This design comes from an exercise in tuning for small area, a short achievable clock period and few clock cycles on the open sky130 flow, not from production work.
Only simulation tests tie the RTL to the original design; equivalence was not proved.
Not every run is shown, and edits may drop behaviour that the tests do not exercise.
No activity file was given, so power comes from the tool's default toggle rates.

--- run.sh ---
#!/bin/bash
# synth_recipe.tcl (not shown) runs the flow's synth.tcl, then flattens the netlist and writes it again
# the make line also repeats each setting of config.mk as NAME=value (left out here)
make -C /OpenROAD-flow-scripts/flow DESIGN_CONFIG=/design/flow/config.mk WORK_HOME=/design/flow/orfs CLKGATE_MAP_FILE= SYNTH_SCRIPT=/design/flow/synth_recipe.tcl finish
--- config.mk ---
export PLATFORM = sky130hd
export DESIGN_NAME = CHIP
export DESIGN_NICKNAME = CHIP
export VERILOG_FILES = /design/flow/design.v
export SDC_FILE = /design/flow/constraint.sdc
export NUM_CORES = 4
export LEC_CHECK = 0
export CAP_MARGIN = 20
export CORE_MARGIN = 2
export CORE_UTILIZATION = 45
export PLACE_DENSITY = 0.6
export SETUP_SLACK_MARGIN = 5
export SLEW_MARGIN = 20
--- constraint.sdc ---
create_clock -name core_clock -period 12.0 [get_ports {clk}]
set_input_delay 2.4000 -clock core_clock [delete_from_list [all_inputs] [get_ports {clk}]]
set_output_delay 2.4000 -clock core_clock [all_outputs]
set_load 0.01 [all_outputs]
--- design.v ---
module CHIP (	clk,
                rst_n,
                mem_read_D,
                mem_write_D,
                mem_addr_D,
                mem_wdata_D,
                mem_rdata_D,
                mem_ready_D,
                mem_read_I,
                mem_write_I,
                mem_addr_I,
                mem_wdata_I,
                mem_rdata_I,
                mem_ready_I,
                DCACHE_addr,
                DCACHE_wdata,
                DCACHE_wen
            );
input			clk, rst_n;
output			mem_read_D;
output			mem_write_D;
output	[31:4]	mem_addr_D;
output	[127:0]	mem_wdata_D;
input	[127:0]	mem_rdata_D;
input			mem_ready_D;
output			mem_read_I;
output			mem_write_I;
output	[31:4]	mem_addr_I;
output	[127:0]	mem_wdata_I;
input	[127:0]	mem_rdata_I;
input			mem_ready_I;
output	[29:0]	DCACHE_addr;
output	[31:0]	DCACHE_wdata;
output			DCACHE_wen;
    integer i;
    function [31:0] swap;
        input [31:0] v;
        swap = {v[7:0], v[15:8], v[23:16], v[31:24]};
    endfunction
    reg  [29:0] pc;                  
    reg         d_valid;
    reg  [29:0] d_pc;
    reg  [31:0] d_ins;
    reg         e_we, e_load, e_store, e_br, e_bne, e_pred, e_jalr, e_link;
    reg  [4:0]  e_rd;
    reg  [31:0] e_a, e_b, e_sd;
    reg         e_fm1, e_fw1, e_fm2, e_fw2, e_sfm, e_sfw;
    reg         e_sub, e_sra;
    reg  [5:0]  e_fsel;              
    reg         e_sl;                
    reg  [29:0] e_alt;               
    reg  [29:0] e_pc4;               
    reg         m_we, m_load, m_store;
    reg  [4:0]  m_rd;
    reg  [31:0] m_res, m_sd;
    reg         w_we;
    reg  [4:0]  w_rd;
    reg  [31:0] w_data;
    reg  [31:0] regs [1:31];
    wire        freeze;              
    wire        ex_redirect;
    wire [29:0] ex_target;
    reg  [1:0]   iv [0:3];           
    reg  [25:0]  it0 [0:3], it1 [0:3];
    reg  [127:0] id0 [0:3], id1 [0:3];
    reg  [3:0]   ilru;               
    reg          ibusy;
    reg  [27:0]  ireq;
    wire [27:0] pc_line = pc[29:2];
    wire [1:0]  pset    = pc[3:2];
    wire        ih0 = iv[pset][0] & (it0[pset] == pc[29:4]);
    wire        ih1 = iv[pset][1] & (it1[pset] == pc[29:4]);
    wire        ifwd = mem_ready_I & (ireq == pc_line);
    wire [127:0] iline = ih0 ? id0[pset] : ih1 ? id1[pset] : mem_rdata_I;
    wire        if_ok = ih0 | ih1 | ifwd;
    wire [31:0] if_ins = swap(iline[pc[1:0]*32 +: 32]);
    wire [27:0] nl1 = pc_line + 28'd1;
    wire [27:0] nl2 = pc_line + 28'd2;
    wire        p1 = (iv[nl1[1:0]][0] & (it0[nl1[1:0]] == nl1[27:2])) |
                     (iv[nl1[1:0]][1] & (it1[nl1[1:0]] == nl1[27:2]));
    wire        p2 = (iv[nl2[1:0]][0] & (it0[nl2[1:0]] == nl2[27:2])) |
                     (iv[nl2[1:0]][1] & (it1[nl2[1:0]] == nl2[27:2]));
    wire        id_redirect;
    assign mem_read_I  = ibusy;
    assign mem_write_I = 1'b0;
    assign mem_addr_I  = ireq;
    assign mem_wdata_I = 128'b0;
    wire [1:0] fset = ireq[1:0];
    wire       fway = ~iv[fset][0] ? 1'b0 : ~iv[fset][1] ? 1'b1 : ilru[fset];
    always @(posedge clk) begin
        if (!rst_n) begin
            ibusy <= 1'b0;
            ilru  <= 4'b0;
            for (i = 0; i < 4; i = i + 1) iv[i] <= 2'b00;
        end else begin
            if (ibusy) begin
                if (mem_ready_I) begin
                    ibusy <= 1'b0;
                    if (fway) begin
                        iv[fset][1] <= 1'b1;
                        it1[fset]   <= ireq[27:2];
                        id1[fset]   <= mem_rdata_I;
                    end else begin
                        iv[fset][0] <= 1'b1;
                        it0[fset]   <= ireq[27:2];
                        id0[fset]   <= mem_rdata_I;
                    end
                    ilru[fset] <= ~fway;
                end
            end else if (!if_ok && !ex_redirect && !id_redirect) begin
                ibusy <= 1'b1;
                ireq  <= pc_line;
            end else if (!p1) begin
                ibusy <= 1'b1;
                ireq  <= nl1;
            end else if (!p2) begin
                ibusy <= 1'b1;
                ireq  <= nl2;
            end
            if (ih0 | ih1) ilru[pset] <= ih0;
        end
    end
    wire [4:0]  op  = d_ins[6:2];
    wire [2:0]  f3  = d_ins[14:12];
    wire [4:0]  rs1 = d_ins[19:15];
    wire [4:0]  rs2 = d_ins[24:20];
    wire [4:0]  rd  = d_ins[11:7];
    wire is_r   = op == 5'b01100;
    wire is_i   = op == 5'b00100;
    wire is_ld  = op == 5'b00000;
    wire is_st  = op == 5'b01000;
    wire is_br  = op == 5'b11000;
    wire is_jal = op == 5'b11011;
    wire is_jr  = op == 5'b11001;
    wire use1   = ~is_jal;
    wire use2   = is_r | is_st | is_br;
    wire wr     = is_r | is_i | is_ld | is_jal | is_jr;
    wire [31:0] imm_i = {{20{d_ins[31]}}, d_ins[31:20]};
    wire [31:0] imm_s = {{20{d_ins[31]}}, d_ins[31:25], d_ins[11:7]};
    wire [29:0] imm_b = {{20{d_ins[31]}}, d_ins[7], d_ins[30:25], d_ins[11:9]};
    wire [29:0] imm_j = {{12{d_ins[31]}}, d_ins[19:12], d_ins[20], d_ins[30:22]};
    wire [29:0] br_tgt = d_pc + imm_b;
    wire [29:0] j_tgt  = d_pc + imm_j;
    wire [29:0] pc4    = d_pc + 30'd1;
    wire [31:0] r1 = (rs1 == 5'd0) ? 32'd0 : (w_we && w_rd == rs1) ? w_data : regs[rs1];
    wire [31:0] r2 = (rs2 == 5'd0) ? 32'd0 : (w_we && w_rd == rs2) ? w_data : regs[rs2];
    wire ld_use = d_valid & e_load & (e_rd != 5'd0) &
                  ((use1 & (rs1 == e_rd)) | (use2 & (rs2 == e_rd)));
    wire pred   = is_br & d_ins[31];     
    assign id_redirect = d_valid & (is_jal | pred) & ~ld_use & ~freeze & ~ex_redirect;
    wire [29:0] id_target = is_jal ? j_tgt : br_tgt;
    wire m1 = e_we & (e_rd != 5'd0) & (e_rd == rs1);
    wire w1 = m_we & (m_rd != 5'd0) & (m_rd == rs1);
    wire m2 = e_we & (e_rd != 5'd0) & (e_rd == rs2);
    wire w2 = m_we & (m_rd != 5'd0) & (m_rd == rs2);
    wire useimm = is_i | is_ld | is_st | is_jr;
    wire [3:0] fn = is_r ? {d_ins[30], f3} : (is_i ? {f3 == 3'b101 && d_ins[30], f3} : 4'b0000);
    always @(posedge clk) begin
        if (!rst_n) begin
            e_we <= 1'b0; e_load <= 1'b0; e_store <= 1'b0; e_br <= 1'b0;
            e_jalr <= 1'b0; e_link <= 1'b0;
        end else if (!freeze) begin
            if (ex_redirect || ld_use || !d_valid) begin
                e_we <= 1'b0; e_load <= 1'b0; e_store <= 1'b0; e_br <= 1'b0;
                e_jalr <= 1'b0; e_link <= 1'b0;
            end else begin
                e_we <= wr; e_load <= is_ld; e_store <= is_st; e_br <= is_br;
                e_jalr <= is_jr; e_link <= is_jal | is_jr;
            end
            e_rd   <= rd;
            e_bne  <= f3[0];
            e_pred <= pred;
            e_a    <= r1;
            e_b    <= useimm ? (is_st ? imm_s : imm_i) : r2;
            e_sd   <= r2;
            e_fm1  <= m1;
            e_fw1  <= w1 & ~m1;
            e_fm2  <= m2 & ~useimm;
            e_fw2  <= w2 & ~m2 & ~useimm;
            e_sfm  <= m2;
            e_sfw  <= w2 & ~m2;
            e_sub  <= (fn == 4'b1000) | (fn[2:0] == 3'b010) | is_br;
            e_sra  <= fn[3];
            e_sl   <= fn[2:0] == 3'b001;
            e_fsel <= {fn[1:0] == 2'b01,                
                       fn[2:0] == 3'b010,               
                       fn[2:0] == 3'b100,               
                       fn[2:0] == 3'b110,               
                       fn[2:0] == 3'b111,               
                       fn[2:0] == 3'b000};              
            e_alt  <= pred ? pc4 : br_tgt;
            e_pc4  <= pc4;
        end
    end
    wire [31:0] opa = e_fm1 ? m_res : e_fw1 ? w_data : e_a;
    wire [31:0] opb = e_fm2 ? m_res : e_fw2 ? w_data : e_b;
    wire [31:0] sdv = e_sfm ? m_res : e_sfw ? w_data : e_sd;
    wire [31:0] sum = opa + (e_sub ? ~opb : opb) + {31'd0, e_sub};
    wire        lt  = (opa[31] ^ opb[31]) ? opa[31] : sum[31];
    wire [31:0] shr = $signed({e_sra & opa[31], opa}) >>> opb[4:0];
    wire [31:0] shl = opa << opb[4:0];
    wire [31:0] alu = ({32{e_fsel[0]}} & sum) |
                      ({32{e_fsel[1]}} & (opa & opb)) |
                      ({32{e_fsel[2]}} & (opa | opb)) |
                      ({32{e_fsel[3]}} & (opa ^ opb)) |
                      ({32{e_fsel[4]}} & {31'd0, lt}) |
                      ({32{e_fsel[5]}} & (e_sl ? shl : shr));
    wire        eq  = (opa == opb);
    assign ex_redirect = (e_br & ((eq ^ e_bne) ^ e_pred)) | e_jalr;
    assign ex_target   = e_jalr ? sum[31:2] : e_alt;
    always @(posedge clk) begin
        if (!rst_n) begin
            m_we <= 1'b0; m_load <= 1'b0; m_store <= 1'b0;
        end else if (!freeze) begin
            m_we    <= e_we;
            m_load  <= e_load;
            m_store <= e_store;
            m_rd    <= e_rd;
            m_res   <= e_link ? {e_pc4, 2'b00} : alu;
            m_sd    <= sdv;
        end
    end
    localparam ND = 8;
    localparam NB = 3;
    reg  [ND-1:0] dv, dd;
    reg  [3:0]    dm   [0:ND-1];
    reg  [27:0]   dtag [0:ND-1];
    reg  [127:0]  ddat [0:ND-1];
    reg  [NB-1:0] vptr;
    reg  [1:0]    est;               
    reg  [NB-1:0] eline;
    wire [27:0]   m_line = m_res[31:4];
    wire [1:0]    m_word = m_res[3:2];
    reg  [ND-1:0] dh, dwv;
    always @(*) for (i = 0; i < ND; i = i + 1) begin
        dh[i]  = dv[i] & (dtag[i] == m_line);
        dwv[i] = dm[i][m_word];
    end
    wire          taghit = |dh;
    wire          wvalid = |(dh & dwv);
    reg  [NB-1:0] hidx;
    always @(*) begin
        hidx = {NB{1'b0}};
        for (i = 0; i < ND; i = i + 1) if (dh[i]) hidx = hidx | i[NB-1:0];
    end
    wire          eng_idle  = est == 2'd0;
    wire          vdirty    = dv[vptr] & dd[vptr];
    wire          alloc_ok  = ~vdirty & (eng_idle | (eline != vptr));
    wire          st_wbhit  = (est == 2'd2) & dh[eline];
    assign freeze = (m_load & ~(taghit & wvalid)) |
                    (m_store & (taghit ? st_wbhit : ~alloc_ok));
    wire          st_hit    = m_store & taghit & ~st_wbhit;
    wire          st_alloc  = m_store & ~taghit & alloc_ok;
    wire          ld_alloc  = m_load & ~taghit & alloc_ok & eng_idle;
    wire          ld_fill   = m_load & taghit & ~wvalid & eng_idle;
    reg  [127:0] dline;
    always @(*) begin
        dline = 128'd0;
        for (i = 0; i < ND; i = i + 1) dline = dline | ({128{dh[i]}} & ddat[i]);
    end
    wire [31:0] ld_val = swap(dline[m_word*32 +: 32]);
    wire [31:0] st_val = swap(m_sd);
    assign mem_read_D  = est == 2'd1;
    assign mem_write_D = est == 2'd2;
    assign mem_addr_D  = dtag[eline];
    assign mem_wdata_D = ddat[eline];
    assign DCACHE_wen   = m_store;
    assign DCACHE_addr  = m_res[31:2];
    assign DCACHE_wdata = st_val;
    integer k;
    always @(posedge clk) begin
        if (!rst_n) begin
            dv <= {ND{1'b0}};
            dd <= {ND{1'b0}};
            vptr <= {NB{1'b0}};
            est <= 2'd0;
            eline <= {NB{1'b0}};
        end else begin
            case (est)
            2'd0: begin
                if (ld_fill) begin
                    est <= 2'd1; eline <= hidx;
                end else if (ld_alloc) begin
                    est <= 2'd1; eline <= vptr;
                end else if (vdirty) begin
                    est   <= (dm[vptr] == 4'hf) ? 2'd2 : 2'd1;
                    eline <= vptr;
                end
            end
            2'd1: if (mem_ready_D) begin
                est <= 2'd0;
                dm[eline] <= 4'hf;
                for (k = 0; k < 4; k = k + 1)
                    if (!dm[eline][k]) ddat[eline][k*32 +: 32] <= mem_rdata_D[k*32 +: 32];
            end
            default: if (mem_ready_D) begin
                est <= 2'd0;
                dd[eline] <= 1'b0;
            end
            endcase
            if (ld_alloc | st_alloc) begin
                dv[vptr]   <= 1'b1;
                dtag[vptr] <= m_line;
                dm[vptr]   <= st_alloc ? (4'b0001 << m_word) : 4'b0000;
                dd[vptr]   <= st_alloc;
                vptr <= vptr + 1'b1;
            end
            if (st_alloc) ddat[vptr][m_word*32 +: 32] <= st_val;
            if (st_hit) begin
                dd[hidx] <= 1'b1;
                dm[hidx][m_word] <= 1'b1;
                ddat[hidx][m_word*32 +: 32] <= st_val;
            end
        end
    end
    always @(posedge clk) begin
        if (!rst_n) begin
            w_we <= 1'b0;
        end else if (!freeze) begin
            w_we   <= m_we;
            w_rd   <= m_rd;
            w_data <= m_load ? ld_val : m_res;
        end
    end
    always @(posedge clk) begin
        if (!rst_n) begin
            for (i = 1; i < 32; i = i + 1) regs[i] <= 32'd0;
        end else if (w_we && w_rd != 5'd0) begin
            regs[w_rd] <= w_data;
        end
    end
    always @(posedge clk) begin
        if (!rst_n) begin
            pc <= 30'd0;
            d_valid <= 1'b0;
        end else if (!freeze) begin
            if (ex_redirect) begin
                pc <= ex_target;
                d_valid <= 1'b0;
            end else if (ld_use) begin
            end else if (id_redirect) begin
                pc <= id_target;
                d_valid <= 1'b0;
            end else begin
                d_valid <= if_ok;
                d_pc    <= pc;
                d_ins   <= if_ins;
                if (if_ok) pc <= pc + 30'd1;
            end
        end
    end
endmodule
==> results.py, run 1 <==
metrics = {
    "finish": {
        "final-nonclk-buf-share_pct": 3.75,
        "instances_no_fill": 21347,
        "inv_count": 153,
        "buffers": 962,
        "multi_input_area_share_pct": 37.4,
        "multi_input_area_mm2": 0.0889,
    },
    "global_routing": {
        "antenna_found_initial": 107,
        "grt_use_met1_pct": 42.4,
        "grt_pass1_wl_mm": 1040,
        "busiest_layer": "met2",
    },
    "timing": {
        "finalSetupTns_ns": 0,
        "finClkSkew_ns": 0.184,
        "worst_pin_slew_ns": 1.30,
    },
    "status": {
        "outcome": "finished clean",
    },
    "logic_synthesis": {
        "synth-main-ff-cell": "edfxtp_1",
        "netlist_instances": 14627,
        "avgSynthCellArea_um2": 14.5,
    },
    "floorplanning": {
        "floorplan.rows": 251,
        "ioPinCount": 639,
    },
    "hold_path": {
        "hold_path.class": "reg -> reg",
        "whs_path_depth": 2,
    },
    "pwr": {
        "pg_seq_w": 0.0158,
        "clock_net_power_w": 0.0136,
    },
    "clocking": {
        "hold_buffers": 0,
    },
    "setup_path": {
        "crit_end": "ddat[4][27]",
        "end_kind": "register",
        "worstReg2RegStart": "m_res[23]",
        "startpoint": "m_res[23]",
    },
    "routing": {
        "vias_per_cell": 6.54,
    },
}
Testbench counts for the RTL of run 1, summed over its fixed seeds: cycles 188,594.
Run 1, IR drop map:
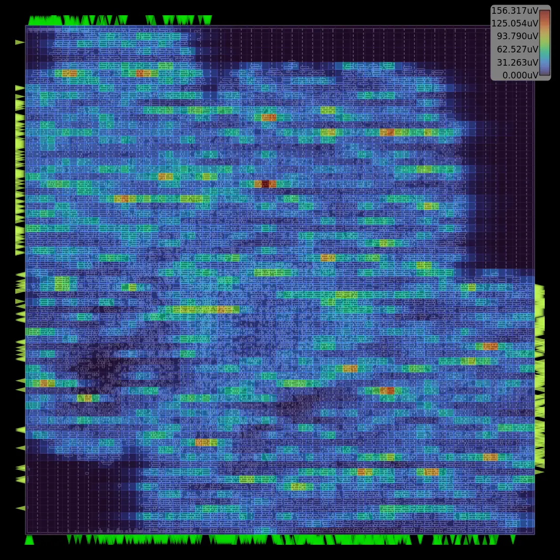
pwr dens: 142 mW/mm2
total power: 0.0339 W
internal power: 0.0248 W
Net Sw Power: 0.00909 W

Run 1, where the registers sit:
The bar under the picture is 200 um long. Other sequential cells in the stronger gray, the rest of the logic in the fainter gray.
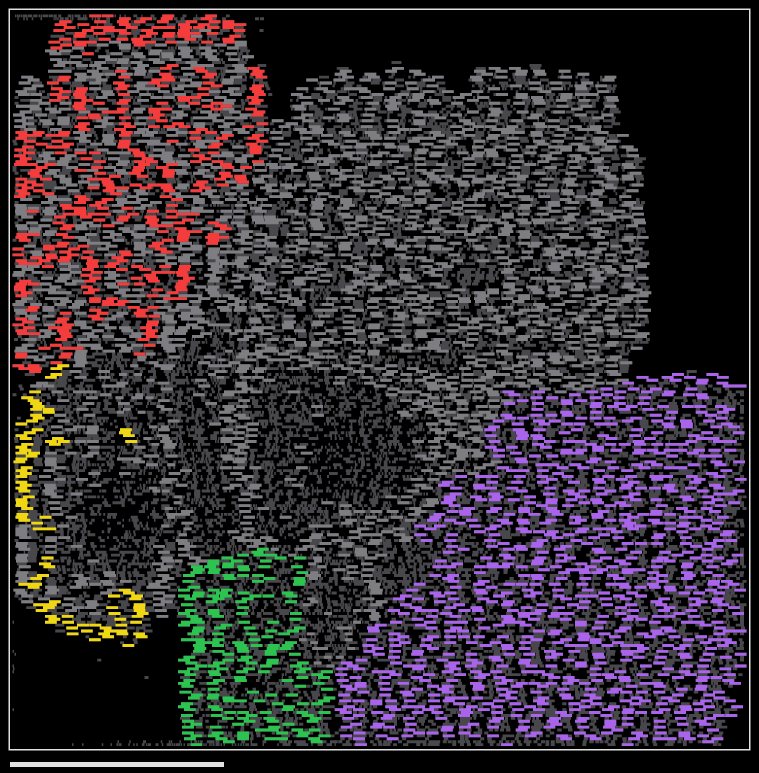
green -> `dtag`  # sequential cells 224
purple -> `ddat`  # sequential cells 1024
yellow -> `it1`  # sequential cells 104
red -> `id0`  # sequential cells 480
not colored = 2105
fraction of area in registers: 49.3%
register area: 0.117 mm2

Run 1, the metal 3 layer:
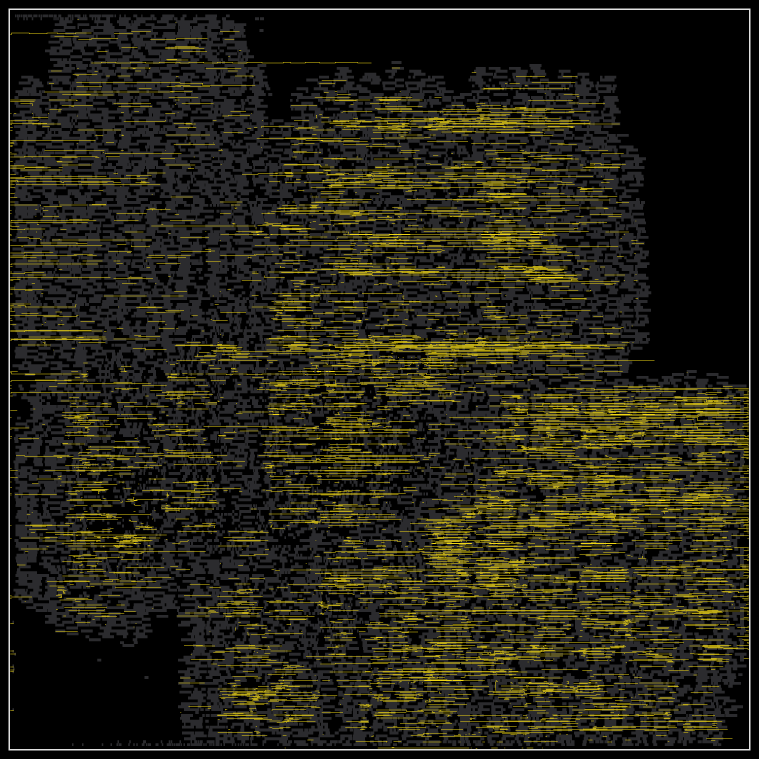
wire length on this layer = 79.0 mm
longest straight run = 219 um
nets with wire on the layer = 1941
share of all routed wire = 11%
Detailed Route WL: 747 mm
Vias: 139566
global routing usage on met3: 6.58%

Run 1, clock wires, drivers and flops:
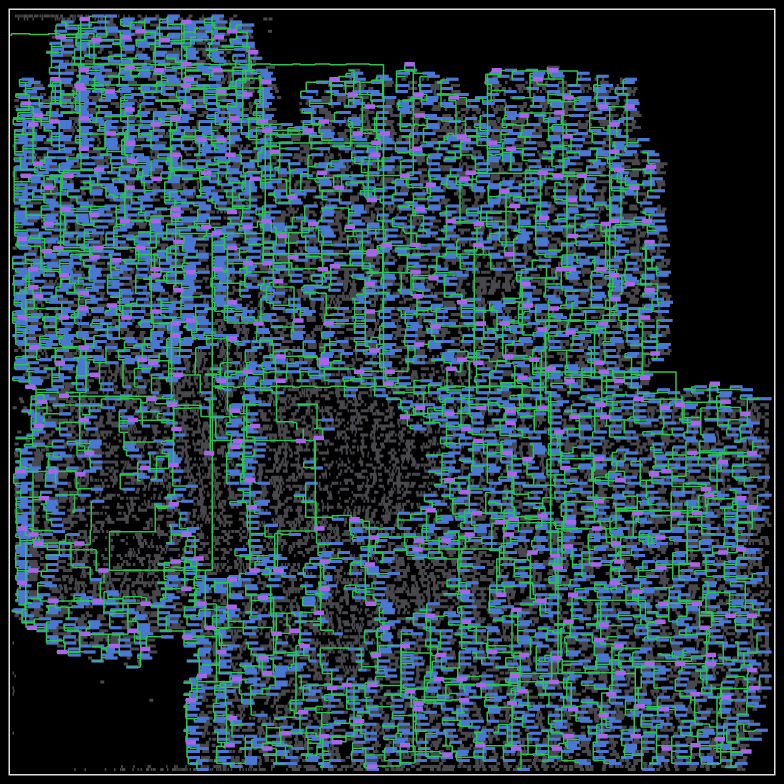
purple -> clock-net drivers  # count 435
green -> clock wires  # length 51.6 mm
blue -> flip-flops  # count 3937
flops lie = spread over the die
routed clock nets = 436

Run 1, the clock network:
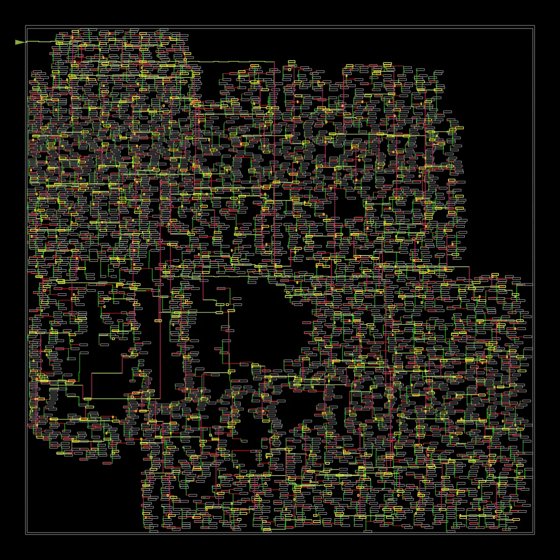

==> inputs of run 2 (changes only) <==
--- a/design.v
+++ b/design.v
@@ -55,2 +55,3 @@
     reg  [31:0] m_res, m_sd;
+    reg  [29:0] st_addr;             
     reg         w_we;
@@ -68,2 +69,5 @@
     reg  [27:0]  ireq;
+    reg          sbv;
+    reg  [27:0]  sbtag;
+    reg  [127:0] sbdat;
     wire [27:0] pc_line = pc[29:2];
@@ -72,5 +76,6 @@
     wire        ih1 = iv[pset][1] & (it1[pset] == pc[29:4]);
+    wire        ihs = sbv & (sbtag == pc_line);
     wire        ifwd = mem_ready_I & (ireq == pc_line);
-    wire [127:0] iline = ih0 ? id0[pset] : ih1 ? id1[pset] : mem_rdata_I;
-    wire        if_ok = ih0 | ih1 | ifwd;
+    wire [127:0] iline = ih0 ? id0[pset] : ih1 ? id1[pset] : ihs ? sbdat : mem_rdata_I;
+    wire        if_ok = ih0 | ih1 | ihs | ifwd;
     wire [31:0] if_ins = swap(iline[pc[1:0]*32 +: 32]);
@@ -78,7 +83,10 @@
     wire [27:0] nl2 = pc_line + 28'd2;
-    wire        p1 = (iv[nl1[1:0]][0] & (it0[nl1[1:0]] == nl1[27:2])) |
+    wire        c1 = (iv[nl1[1:0]][0] & (it0[nl1[1:0]] == nl1[27:2])) |
                      (iv[nl1[1:0]][1] & (it1[nl1[1:0]] == nl1[27:2]));
-    wire        p2 = (iv[nl2[1:0]][0] & (it0[nl2[1:0]] == nl2[27:2])) |
+    wire        c2 = (iv[nl2[1:0]][0] & (it0[nl2[1:0]] == nl2[27:2])) |
                      (iv[nl2[1:0]][1] & (it1[nl2[1:0]] == nl2[27:2]));
+    wire        s1 = sbv & (sbtag == nl1);
+    wire        s2 = sbv & (sbtag == nl2);
     wire        id_redirect;
+    wire        id_jump;             
     assign mem_read_I  = ibusy;
@@ -87,4 +95,5 @@
     assign mem_wdata_I = 128'b0;
-    wire [1:0] fset = ireq[1:0];
-    wire       fway = ~iv[fset][0] ? 1'b0 : ~iv[fset][1] ? 1'b1 : ilru[fset];
+    wire        promote = (ihs & ~ih0 & ~ih1) | (ibusy & mem_ready_I & s1);
+    wire [1:0]  sset = sbtag[1:0];
+    wire        sway = ~iv[sset][0] ? 1'b0 : ~iv[sset][1] ? 1'b1 : ilru[sset];
     always @(posedge clk) begin
@@ -93,4 +102,18 @@
             ilru  <= 4'b0;
+            sbv   <= 1'b0;
             for (i = 0; i < 4; i = i + 1) iv[i] <= 2'b00;
         end else begin
+            if (ih0 | ih1) ilru[pset] <= ih0;
+            if (promote) begin
+                if (sway) begin
+                    iv[sset][1] <= 1'b1;
+                    it1[sset]   <= sbtag[27:2];
+                    id1[sset]   <= sbdat;
+                end else begin
+                    iv[sset][0] <= 1'b1;
+                    it0[sset]   <= sbtag[27:2];
+                    id0[sset]   <= sbdat;
+                end
+                ilru[sset] <= ~sway;
+            end
             if (ibusy) begin
@@ -98,20 +121,13 @@
                     ibusy <= 1'b0;
-                    if (fway) begin
-                        iv[fset][1] <= 1'b1;
-                        it1[fset]   <= ireq[27:2];
-                        id1[fset]   <= mem_rdata_I;
-                    end else begin
-                        iv[fset][0] <= 1'b1;
-                        it0[fset]   <= ireq[27:2];
-                        id0[fset]   <= mem_rdata_I;
-                    end
-                    ilru[fset] <= ~fway;
+                    sbv   <= 1'b1;
+                    sbtag <= ireq;
+                    sbdat <= mem_rdata_I;
                 end
-            end else if (!if_ok && !ex_redirect && !id_redirect) begin
+            end else if (!if_ok && !e_br && !e_jalr && !id_jump) begin
                 ibusy <= 1'b1;
                 ireq  <= pc_line;
-            end else if (!p1) begin
+            end else if (!c1 && !s1) begin
                 ibusy <= 1'b1;
                 ireq  <= nl1;
-            end else if (!p2) begin
+            end else if ((c1 || s1) && !c2 && !s2) begin
                 ibusy <= 1'b1;
@@ -119,3 +135,2 @@
             end
-            if (ih0 | ih1) ilru[pset] <= ih0;
         end
@@ -149,2 +164,3 @@
     wire pred   = is_br & d_ins[31];     
+    assign id_jump = d_valid & (is_jal | pred);
     assign id_redirect = d_valid & (is_jal | pred) & ~ld_use & ~freeze & ~ex_redirect;
@@ -220,2 +236,3 @@
             m_sd    <= sdv;
+            if (e_store) st_addr <= sum[31:2];
         end
@@ -247,5 +264,17 @@
     wire          vdirty    = dv[vptr] & dd[vptr];
+    wire [NB-1:0] vptr1     = vptr + 1'b1;
+    wire          cln_sel   = ~vdirty;
+    reg  [NB-1:0] cptr;
+    integer j;
+    always @(*) begin
+        cptr = vptr;
+        for (j = ND-1; j >= 0; j = j - 1)
+            if (dv[vptr + j[NB-1:0]] & dd[vptr + j[NB-1:0]]) cptr = vptr + j[NB-1:0];
+    end
+    wire          cdirty    = dv[cptr] & dd[cptr];
     wire          alloc_ok  = ~vdirty & (eng_idle | (eline != vptr));
-    wire          st_wbhit  = (est == 2'd2) & dh[eline];
-    assign freeze = (m_load & ~(taghit & wvalid)) |
+    wire          fill_now  = (est == 2'd1) & mem_ready_D;
+    wire          st_wbhit  = ((est == 2'd2) | fill_now) & dh[eline];
+    wire          ld_fwd    = (est == 2'd1) & mem_ready_D & dh[eline] & ~wvalid;
+    assign freeze = (m_load & ~(taghit & wvalid) & ~ld_fwd) |
                     (m_store & (taghit ? st_wbhit : ~alloc_ok));
@@ -260,3 +289,3 @@
     end
-    wire [31:0] ld_val = swap(dline[m_word*32 +: 32]);
+    wire [31:0] ld_val = swap(ld_fwd ? mem_rdata_D[m_word*32 +: 32] : dline[m_word*32 +: 32]);
     wire [31:0] st_val = swap(m_sd);
@@ -264,6 +293,8 @@
     assign mem_write_D = est == 2'd2;
-    assign mem_addr_D  = dtag[eline];
-    assign mem_wdata_D = ddat[eline];
+    reg  [27:0]  eaddr;
+    reg  [127:0] ewdata;
+    assign mem_addr_D  = eaddr;
+    assign mem_wdata_D = ewdata;
     assign DCACHE_wen   = m_store;
-    assign DCACHE_addr  = m_res[31:2];
+    assign DCACHE_addr  = st_addr;
     assign DCACHE_wdata = st_val;
@@ -281,8 +312,10 @@
                 if (ld_fill) begin
-                    est <= 2'd1; eline <= hidx;
+                    est <= 2'd1; eline <= hidx; eaddr <= m_line;
                 end else if (ld_alloc) begin
-                    est <= 2'd1; eline <= vptr;
-                end else if (vdirty) begin
-                    est   <= (dm[vptr] == 4'hf) ? 2'd2 : 2'd1;
-                    eline <= vptr;
+                    est <= 2'd1; eline <= vptr; eaddr <= m_line;
+                end else if (cdirty & ~(m_store & dh[cptr]) & ~(st_alloc & cln_sel)) begin
+                    est    <= (dm[cptr] == 4'hf) ? 2'd2 : 2'd1;
+                    eline  <= cptr;
+                    eaddr  <= dtag[cptr];
+                    ewdata <= ddat[cptr];
                 end
@@ -292,4 +325,2 @@
                 dm[eline] <= 4'hf;
-                for (k = 0; k < 4; k = k + 1)
-                    if (!dm[eline][k]) ddat[eline][k*32 +: 32] <= mem_rdata_D[k*32 +: 32];
             end
@@ -307,3 +338,2 @@
             end
-            if (st_alloc) ddat[vptr][m_word*32 +: 32] <= st_val;
             if (st_hit) begin
@@ -311,3 +341,2 @@
                 dm[hidx][m_word] <= 1'b1;
-                ddat[hidx][m_word*32 +: 32] <= st_val;
             end
@@ -315,2 +344,9 @@
     end
+    wire [ND-1:0] st_line = ({ND{st_hit}} & dh) | ({ND{st_alloc}} & ({{(ND-1){1'b0}}, 1'b1} << vptr));
+    always @(posedge clk) begin
+        for (i = 0; i < ND; i = i + 1)
+            for (k = 0; k < 4; k = k + 1)
+                if ((fill_now & (eline == i) & ~dm[i][k]) | (st_line[i] & (m_word == k)))
+                    ddat[i][k*32 +: 32] <= (fill_now & (eline == i)) ? mem_rdata_D[k*32 +: 32] : st_val;
+    end
     always @(posedge clk) begin
==> flow/run.sh (new file) <==
#!/bin/bash
set -euo pipefail
cd "$(dirname "$0")/.."
echo "export SETUP_SLACK_MARGIN = 7.5" >> config.mk
bash standard.sh > standard.log 2>&1
==> standard.sh (new file) <==
#!/bin/bash
# synth_recipe.tcl (not shown) runs the flow's synth.tcl, then flattens the netlist and writes it again
# the make line also repeats each setting of config.mk as NAME=value (left out here)
make -C /OpenROAD-flow-scripts/flow DESIGN_CONFIG=/design/flow/config.mk WORK_HOME=/design/flow/orfs CLKGATE_MAP_FILE= SYNTH_SCRIPT=/design/flow/synth_recipe.tcl "${@:-finish}"
--- a/config.mk
+++ b/config.mk
@@ -11,3 +11,3 @@
 export PLACE_DENSITY = 0.6
-export SETUP_SLACK_MARGIN = 5
 export SLEW_MARGIN = 20
+export SETUP_SLACK_MARGIN = 7.5
removed: run.sh
Run 2, the clock network:
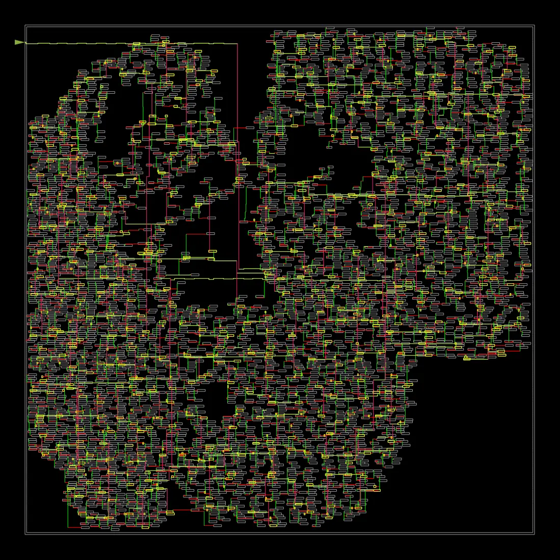
Clock Skews: 0.148 ns
Skew-Pair Late Insertion Delay: 1.12 ns
cts bufs inserted: 460

Run 2, where the registers sit:
The bar under the picture is 200 um long. Other sequential cells in the stronger gray, the rest of the logic in the fainter gray.
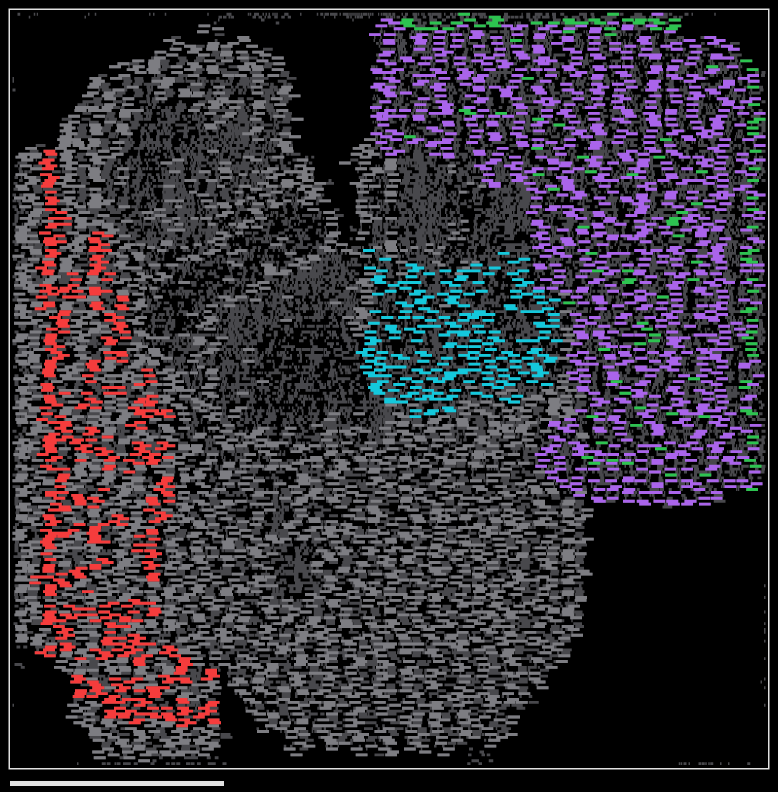
cyan -> `dtag`  # sequential cells 224, where center
green -> `ewdata`  # sequential cells 128
red -> `id0`  # sequential cells 480
purple -> `ddat`  # sequential cells 1024
not colored = 2410
register area: 0.127 mm2
fraction of area in registers: 48.8%
Final Util: 52.9%

==> run 2 against run 1 <==
Still clean. Register-to-register slack gained 2.1 ns. Wire length rose by 20%. Area after synthesis increased by 5.2%. Worst hold slack improved by 0.047 ns. Synthesized cell count grew 20%. Critical path depth up 4. First-iteration DRC count up 48%. Via count increased by 19%. Setup slack gained 2.1 ns. Critical endpoint is now m_res[23]. Largest cell class unchanged. Largest power group unchanged.
==> results.py, run 2 <==
metrics = {
    "pwr": {
        "intPower_w": 0.0267,
        "pg_seq_w": 0.0170,
        "power_density_mw_per_mm2": 141,
        "p_comb_w": 0.00567,
        "power_w": 0.0369,
        "p_sw_w": 0.0102,
    },
    "timing": {
        "worst_pin_slew_ns": 1.37,
        "finalSetupTns_ns": 0,
    },
    "global_routing": {
        "gr-usage-met2_pct": 50.3,
        "overflow": 0,
        "antenna_found_initial": 124,
        "gr-usage-met3_pct": 10.6,
        "busiest_layer": "met2",
        "grt_use_met1_pct": 44.9,
        "grt_pass1_wl_mm": 1220,
    },
    "status": {
        "outcome": "finished clean",
    },
    "finish": {
        "buffers": 1473,
        "multi_input_area_mm2": 0.0929,
        "inv_count": 201,
        "instances_no_fill": 24989,
        "post-route-cell-area_mm2": 0.261,
        "final-nonclk-buf-share_pct": 6.42,
    },
    "floorplanning": {
        "ioPinCount": 639,
        "floorplan.rows": 258,
    },
    "routing": {
        "via_count": 165485,
        "routed_wl_mm": 898,
        "wire_per_inst_um": 36.0,
        "vias_per_cell": 6.62,
    },
    "setup_path": {
        "startpoint": "e_fw2",
        "end_kind": "register",
        "worst-path-stages": 19,
        "worstReg2RegStart": "e_fw2",
        "r2r_slack_ns": 7.08,
        "crit_end": "m_res[23]",
    },
    "placement": {
        "dpl.cell_count": 23501,
    },
    "clocking": {
        "hold_buffers": 0,
    },
    "logic_synthesis": {
        "netlist_instances": 17543,
        "synth-main-ff-cell": "edfxtp_1",
        "avgSynthCellArea_um2": 12.7,
        "synth_compound_area_share_pct": 6.96,
    },
    "flow_run": {
        "cap_violations": 0,
    },
    "hold_path": {
        "whs_path_depth": 0,
        "hold_path.class": "reg -> reg",
    },
}
Testbench counts for the RTL of run 2, summed over its fixed seeds: cycles 161,696.
Run 2, clock wires, drivers and flops:
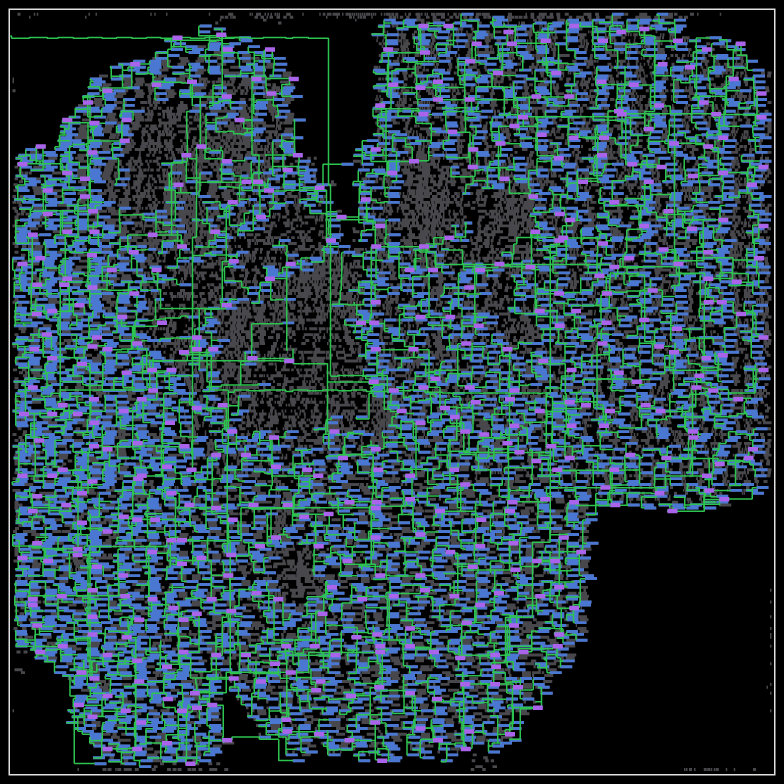

==> inputs of run 3 (changes only) <==
--- a/design.v
+++ b/design.v
@@ -39,2 +39,13 @@
     endfunction
+    function [119:0] ipack;
+        input [127:0] l;
+        integer n;
+        reg [31:0] w;
+        begin
+            for (n = 0; n < 4; n = n + 1) begin
+                w = swap(l[n*32 +: 32]);
+                ipack[n*30 +: 30] = w[31:2];
+            end
+        end
+    endfunction
     reg  [29:0] pc;                  
@@ -51,3 +62,2 @@
     reg  [29:0] e_alt;               
-    reg  [29:0] e_pc4;               
     reg         m_we, m_load, m_store;
@@ -65,3 +75,3 @@
     reg  [25:0]  it0 [0:3], it1 [0:3];
-    reg  [127:0] id0 [0:3], id1 [0:3];
+    reg  [119:0] id0 [0:3], id1 [0:3];
     reg  [3:0]   ilru;               
@@ -71,3 +81,3 @@
     reg  [27:0]  sbtag;
-    reg  [127:0] sbdat;
+    reg  [119:0] sbdat;
     wire [27:0] pc_line = pc[29:2];
@@ -78,5 +88,5 @@
     wire        ifwd = mem_ready_I & (ireq == pc_line);
-    wire [127:0] iline = ih0 ? id0[pset] : ih1 ? id1[pset] : ihs ? sbdat : mem_rdata_I;
+    wire [119:0] iline = ih0 ? id0[pset] : ih1 ? id1[pset] : ihs ? sbdat : ipack(mem_rdata_I);
     wire        if_ok = ih0 | ih1 | ihs | ifwd;
-    wire [31:0] if_ins = swap(iline[pc[1:0]*32 +: 32]);
+    wire [31:0] if_ins = {iline[pc[1:0]*30 +: 30], 2'b11};
     wire [27:0] nl1 = pc_line + 28'd1;
@@ -123,3 +133,3 @@
                     sbtag <= ireq;
-                    sbdat <= mem_rdata_I;
+                    sbdat <= ipack(mem_rdata_I);
                 end
@@ -128,2 +138,3 @@
                 ireq  <= pc_line;
+            end else if (e_br || e_jalr || id_jump || (d_valid && (is_br || is_jr))) begin
             end else if (!c1 && !s1) begin
@@ -206,4 +217,3 @@
                        fn[2:0] == 3'b000};              
-            e_alt  <= pred ? pc4 : br_tgt;
-            e_pc4  <= pc4;
+            e_alt  <= (pred | ~is_br) ? pc4 : br_tgt;    
         end
@@ -234,3 +244,3 @@
             m_rd    <= e_rd;
-            m_res   <= e_link ? {e_pc4, 2'b00} : alu;
+            m_res   <= e_link ? {e_alt, 2'b00} : alu;
             m_sd    <= sdv;
@@ -262,3 +272,3 @@
     end
-    wire          eng_idle  = est == 2'd0;
+    wire          eng_idle  = ~est[0] & ~est[1];
     wire          vdirty    = dv[vptr] & dd[vptr];
@@ -275,5 +285,5 @@
     wire          alloc_ok  = ~vdirty & (eng_idle | (eline != vptr));
-    wire          fill_now  = (est == 2'd1) & mem_ready_D;
-    wire          st_wbhit  = ((est == 2'd2) | fill_now) & dh[eline];
-    wire          ld_fwd    = (est == 2'd1) & mem_ready_D & dh[eline] & ~wvalid;
+    wire          fill_now  = est[0] & mem_ready_D;
+    wire          st_wbhit  = (est[1] | fill_now) & dh[eline];
+    wire          ld_fwd    = est[0] & mem_ready_D & dh[eline] & ~wvalid;
     assign freeze = (m_load & ~(taghit & wvalid) & ~ld_fwd) |
@@ -291,4 +301,4 @@
     wire [31:0] st_val = swap(m_sd);
-    assign mem_read_D  = est == 2'd1;
-    assign mem_write_D = est == 2'd2;
+    assign mem_read_D  = est[0];
+    assign mem_write_D = est[1];
     reg  [27:0]  eaddr;
Run 3, clock wires, drivers and flops:
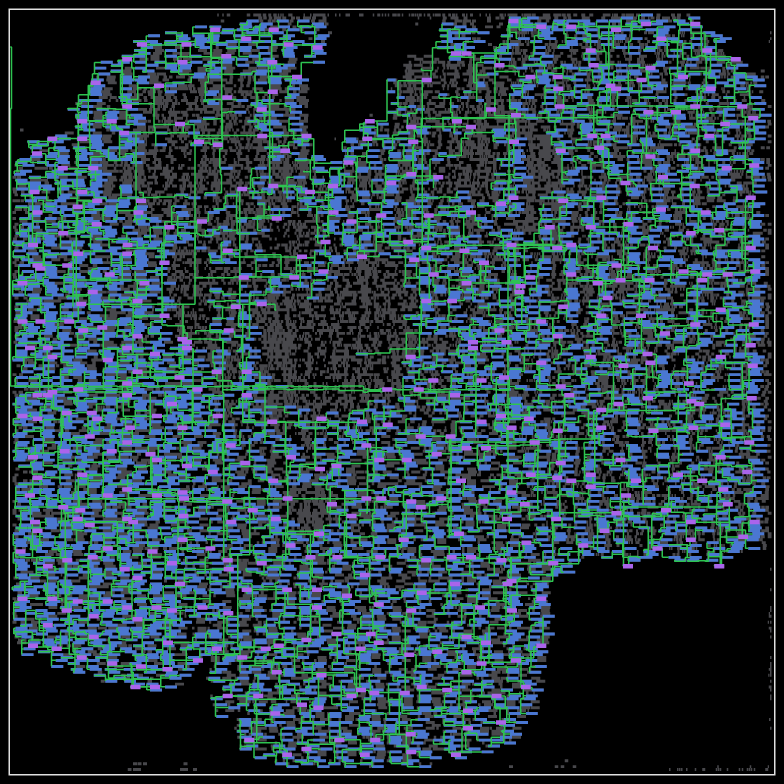
green -> clock wires  # length 55.1 mm
purple -> clock-net drivers  # count 458
blue -> flip-flops  # count 4236
flops lie = spread over the die
routed clock nets = 459

==> run 3 against run 2 <==
Still clean on timing, DRC and antenna. Worst hold slack worse by 0.00097 ns. Final cell count is 0.11% higher. Design area is 0.48% higher. Utilization is 0.60 points higher. Clock skew is 0.058 ns lower. Wire length is 2.5% higher. Clock power hardly changed. First-iteration DRC count is 0.24% higher. Non-clock buffer count is 188 higher. Maximum frequency is 3.9% higher. Power is 0.55% higher. Sequential share of layout area is 0.58 points lower. Critical path type unchanged.
==> results.py, run 3 <==
metrics = {
    "timing": {
        "finalSetupTns_ns": 0,
        "period_needed_ns": 4.73,
        "final_max_slew_viol_count": 0,
        "worst_pin_slew_ns": 1.34,
    },
    "setup_path": {
        "worstReg2RegStart": "vptr[2]",
        "worst-path-stages": 18,
        "worstRegToRegCells": 18,
        "end_kind": "register",
        "r2r_slack_ns": 7.27,
        "crit_end": "ewdata[28]",
    },
    "finish": {
        "inv_count": 199,
        "instances_no_fill": 25016,
        "buffers": 1661,
        "final_core_util_pct": 53.5,
        "seq-cell-share_pct": 48.2,
        "final-nonclk-buf-share_pct": 7.64,
        "post-route-cell-area_mm2": 0.262,
        "seqCellArea_mm2": 0.126,
    },
    "clocking": {
        "numCtsBuffers": 458,
        "hold_buffers": 0,
        "clock_latency_ns": 1.13,
        "root_buffer": "clkbuf_16",
    },
    "hold_path": {
        "hold_path.class": "reg -> reg",
        "whs_path_depth": 2,
    },
    "pwr": {
        "intPower_w": 0.0267,
        "pg_seq_w": 0.0169,
        "power_density_mw_per_mm2": 141,
        "combPwrFrac_pct": 16.4,
        "p_comb_w": 0.00607,
    },
    "global_routing": {
        "grt_pass1_wl_mm": 1240,
        "busiest_layer": "met2",
        "overflow": 0,
        "antenna_found_initial": 144,
        "grt_use_met1_pct": 43.8,
    },
    "floorplanning": {
        "floorplan.rows": 257,
        "ioPinCount": 639,
        "initial_core_util_pct": 45.2,
    },
    "logic_synthesis": {
        "avgSynthCellArea_um2": 12.7,
        "synth_compound_area_share_pct": 7.45,
        "netlist_instances": 17419,
        "synth-main-ff-cell": "edfxtp_1",
    },
    "routing": {
        "drt_iter0_markers": 28881,
        "wire_per_inst_um": 36.8,
        "vias_per_cell": 6.66,
        "wl_met3_mm": 133,
    },
    "flow_run": {
        "cap_violations": 0,
    },
    "placement": {
        "dpl.cell_count": 23361,
    },
    "status": {
        "outcome": "finished clean",
    },
}
Testbench counts for the RTL of run 3, summed over its fixed seeds: cycles 158,834.
Run 3, the metal 3 layer:
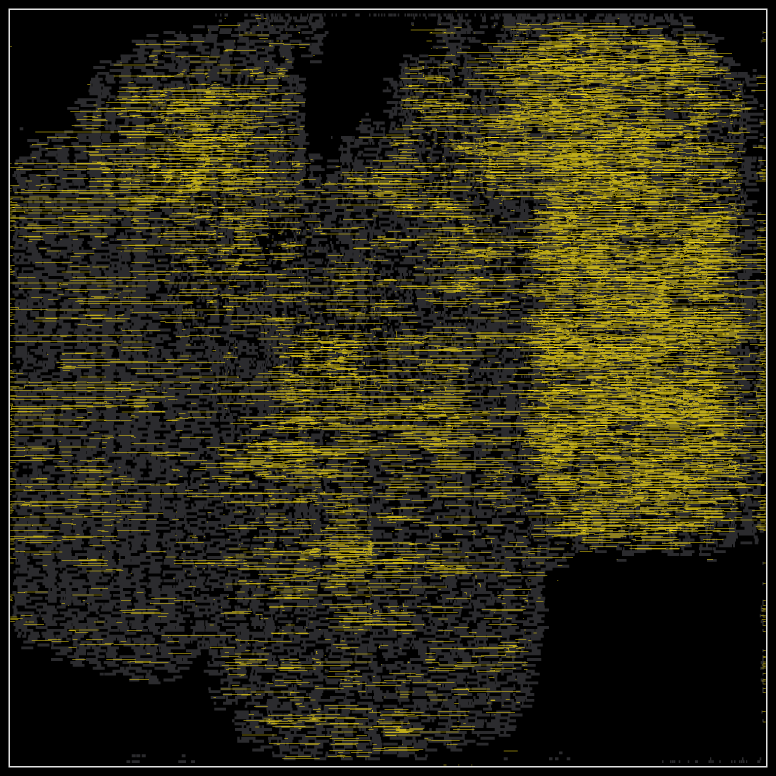
share of all routed wire = 14%
main direction = horizontal
longest straight run = 262 um
Detailed Route WL: 920 mm
Vias: 166645
global routing usage on met3: 12.3%

Run 3, IR drop map:
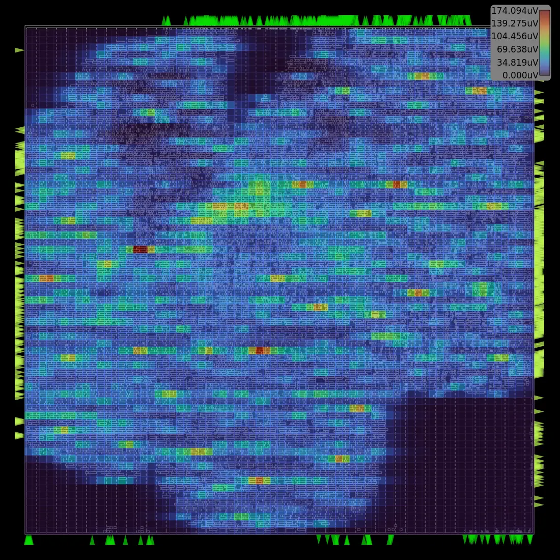

==> inputs of run 4 (changes only) <==
--- a/design.v
+++ b/design.v
@@ -174,3 +174,3 @@
                   ((use1 & (rs1 == e_rd)) | (use2 & (rs2 == e_rd)));
-    wire pred   = is_br & d_ins[31];     
+    wire pred   = is_br & ((rs1 == rs2) ? ~f3[0] : (d_ins[31] | f3[0]));    
     assign id_jump = d_valid & (is_jal | pred);
@@ -276,18 +276,20 @@
     wire          cln_sel   = ~vdirty;
-    reg  [NB-1:0] cptr;
+    reg  [NB-1:0] cfind, cptr;
     integer j;
     always @(*) begin
-        cptr = vptr;
+        cfind = vptr;
         for (j = ND-1; j >= 0; j = j - 1)
-            if (dv[vptr + j[NB-1:0]] & dd[vptr + j[NB-1:0]]) cptr = vptr + j[NB-1:0];
+            if (dv[vptr + j[NB-1:0]] & dd[vptr + j[NB-1:0]]) cfind = vptr + j[NB-1:0];
     end
+    always @(posedge clk) cptr <= cfind;
     wire          cdirty    = dv[cptr] & dd[cptr];
+    reg           blk;
     wire          alloc_ok  = ~vdirty & (eng_idle | (eline != vptr));
     wire          fill_now  = est[0] & mem_ready_D;
-    wire          st_wbhit  = (est[1] | fill_now) & dh[eline];
+    wire          st_wbhit  = (est[1] & dh[eline]) | fill_now;
     wire          ld_fwd    = est[0] & mem_ready_D & dh[eline] & ~wvalid;
     assign freeze = (m_load & ~(taghit & wvalid) & ~ld_fwd) |
-                    (m_store & (taghit ? st_wbhit : ~alloc_ok));
+                    (m_store & (taghit ? st_wbhit : (~alloc_ok | fill_now)));
     wire          st_hit    = m_store & taghit & ~st_wbhit;
-    wire          st_alloc  = m_store & ~taghit & alloc_ok;
+    wire          st_alloc  = m_store & ~taghit & alloc_ok & ~fill_now;
     wire          ld_alloc  = m_load & ~taghit & alloc_ok & eng_idle;
@@ -310,2 +312,3 @@
     assign DCACHE_wdata = st_val;
+    always @(posedge clk) blk <= rst_n & freeze & (m_load | m_store) & ~taghit & vdirty;
     integer k;
@@ -322,11 +325,11 @@
                 if (ld_fill) begin
-                    est <= 2'd1; eline <= hidx; eaddr <= m_line;
+                    est <= 2'd1; eline <= hidx;
                 end else if (ld_alloc) begin
-                    est <= 2'd1; eline <= vptr; eaddr <= m_line;
-                end else if (cdirty & ~(m_store & dh[cptr]) & ~(st_alloc & cln_sel)) begin
+                    est <= 2'd1; eline <= vptr;
+                end else if (cdirty & ((~m_load & ~m_store) | (blk & vdirty))) begin
                     est    <= (dm[cptr] == 4'hf) ? 2'd2 : 2'd1;
                     eline  <= cptr;
-                    eaddr  <= dtag[cptr];
-                    ewdata <= ddat[cptr];
                 end
+                eaddr  <= (m_load & ~(blk & vdirty)) ? m_line : dtag[cptr];
+                ewdata <= ddat[cptr];
             end
@@ -359,3 +362,3 @@
                 if ((fill_now & (eline == i) & ~dm[i][k]) | (st_line[i] & (m_word == k)))
-                    ddat[i][k*32 +: 32] <= (fill_now & (eline == i)) ? mem_rdata_D[k*32 +: 32] : st_val;
+                    ddat[i][k*32 +: 32] <= fill_now ? mem_rdata_D[k*32 +: 32] : st_val;
     end
Run 4, IR drop map:
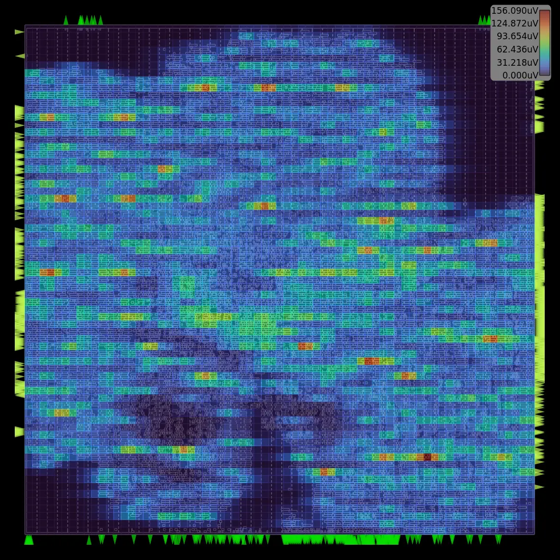
Net Sw Power: 0.0102 W
total power: 0.0370 W

==> run 4 against run 3 <==
Still clean. Clock-buffer cell count down 11. Sequential power barely moved. Clock power about the same. Largest power group unchanged. Highest routed layer unchanged.
==> results.py, run 4 <==
metrics = {
    "timing": {
        "finalSetupTns_ns": 0,
        "worst_pin_slew_ns": 1.44,
        "final_max_slew_viol_count": 0,
    },
    "clocking": {
        "hold_buffers": 0,
        "clock_latency_ns": 1.09,
        "root_buffer": "clkbuf_16",
    },
    "routing": {
        "via_count": 144599,
        "wl_met3_mm": 104,
        "routed_wl_mm": 806,
        "drt_iter0_markers": 22196,
        "wire_per_inst_um": 36.8,
    },
    "pwr": {
        "intPower_w": 0.0268,
        "combPwrFrac_pct": 16.0,
        "power_density_mw_per_mm2": 148,
        "p_comb_w": 0.00593,
    },
    "finish": {
        "instances_no_fill": 21921,
        "final_core_util_pct": 53.3,
        "post-route-cell-area_mm2": 0.250,
        "final-nonclk-buf-share_pct": 6.42,
        "buffers": 1423,
        "inv_count": 217,
    },
    "floorplanning": {
        "ioPinCount": 639,
        "initial_core_util_pct": 45.2,
        "floorplan.rows": 251,
    },
    "setup_path": {
        "crit_end": "pc[22]",
        "worstRegToRegCells": 20,
        "end_kind": "register",
        "worstReg2RegStart": "e_fw2",
    },
    "flow_run": {
        "cap_violations": 0,
    },
    "logic_synthesis": {
        "netlist_instances": 14546,
        "synth_compound_area_share_pct": 7.73,
    },
    "status": {
        "outcome": "finished clean",
    },
    "global_routing": {
        "overflow": 0,
        "antenna_found_initial": 96,
        "busiest_layer": "met2",
        "gr-usage-met3_pct": 8.70,
    },
    "hold_path": {
        "hold_path.class": "reg -> reg",
    },
    "placement": {
        "dpl.cell_count": 20521,
    },
}
Testbench counts for the RTL of run 4, summed over its fixed seeds: cycles 158,552.
Run 4, where the registers sit:
The bar under the picture is 200 um long. Other sequential cells in the stronger gray, the rest of the logic in the fainter gray.
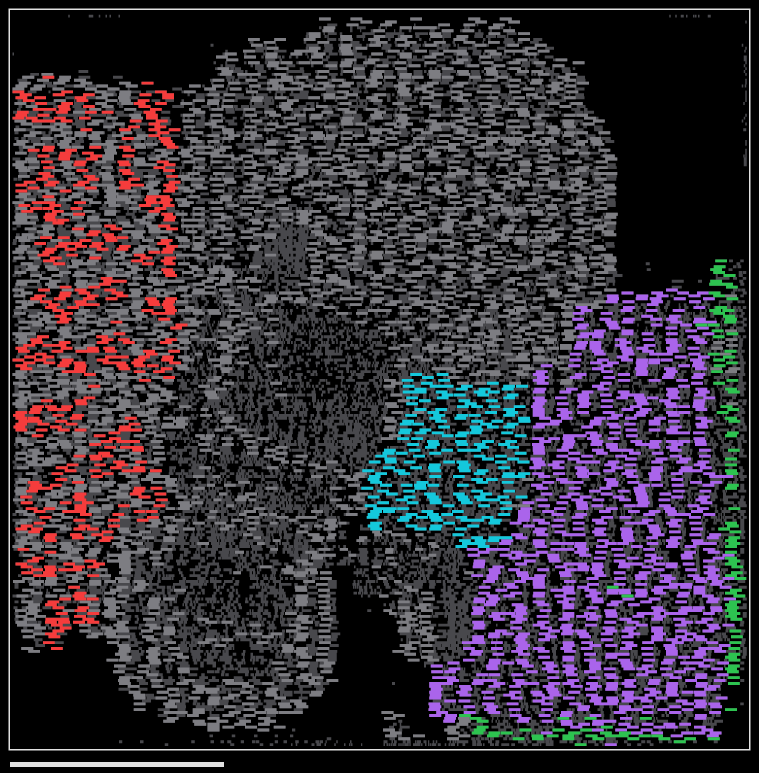
red -> `id0`  # sequential cells 480
purple -> `ddat`  # sequential cells 1024
green -> `ewdata`  # sequential cells 128
cyan -> `dtag`  # sequential cells 224, where center
not colored = 2384
fraction of area in registers: 50.7%
Seq power: 0.0170 W
register area: 0.127 mm2

Run 4, the clock network:
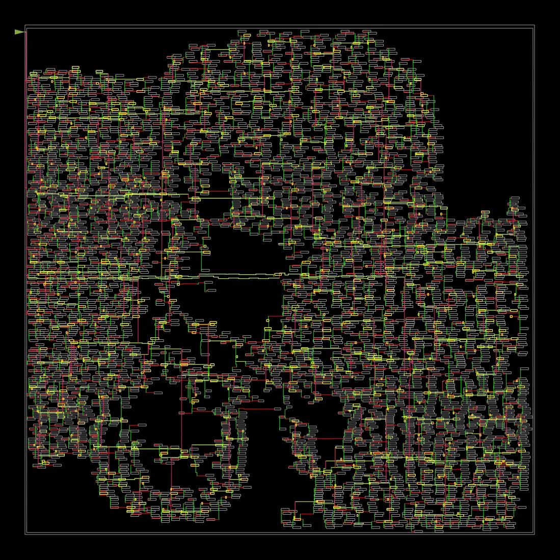

==> inputs of run 5 (changes only) <==
--- a/design.v
+++ b/design.v
@@ -70,2 +70,7 @@
     reg  [31:0] regs [1:31];
+    reg         pv, pdone;
+    reg  [4:0]  prd;
+    reg  [1:0]  pword;
+    reg  [31:0] pdata;
+    wire        go_pend;
     wire        freeze;              
@@ -172,5 +177,7 @@
     wire [31:0] r2 = (rs2 == 5'd0) ? 32'd0 : (w_we && w_rd == rs2) ? w_data : regs[rs2];
-    wire ld_use = d_valid & e_load & (e_rd != 5'd0) &
-                  ((use1 & (rs1 == e_rd)) | (use2 & (rs2 == e_rd)));
-    wire pred   = is_br & ((rs1 == rs2) ? ~f3[0] : (d_ins[31] | f3[0]));    
+    wire ld_use = d_valid & (
+                  (e_load & (e_rd != 5'd0) & ((use1 & (rs1 == e_rd)) | (use2 & (rs2 == e_rd)))) |
+                  (m_load & (m_rd != 5'd0) & ((use1 & (rs1 == m_rd)) | (use2 & (rs2 == m_rd)))) |
+                  (pv & (prd != 5'd0) & ((use1 & (rs1 == prd)) | (use2 & (rs2 == prd)))));
+    wire pred   = is_br & ((rs1 == rs2) ? ~f3[0] : (d_ins[31] | f3[0]));
     assign id_jump = d_valid & (is_jal | pred);
@@ -290,3 +297,3 @@
     wire          ld_fwd    = est[0] & mem_ready_D & dh[eline] & ~wvalid;
-    assign freeze = (m_load & ~(taghit & wvalid) & ~ld_fwd) |
+    assign freeze = (m_load & ~(taghit & wvalid) & ~ld_fwd & ~go_pend) |
                     (m_store & (taghit ? st_wbhit : (~alloc_ok | fill_now)));
@@ -296,2 +303,3 @@
     wire          ld_fill   = m_load & taghit & ~wvalid & eng_idle;
+    assign        go_pend   = (ld_alloc | ld_fill) & ~pv;
     reg  [127:0] dline;
@@ -368,3 +376,3 @@
         end else if (!freeze) begin
-            w_we   <= m_we;
+            w_we   <= m_we & ~go_pend;
             w_rd   <= m_rd;
@@ -373,2 +381,19 @@
     end
+    wire p_kill = pv & w_we & (w_rd == prd);
+    wire p_wr   = pv & pdone & ~w_we;
+    always @(posedge clk) begin
+        if (!rst_n) begin
+            pv <= 1'b0;
+            pdone <= 1'b0;
+        end else begin
+            if (go_pend) begin
+                pv <= 1'b1; pdone <= 1'b0; prd <= m_rd; pword <= m_word;
+            end else if (p_kill | p_wr) begin
+                pv <= 1'b0; pdone <= 1'b0;
+            end else if (pv & ~pdone & fill_now) begin
+                pdone <= 1'b1;
+                pdata <= swap(mem_rdata_D[pword*32 +: 32]);
+            end
+        end
+    end
     always @(posedge clk) begin
@@ -376,2 +401,4 @@
             for (i = 1; i < 32; i = i + 1) regs[i] <= 32'd0;
+        end else if (p_wr) begin
+            if (prd != 5'd0) regs[prd] <= pdata;
         end else if (w_we && w_rd != 5'd0) begin
Run 5, the clock network:
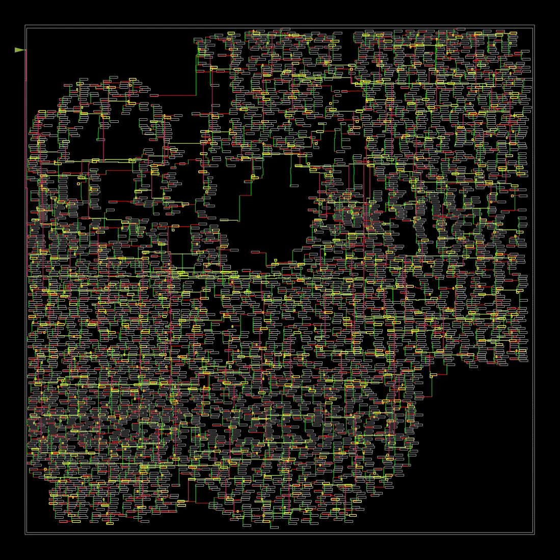
Seq cells: 4314
Skew-Pair Late Insertion Delay: 1.10 ns
clock tree sinks: 4314

Run 5, clock wires, drivers and flops:
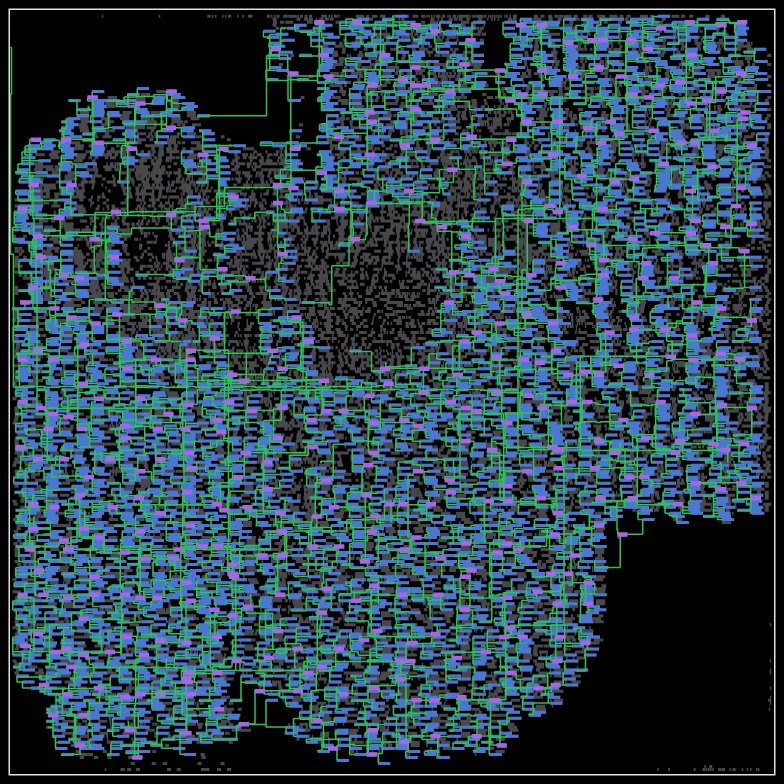
purple -> clock-net drivers  # count 456
green -> clock wires  # length 53.7 mm
blue -> flip-flops  # count 4314
flops lie = spread over the die
routed clock nets = 457

==> run 5 against run 4 <==
Still clean. Wire length is 1.9% lower. Clock skew down 0.026 ns. Global-route usage shrank 0.20 points. Clock-buffer cell count rose by 1. Critical path depth is 11 lower. Register-to-register slack got worse by 0.03 ns. Critical endpoint is now w_data[23]. Largest cell class unchanged. Largest power group unchanged.
==> results.py, run 5 <==
metrics = {
    "logic_synthesis": {
        "netlist_instances": 14739,
        "synth_compound_area_share_pct": 7.67,
    },
    "pwr": {
        "p_comb_w": 0.00511,
        "p_sw_w": 0.00978,
        "combPwrFrac_pct": 13.9,
    },
    "floorplanning": {
        "initial_core_util_pct": 45.2,
        "ioPinCount": 639,
    },
    "global_routing": {
        "overflow": 0,
        "gr-usage-met3_pct": 8.34,
        "busiest_layer": "met2",
        "antenna_found_initial": 68,
    },
    "status": {
        "outcome": "finished clean",
    },
    "finish": {
        "post-route-cell-area_mm2": 0.247,
        "seq-cell-share_pct": 52.2,
        "inv_count": 232,
        "instances_no_fill": 21905,
        "buffers": 1231,
    },
    "routing": {
        "routed_wl_mm": 790,
        "via_count": 145324,
        "drt_iter0_markers": 22167,
        "wl_met3_mm": 99.8,
    },
    "clocking": {
        "hold_buffers": 0,
    },
    "placement": {
        "dpl.cell_count": 20726,
    },
    "timing": {
        "final_max_slew_viol_count": 0,
        "finalSetupTns_ns": 0,
    },
    "hold_path": {
        "hold_path.class": "reg -> reg",
    },
    "setup_path": {
        "end_kind": "register",
        "worstReg2RegStart": "m_res[3]",
    },
}
Testbench counts for the RTL of run 5, summed over its fixed seeds: cycles 155,788.
Run 5, IR drop map:
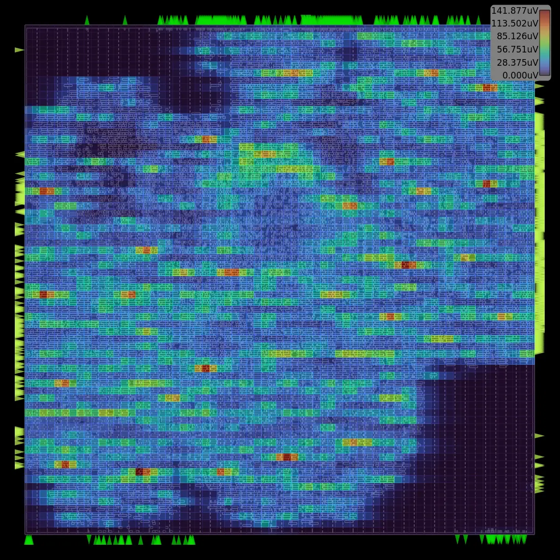

==> inputs of run 6 (changes only) <==
--- a/design.v
+++ b/design.v
@@ -398,4 +398,6 @@
     end
+    reg rst_q;
+    always @(posedge clk) rst_q <= rst_n;
     always @(posedge clk) begin
-        if (!rst_n) begin
+        if (!rst_q) begin
             for (i = 1; i < 32; i = i + 1) regs[i] <= 32'd0;
Run 6, IR drop map:
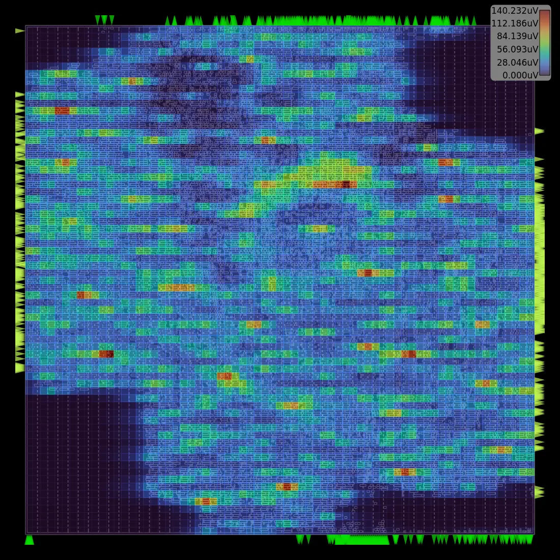
internal power: 0.0268 W
Net Sw Power: 0.00977 W

==> run 6 against run 5 <==
Non-clock buffer count is 135 higher. Worst hold slack worse by 0.034 ns. Via count hardly changed. Largest cell class unchanged. Critical path depth increased by 14. Maximum frequency decreased by 1.2%. Register-to-register slack lost 0.06 ns. Sequential share of layout area is 0.97 points lower. Synthesized cell count fell by 1.2%. Wire length grew 1.8%. Critical path type unchanged. Sequential cell count decreased by 27.
==> results.py, run 6 <==
metrics = {
    "timing": {
        "setup-violations-final": 0,
        "finalSetupTns_ns": 0,
        "slew_headroom_pct": 20.4,
        "final_max_slew_viol_count": 0,
        "rsz0062_at_grt": "yes",
        "period_share_pct": 40.4,
        "setup_ws_ns": 7.15,
    },
    "placement": {
        "dpl.cell_count": 20521,
    },
    "routing": {
        "wl_met3_mm": 99.1,
        "top_layer": "met5",
        "drt_iter0_markers": 22740,
        "vias_per_cell": 6.63,
        "routed_wl_mm": 805,
        "via_count": 145388,
    },
    "hold_path": {
        "hold_path.class": "reg -> reg",
    },
    "finish": {
        "post-route-cell-area_mm2": 0.250,
        "multi_input_area_share_pct": 33.2,
        "fillCellCount": 38391,
        "seq-cell-share_pct": 51.2,
        "seq_cells": 4287,
        "inv_count": 199,
        "clock_tree_area_fraction_pct": 5.78,
        "buffers": 1366,
        "seqCellArea_mm2": 0.128,
        "instances_no_fill": 21919,
    },
    "setup_path": {
        "worst-path-stages": 23,
        "crit_type": "reg -> reg",
        "reg2reg_to": "pc[12]",
        "crit_family": "simple AND/OR/NAND/NOR gates",
        "end_kind": "register",
        "worstReg2RegStart": "e_fw2",
    },
    "global_routing": {
        "grt_max_degree": 121,
        "busiest_layer": "met2",
        "grt_pass1_vias": 138923,
        "grt_usage_pct": 32.5,
        "gr-usage-met3_pct": 8.32,
        "overflow": 0,
        "antenna_found_initial": 112,
    },
    "logic_synthesis": {
        "synth_area_mm2": 0.212,
        "synth_top_area_share_pct": 59.4,
        "synth_edf_count": 4195,
        "yosysWarningCount": 2,
        "yosysSeqAreaShare_pct": 60.3,
        "netlist_instances": 14565,
        "avgSynthCellArea_um2": 14.6,
        "yosys.area_share.simple_pct": 7.51,
        "synth_compound_area_share_pct": 6.57,
    },
    "clocking": {
        "hold_buffers": 0,
        "root_buffer": "clkbuf_16",
        "clock_latency_ns": 1.07,
        "clock-sinks": 4287,
    },
    "floorplanning": {
        "taps": 6223,
        "initial_core_util_pct": 45.1,
        "ioPinCount": 639,
    },
    "pwr": {
        "clock_net_power_w": 0.0139,
        "p_seq_share_pct": 47.3,
        "combPwrFrac_pct": 14.7,
        "p_comb_w": 0.00539,
    },
    "status": {
        "outcome": "finished clean",
    },
}
Testbench counts for the RTL of run 6, summed over its fixed seeds: cycles 155,788.
Run 6, where the registers sit:
The bar under the picture is 200 um long. Other sequential cells in the stronger gray, the rest of the logic in the fainter gray.
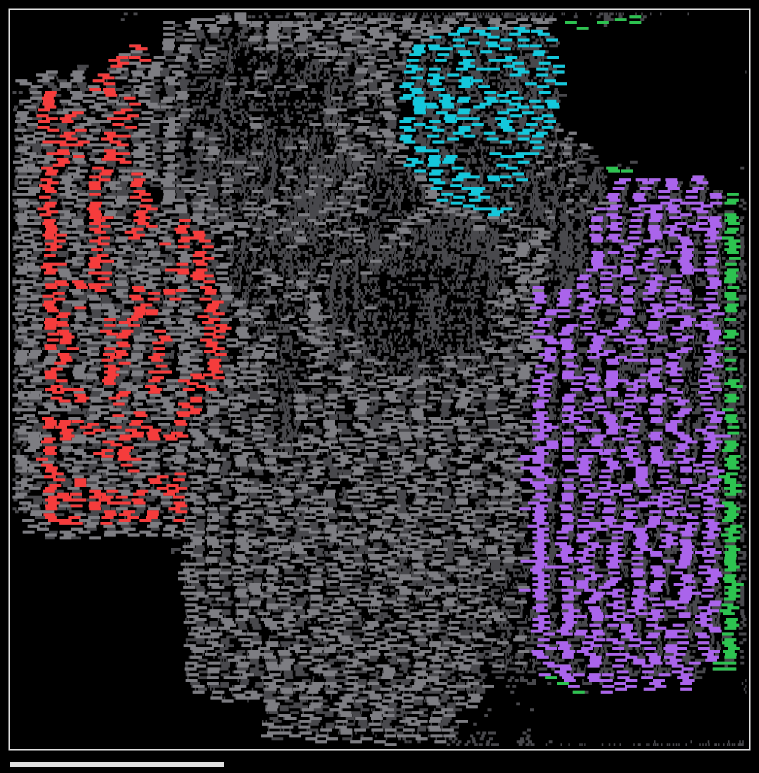
purple -> `ddat`  # sequential cells 1024
red -> `id0`  # sequential cells 480
green -> `ewdata`  # sequential cells 128
cyan -> `dtag`  # sequential cells 224

Run 6, the metal 3 layer:
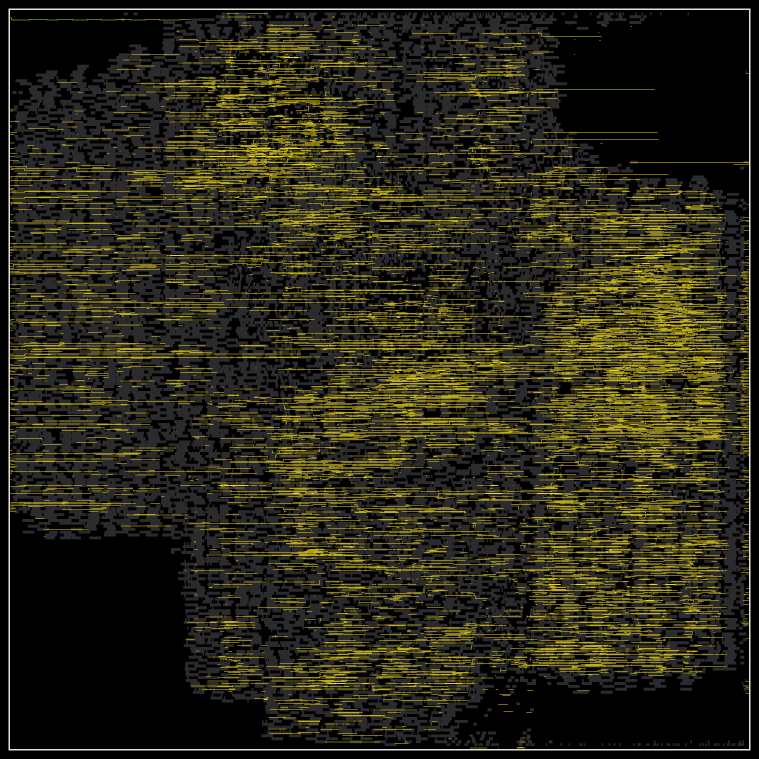

==> inputs of run 7 (changes only) <==
--- a/design.v
+++ b/design.v
@@ -304,8 +304,8 @@
     assign        go_pend   = (ld_alloc | ld_fill) & ~pv;
-    reg  [127:0] dline;
+    reg  [31:0] dword;
     always @(*) begin
-        dline = 128'd0;
-        for (i = 0; i < ND; i = i + 1) dline = dline | ({128{dh[i]}} & ddat[i]);
+        dword = 32'd0;
+        for (i = 0; i < ND; i = i + 1) dword = dword | ({32{dh[i]}} & ddat[i][m_word*32 +: 32]);
     end
-    wire [31:0] ld_val = swap(ld_fwd ? mem_rdata_D[m_word*32 +: 32] : dline[m_word*32 +: 32]);
+    wire [31:0] ld_val = swap(ld_fwd ? mem_rdata_D[m_word*32 +: 32] : dword);
     wire [31:0] st_val = swap(m_sd);
Run 7, the metal 3 layer:
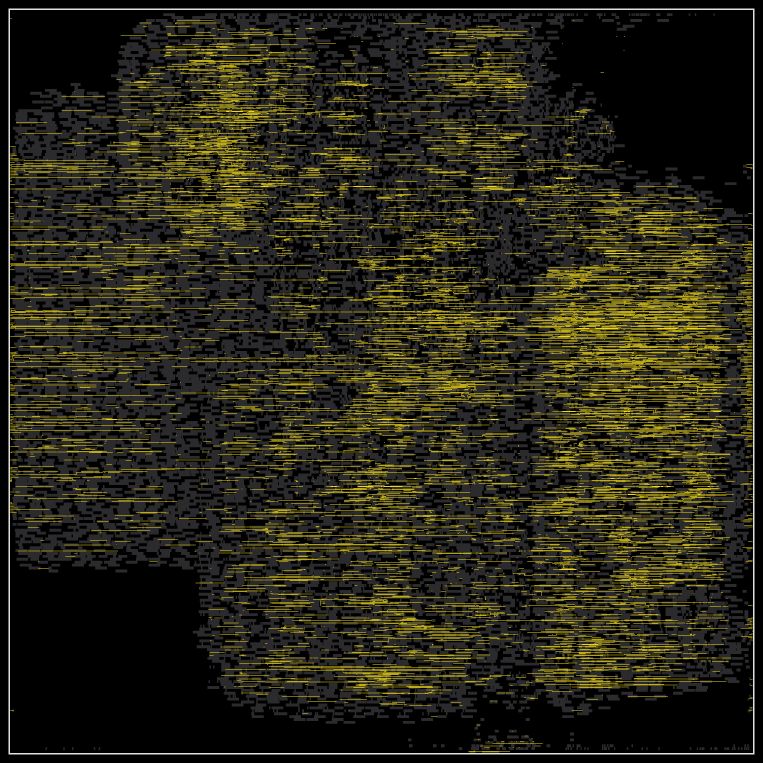
share of all routed wire = 12%
wire length on this layer = 93.1 mm
nets with wire on the layer = 2514
main direction = horizontal

==> run 7 against run 6 <==
Still clean. Clock power hardly changed. Clock skew is 0.014 ns higher. Utilization is 0.080 points lower. Combinational power is 15% higher. Critical path type unchanged. Largest cell class unchanged.
==> results.py, run 7 <==
metrics = {
    "hold_path": {
        "hold_path.class": "reg -> reg",
    },
    "routing": {
        "via_count": 143862,
        "wl_met3_mm": 93.1,
        "top_layer": "met5",
        "vias_per_cell": 6.59,
    },
    "pwr": {
        "clock_net_power_w": 0.0141,
        "intPower_w": 0.0273,
    },
    "timing": {
        "finalSetupTns_ns": 0,
        "rsz0062_at_grt": "yes",
        "period_share_pct": 39.5,
        "final_max_slew_viol_count": 0,
    },
    "floorplanning": {
        "initial_core_util_pct": 45.1,
        "ioPinCount": 639,
    },
    "global_routing": {
        "antenna_found_initial": 88,
        "grt_max_degree": 119,
        "overflow": 0,
        "grt_pass1_vias": 137651,
        "gr-usage-met3_pct": 7.62,
        "grt_usage_pct": 32.0,
    },
    "setup_path": {
        "crit_type": "reg -> reg",
        "worstReg2RegStart": "e_fw2",
        "end_kind": "register",
    },
    "status": {
        "outcome": "finished clean",
    },
    "finish": {
        "seqCellArea_mm2": 0.128,
    },
    "logic_synthesis": {
        "synth_top_area_share_pct": 58.8,
    },
    "clocking": {
        "root_buffer": "clkbuf_16",
        "hold_buffers": 0,
    },
}
Testbench counts for the RTL of run 7, summed over its fixed seeds: cycles 155,788.
Run 7, clock wires, drivers and flops:
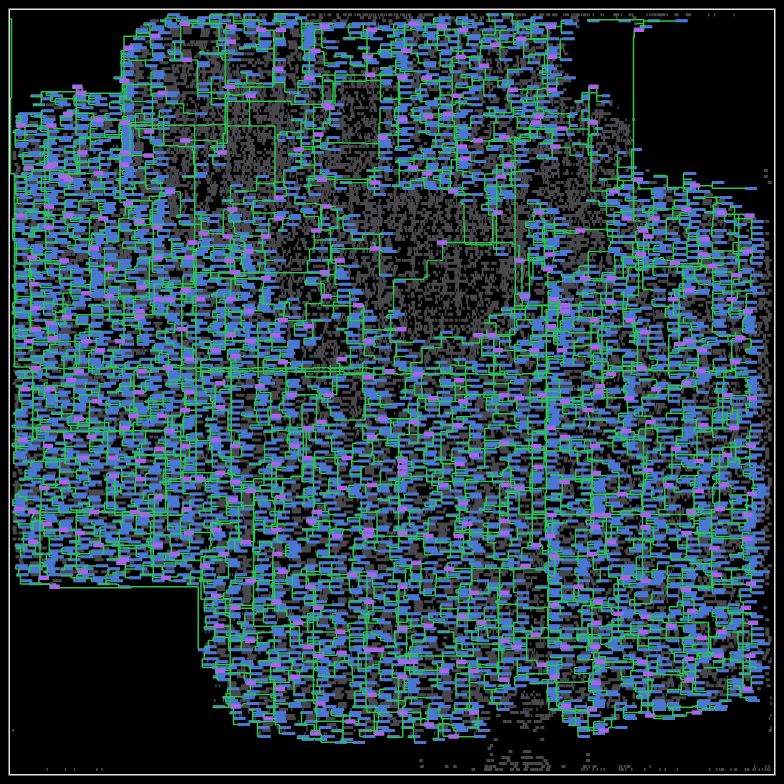
green -> clock wires  # length 54.6 mm
purple -> clock-net drivers  # count 454
blue -> flip-flops  # count 4287
routed clock nets = 455


==> layout pictures side by side <==
Where the registers sit.
The bar under the picture is 200 um long. Other sequential cells in the stronger gray, the rest of the logic in the fainter gray.
panel A
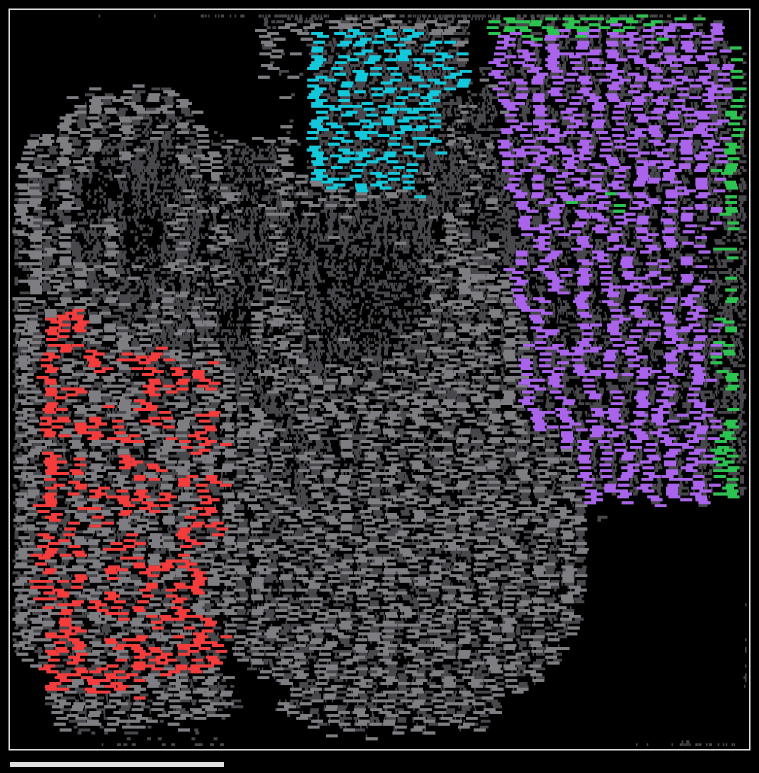
panel B
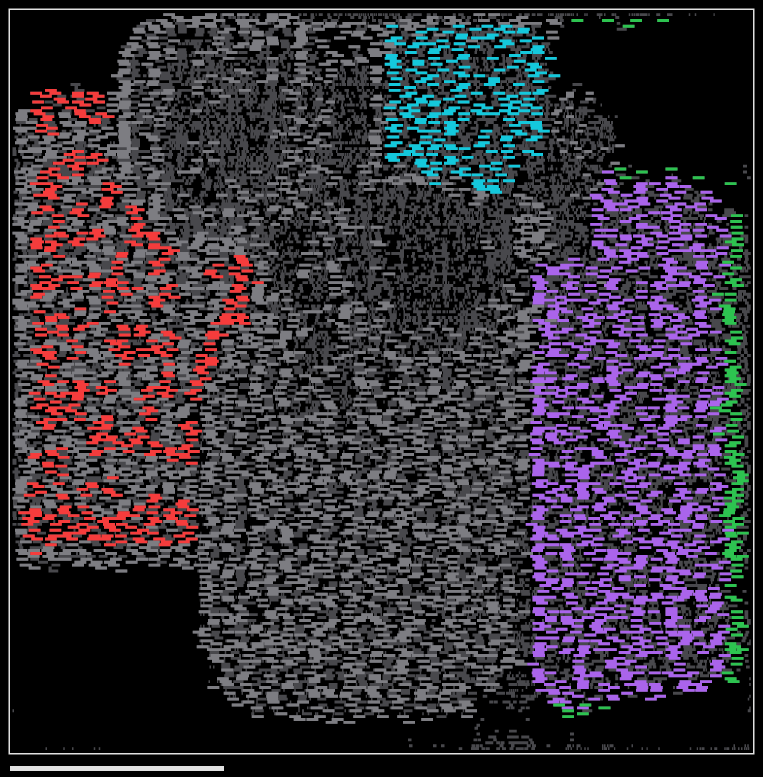
panel C
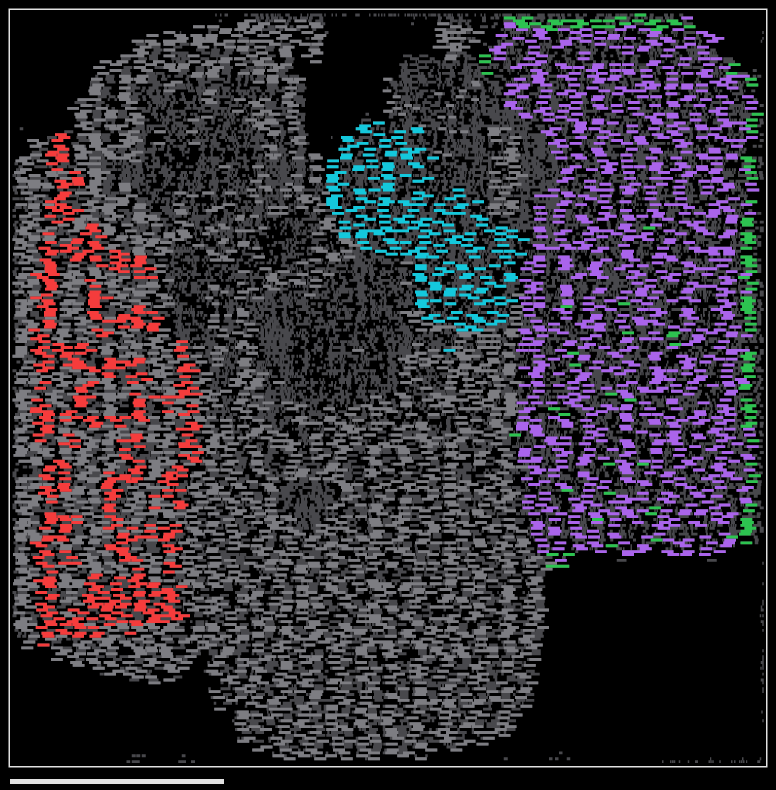
run 5 -> panel A
run 3 -> panel C
run 7 -> panel B

Key to panel C:
purple -> `ddat`  # sequential cells 1024
cyan -> `dtag`  # sequential cells 224
red -> `id0`  # sequential cells 480
green -> `ewdata`  # sequential cells 128
not colored = 2380


==> gallery <==
The clock network.
Plate I
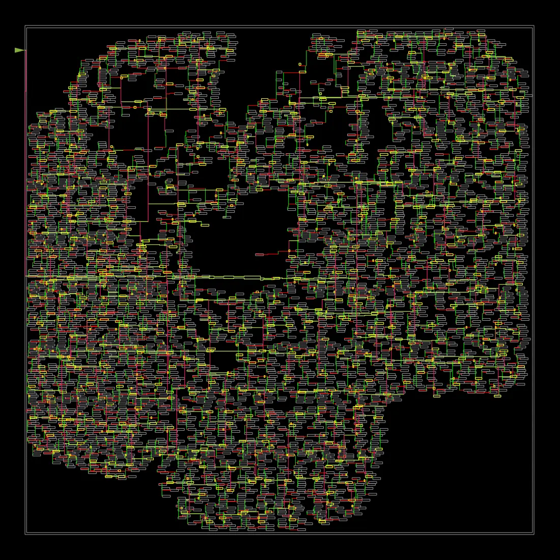
Plate II
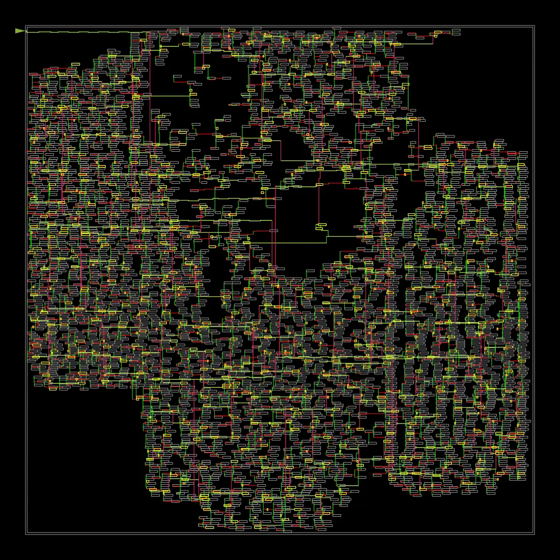
| from | picture |
|---|---|
| run 6 | Plate II |
| run 3 | Plate I |

-- what the ideal ports hide --
How much do the figures lean on ideal ports? The routed layouts below were timed once more, with nothing changed but the port constraints.
Step 1 (the two cells are an assumption about what drives the block):
set clk [get_ports {clk}]
set_driving_cell -lib_cell sky130_fd_sc_hd__clkbuf_16 $clk
set_driving_cell -lib_cell sky130_fd_sc_hd__buf_2 [delete_from_list [all_inputs] $clk]
Step 2 also shifts input and output timing later by t, the mid clock arrival at the registers, as if the neighbouring blocks saw the same clock.
a / b / c = ideal ports / drivers / drivers and shift; a / b = the first two.
run	t (ns)	setup slack, ns	worst setup path at the end
run 1	1.130	5.027 / 4.934 / 5.027	register to register
run 2	1.166	7.082 / 7.082 / 6.281	input to register
run 3	1.198	7.268 / 7.268 / 6.134	input to register
run 4	1.151	7.234 / 7.234 / 6.275	input to register
run 5	1.158	7.207 / 7.207 / 6.312	input to register
run 6	1.164	7.149 / 7.149 / 6.321	input to register
run 7	1.151	7.266 / 7.266 / 6.338	input to register
After both steps every run listed still meets setup and hold. For run 3, which loses most, drivers alone change the setup slack by 0.000 ns; drivers and shift together by -1.134 ns.
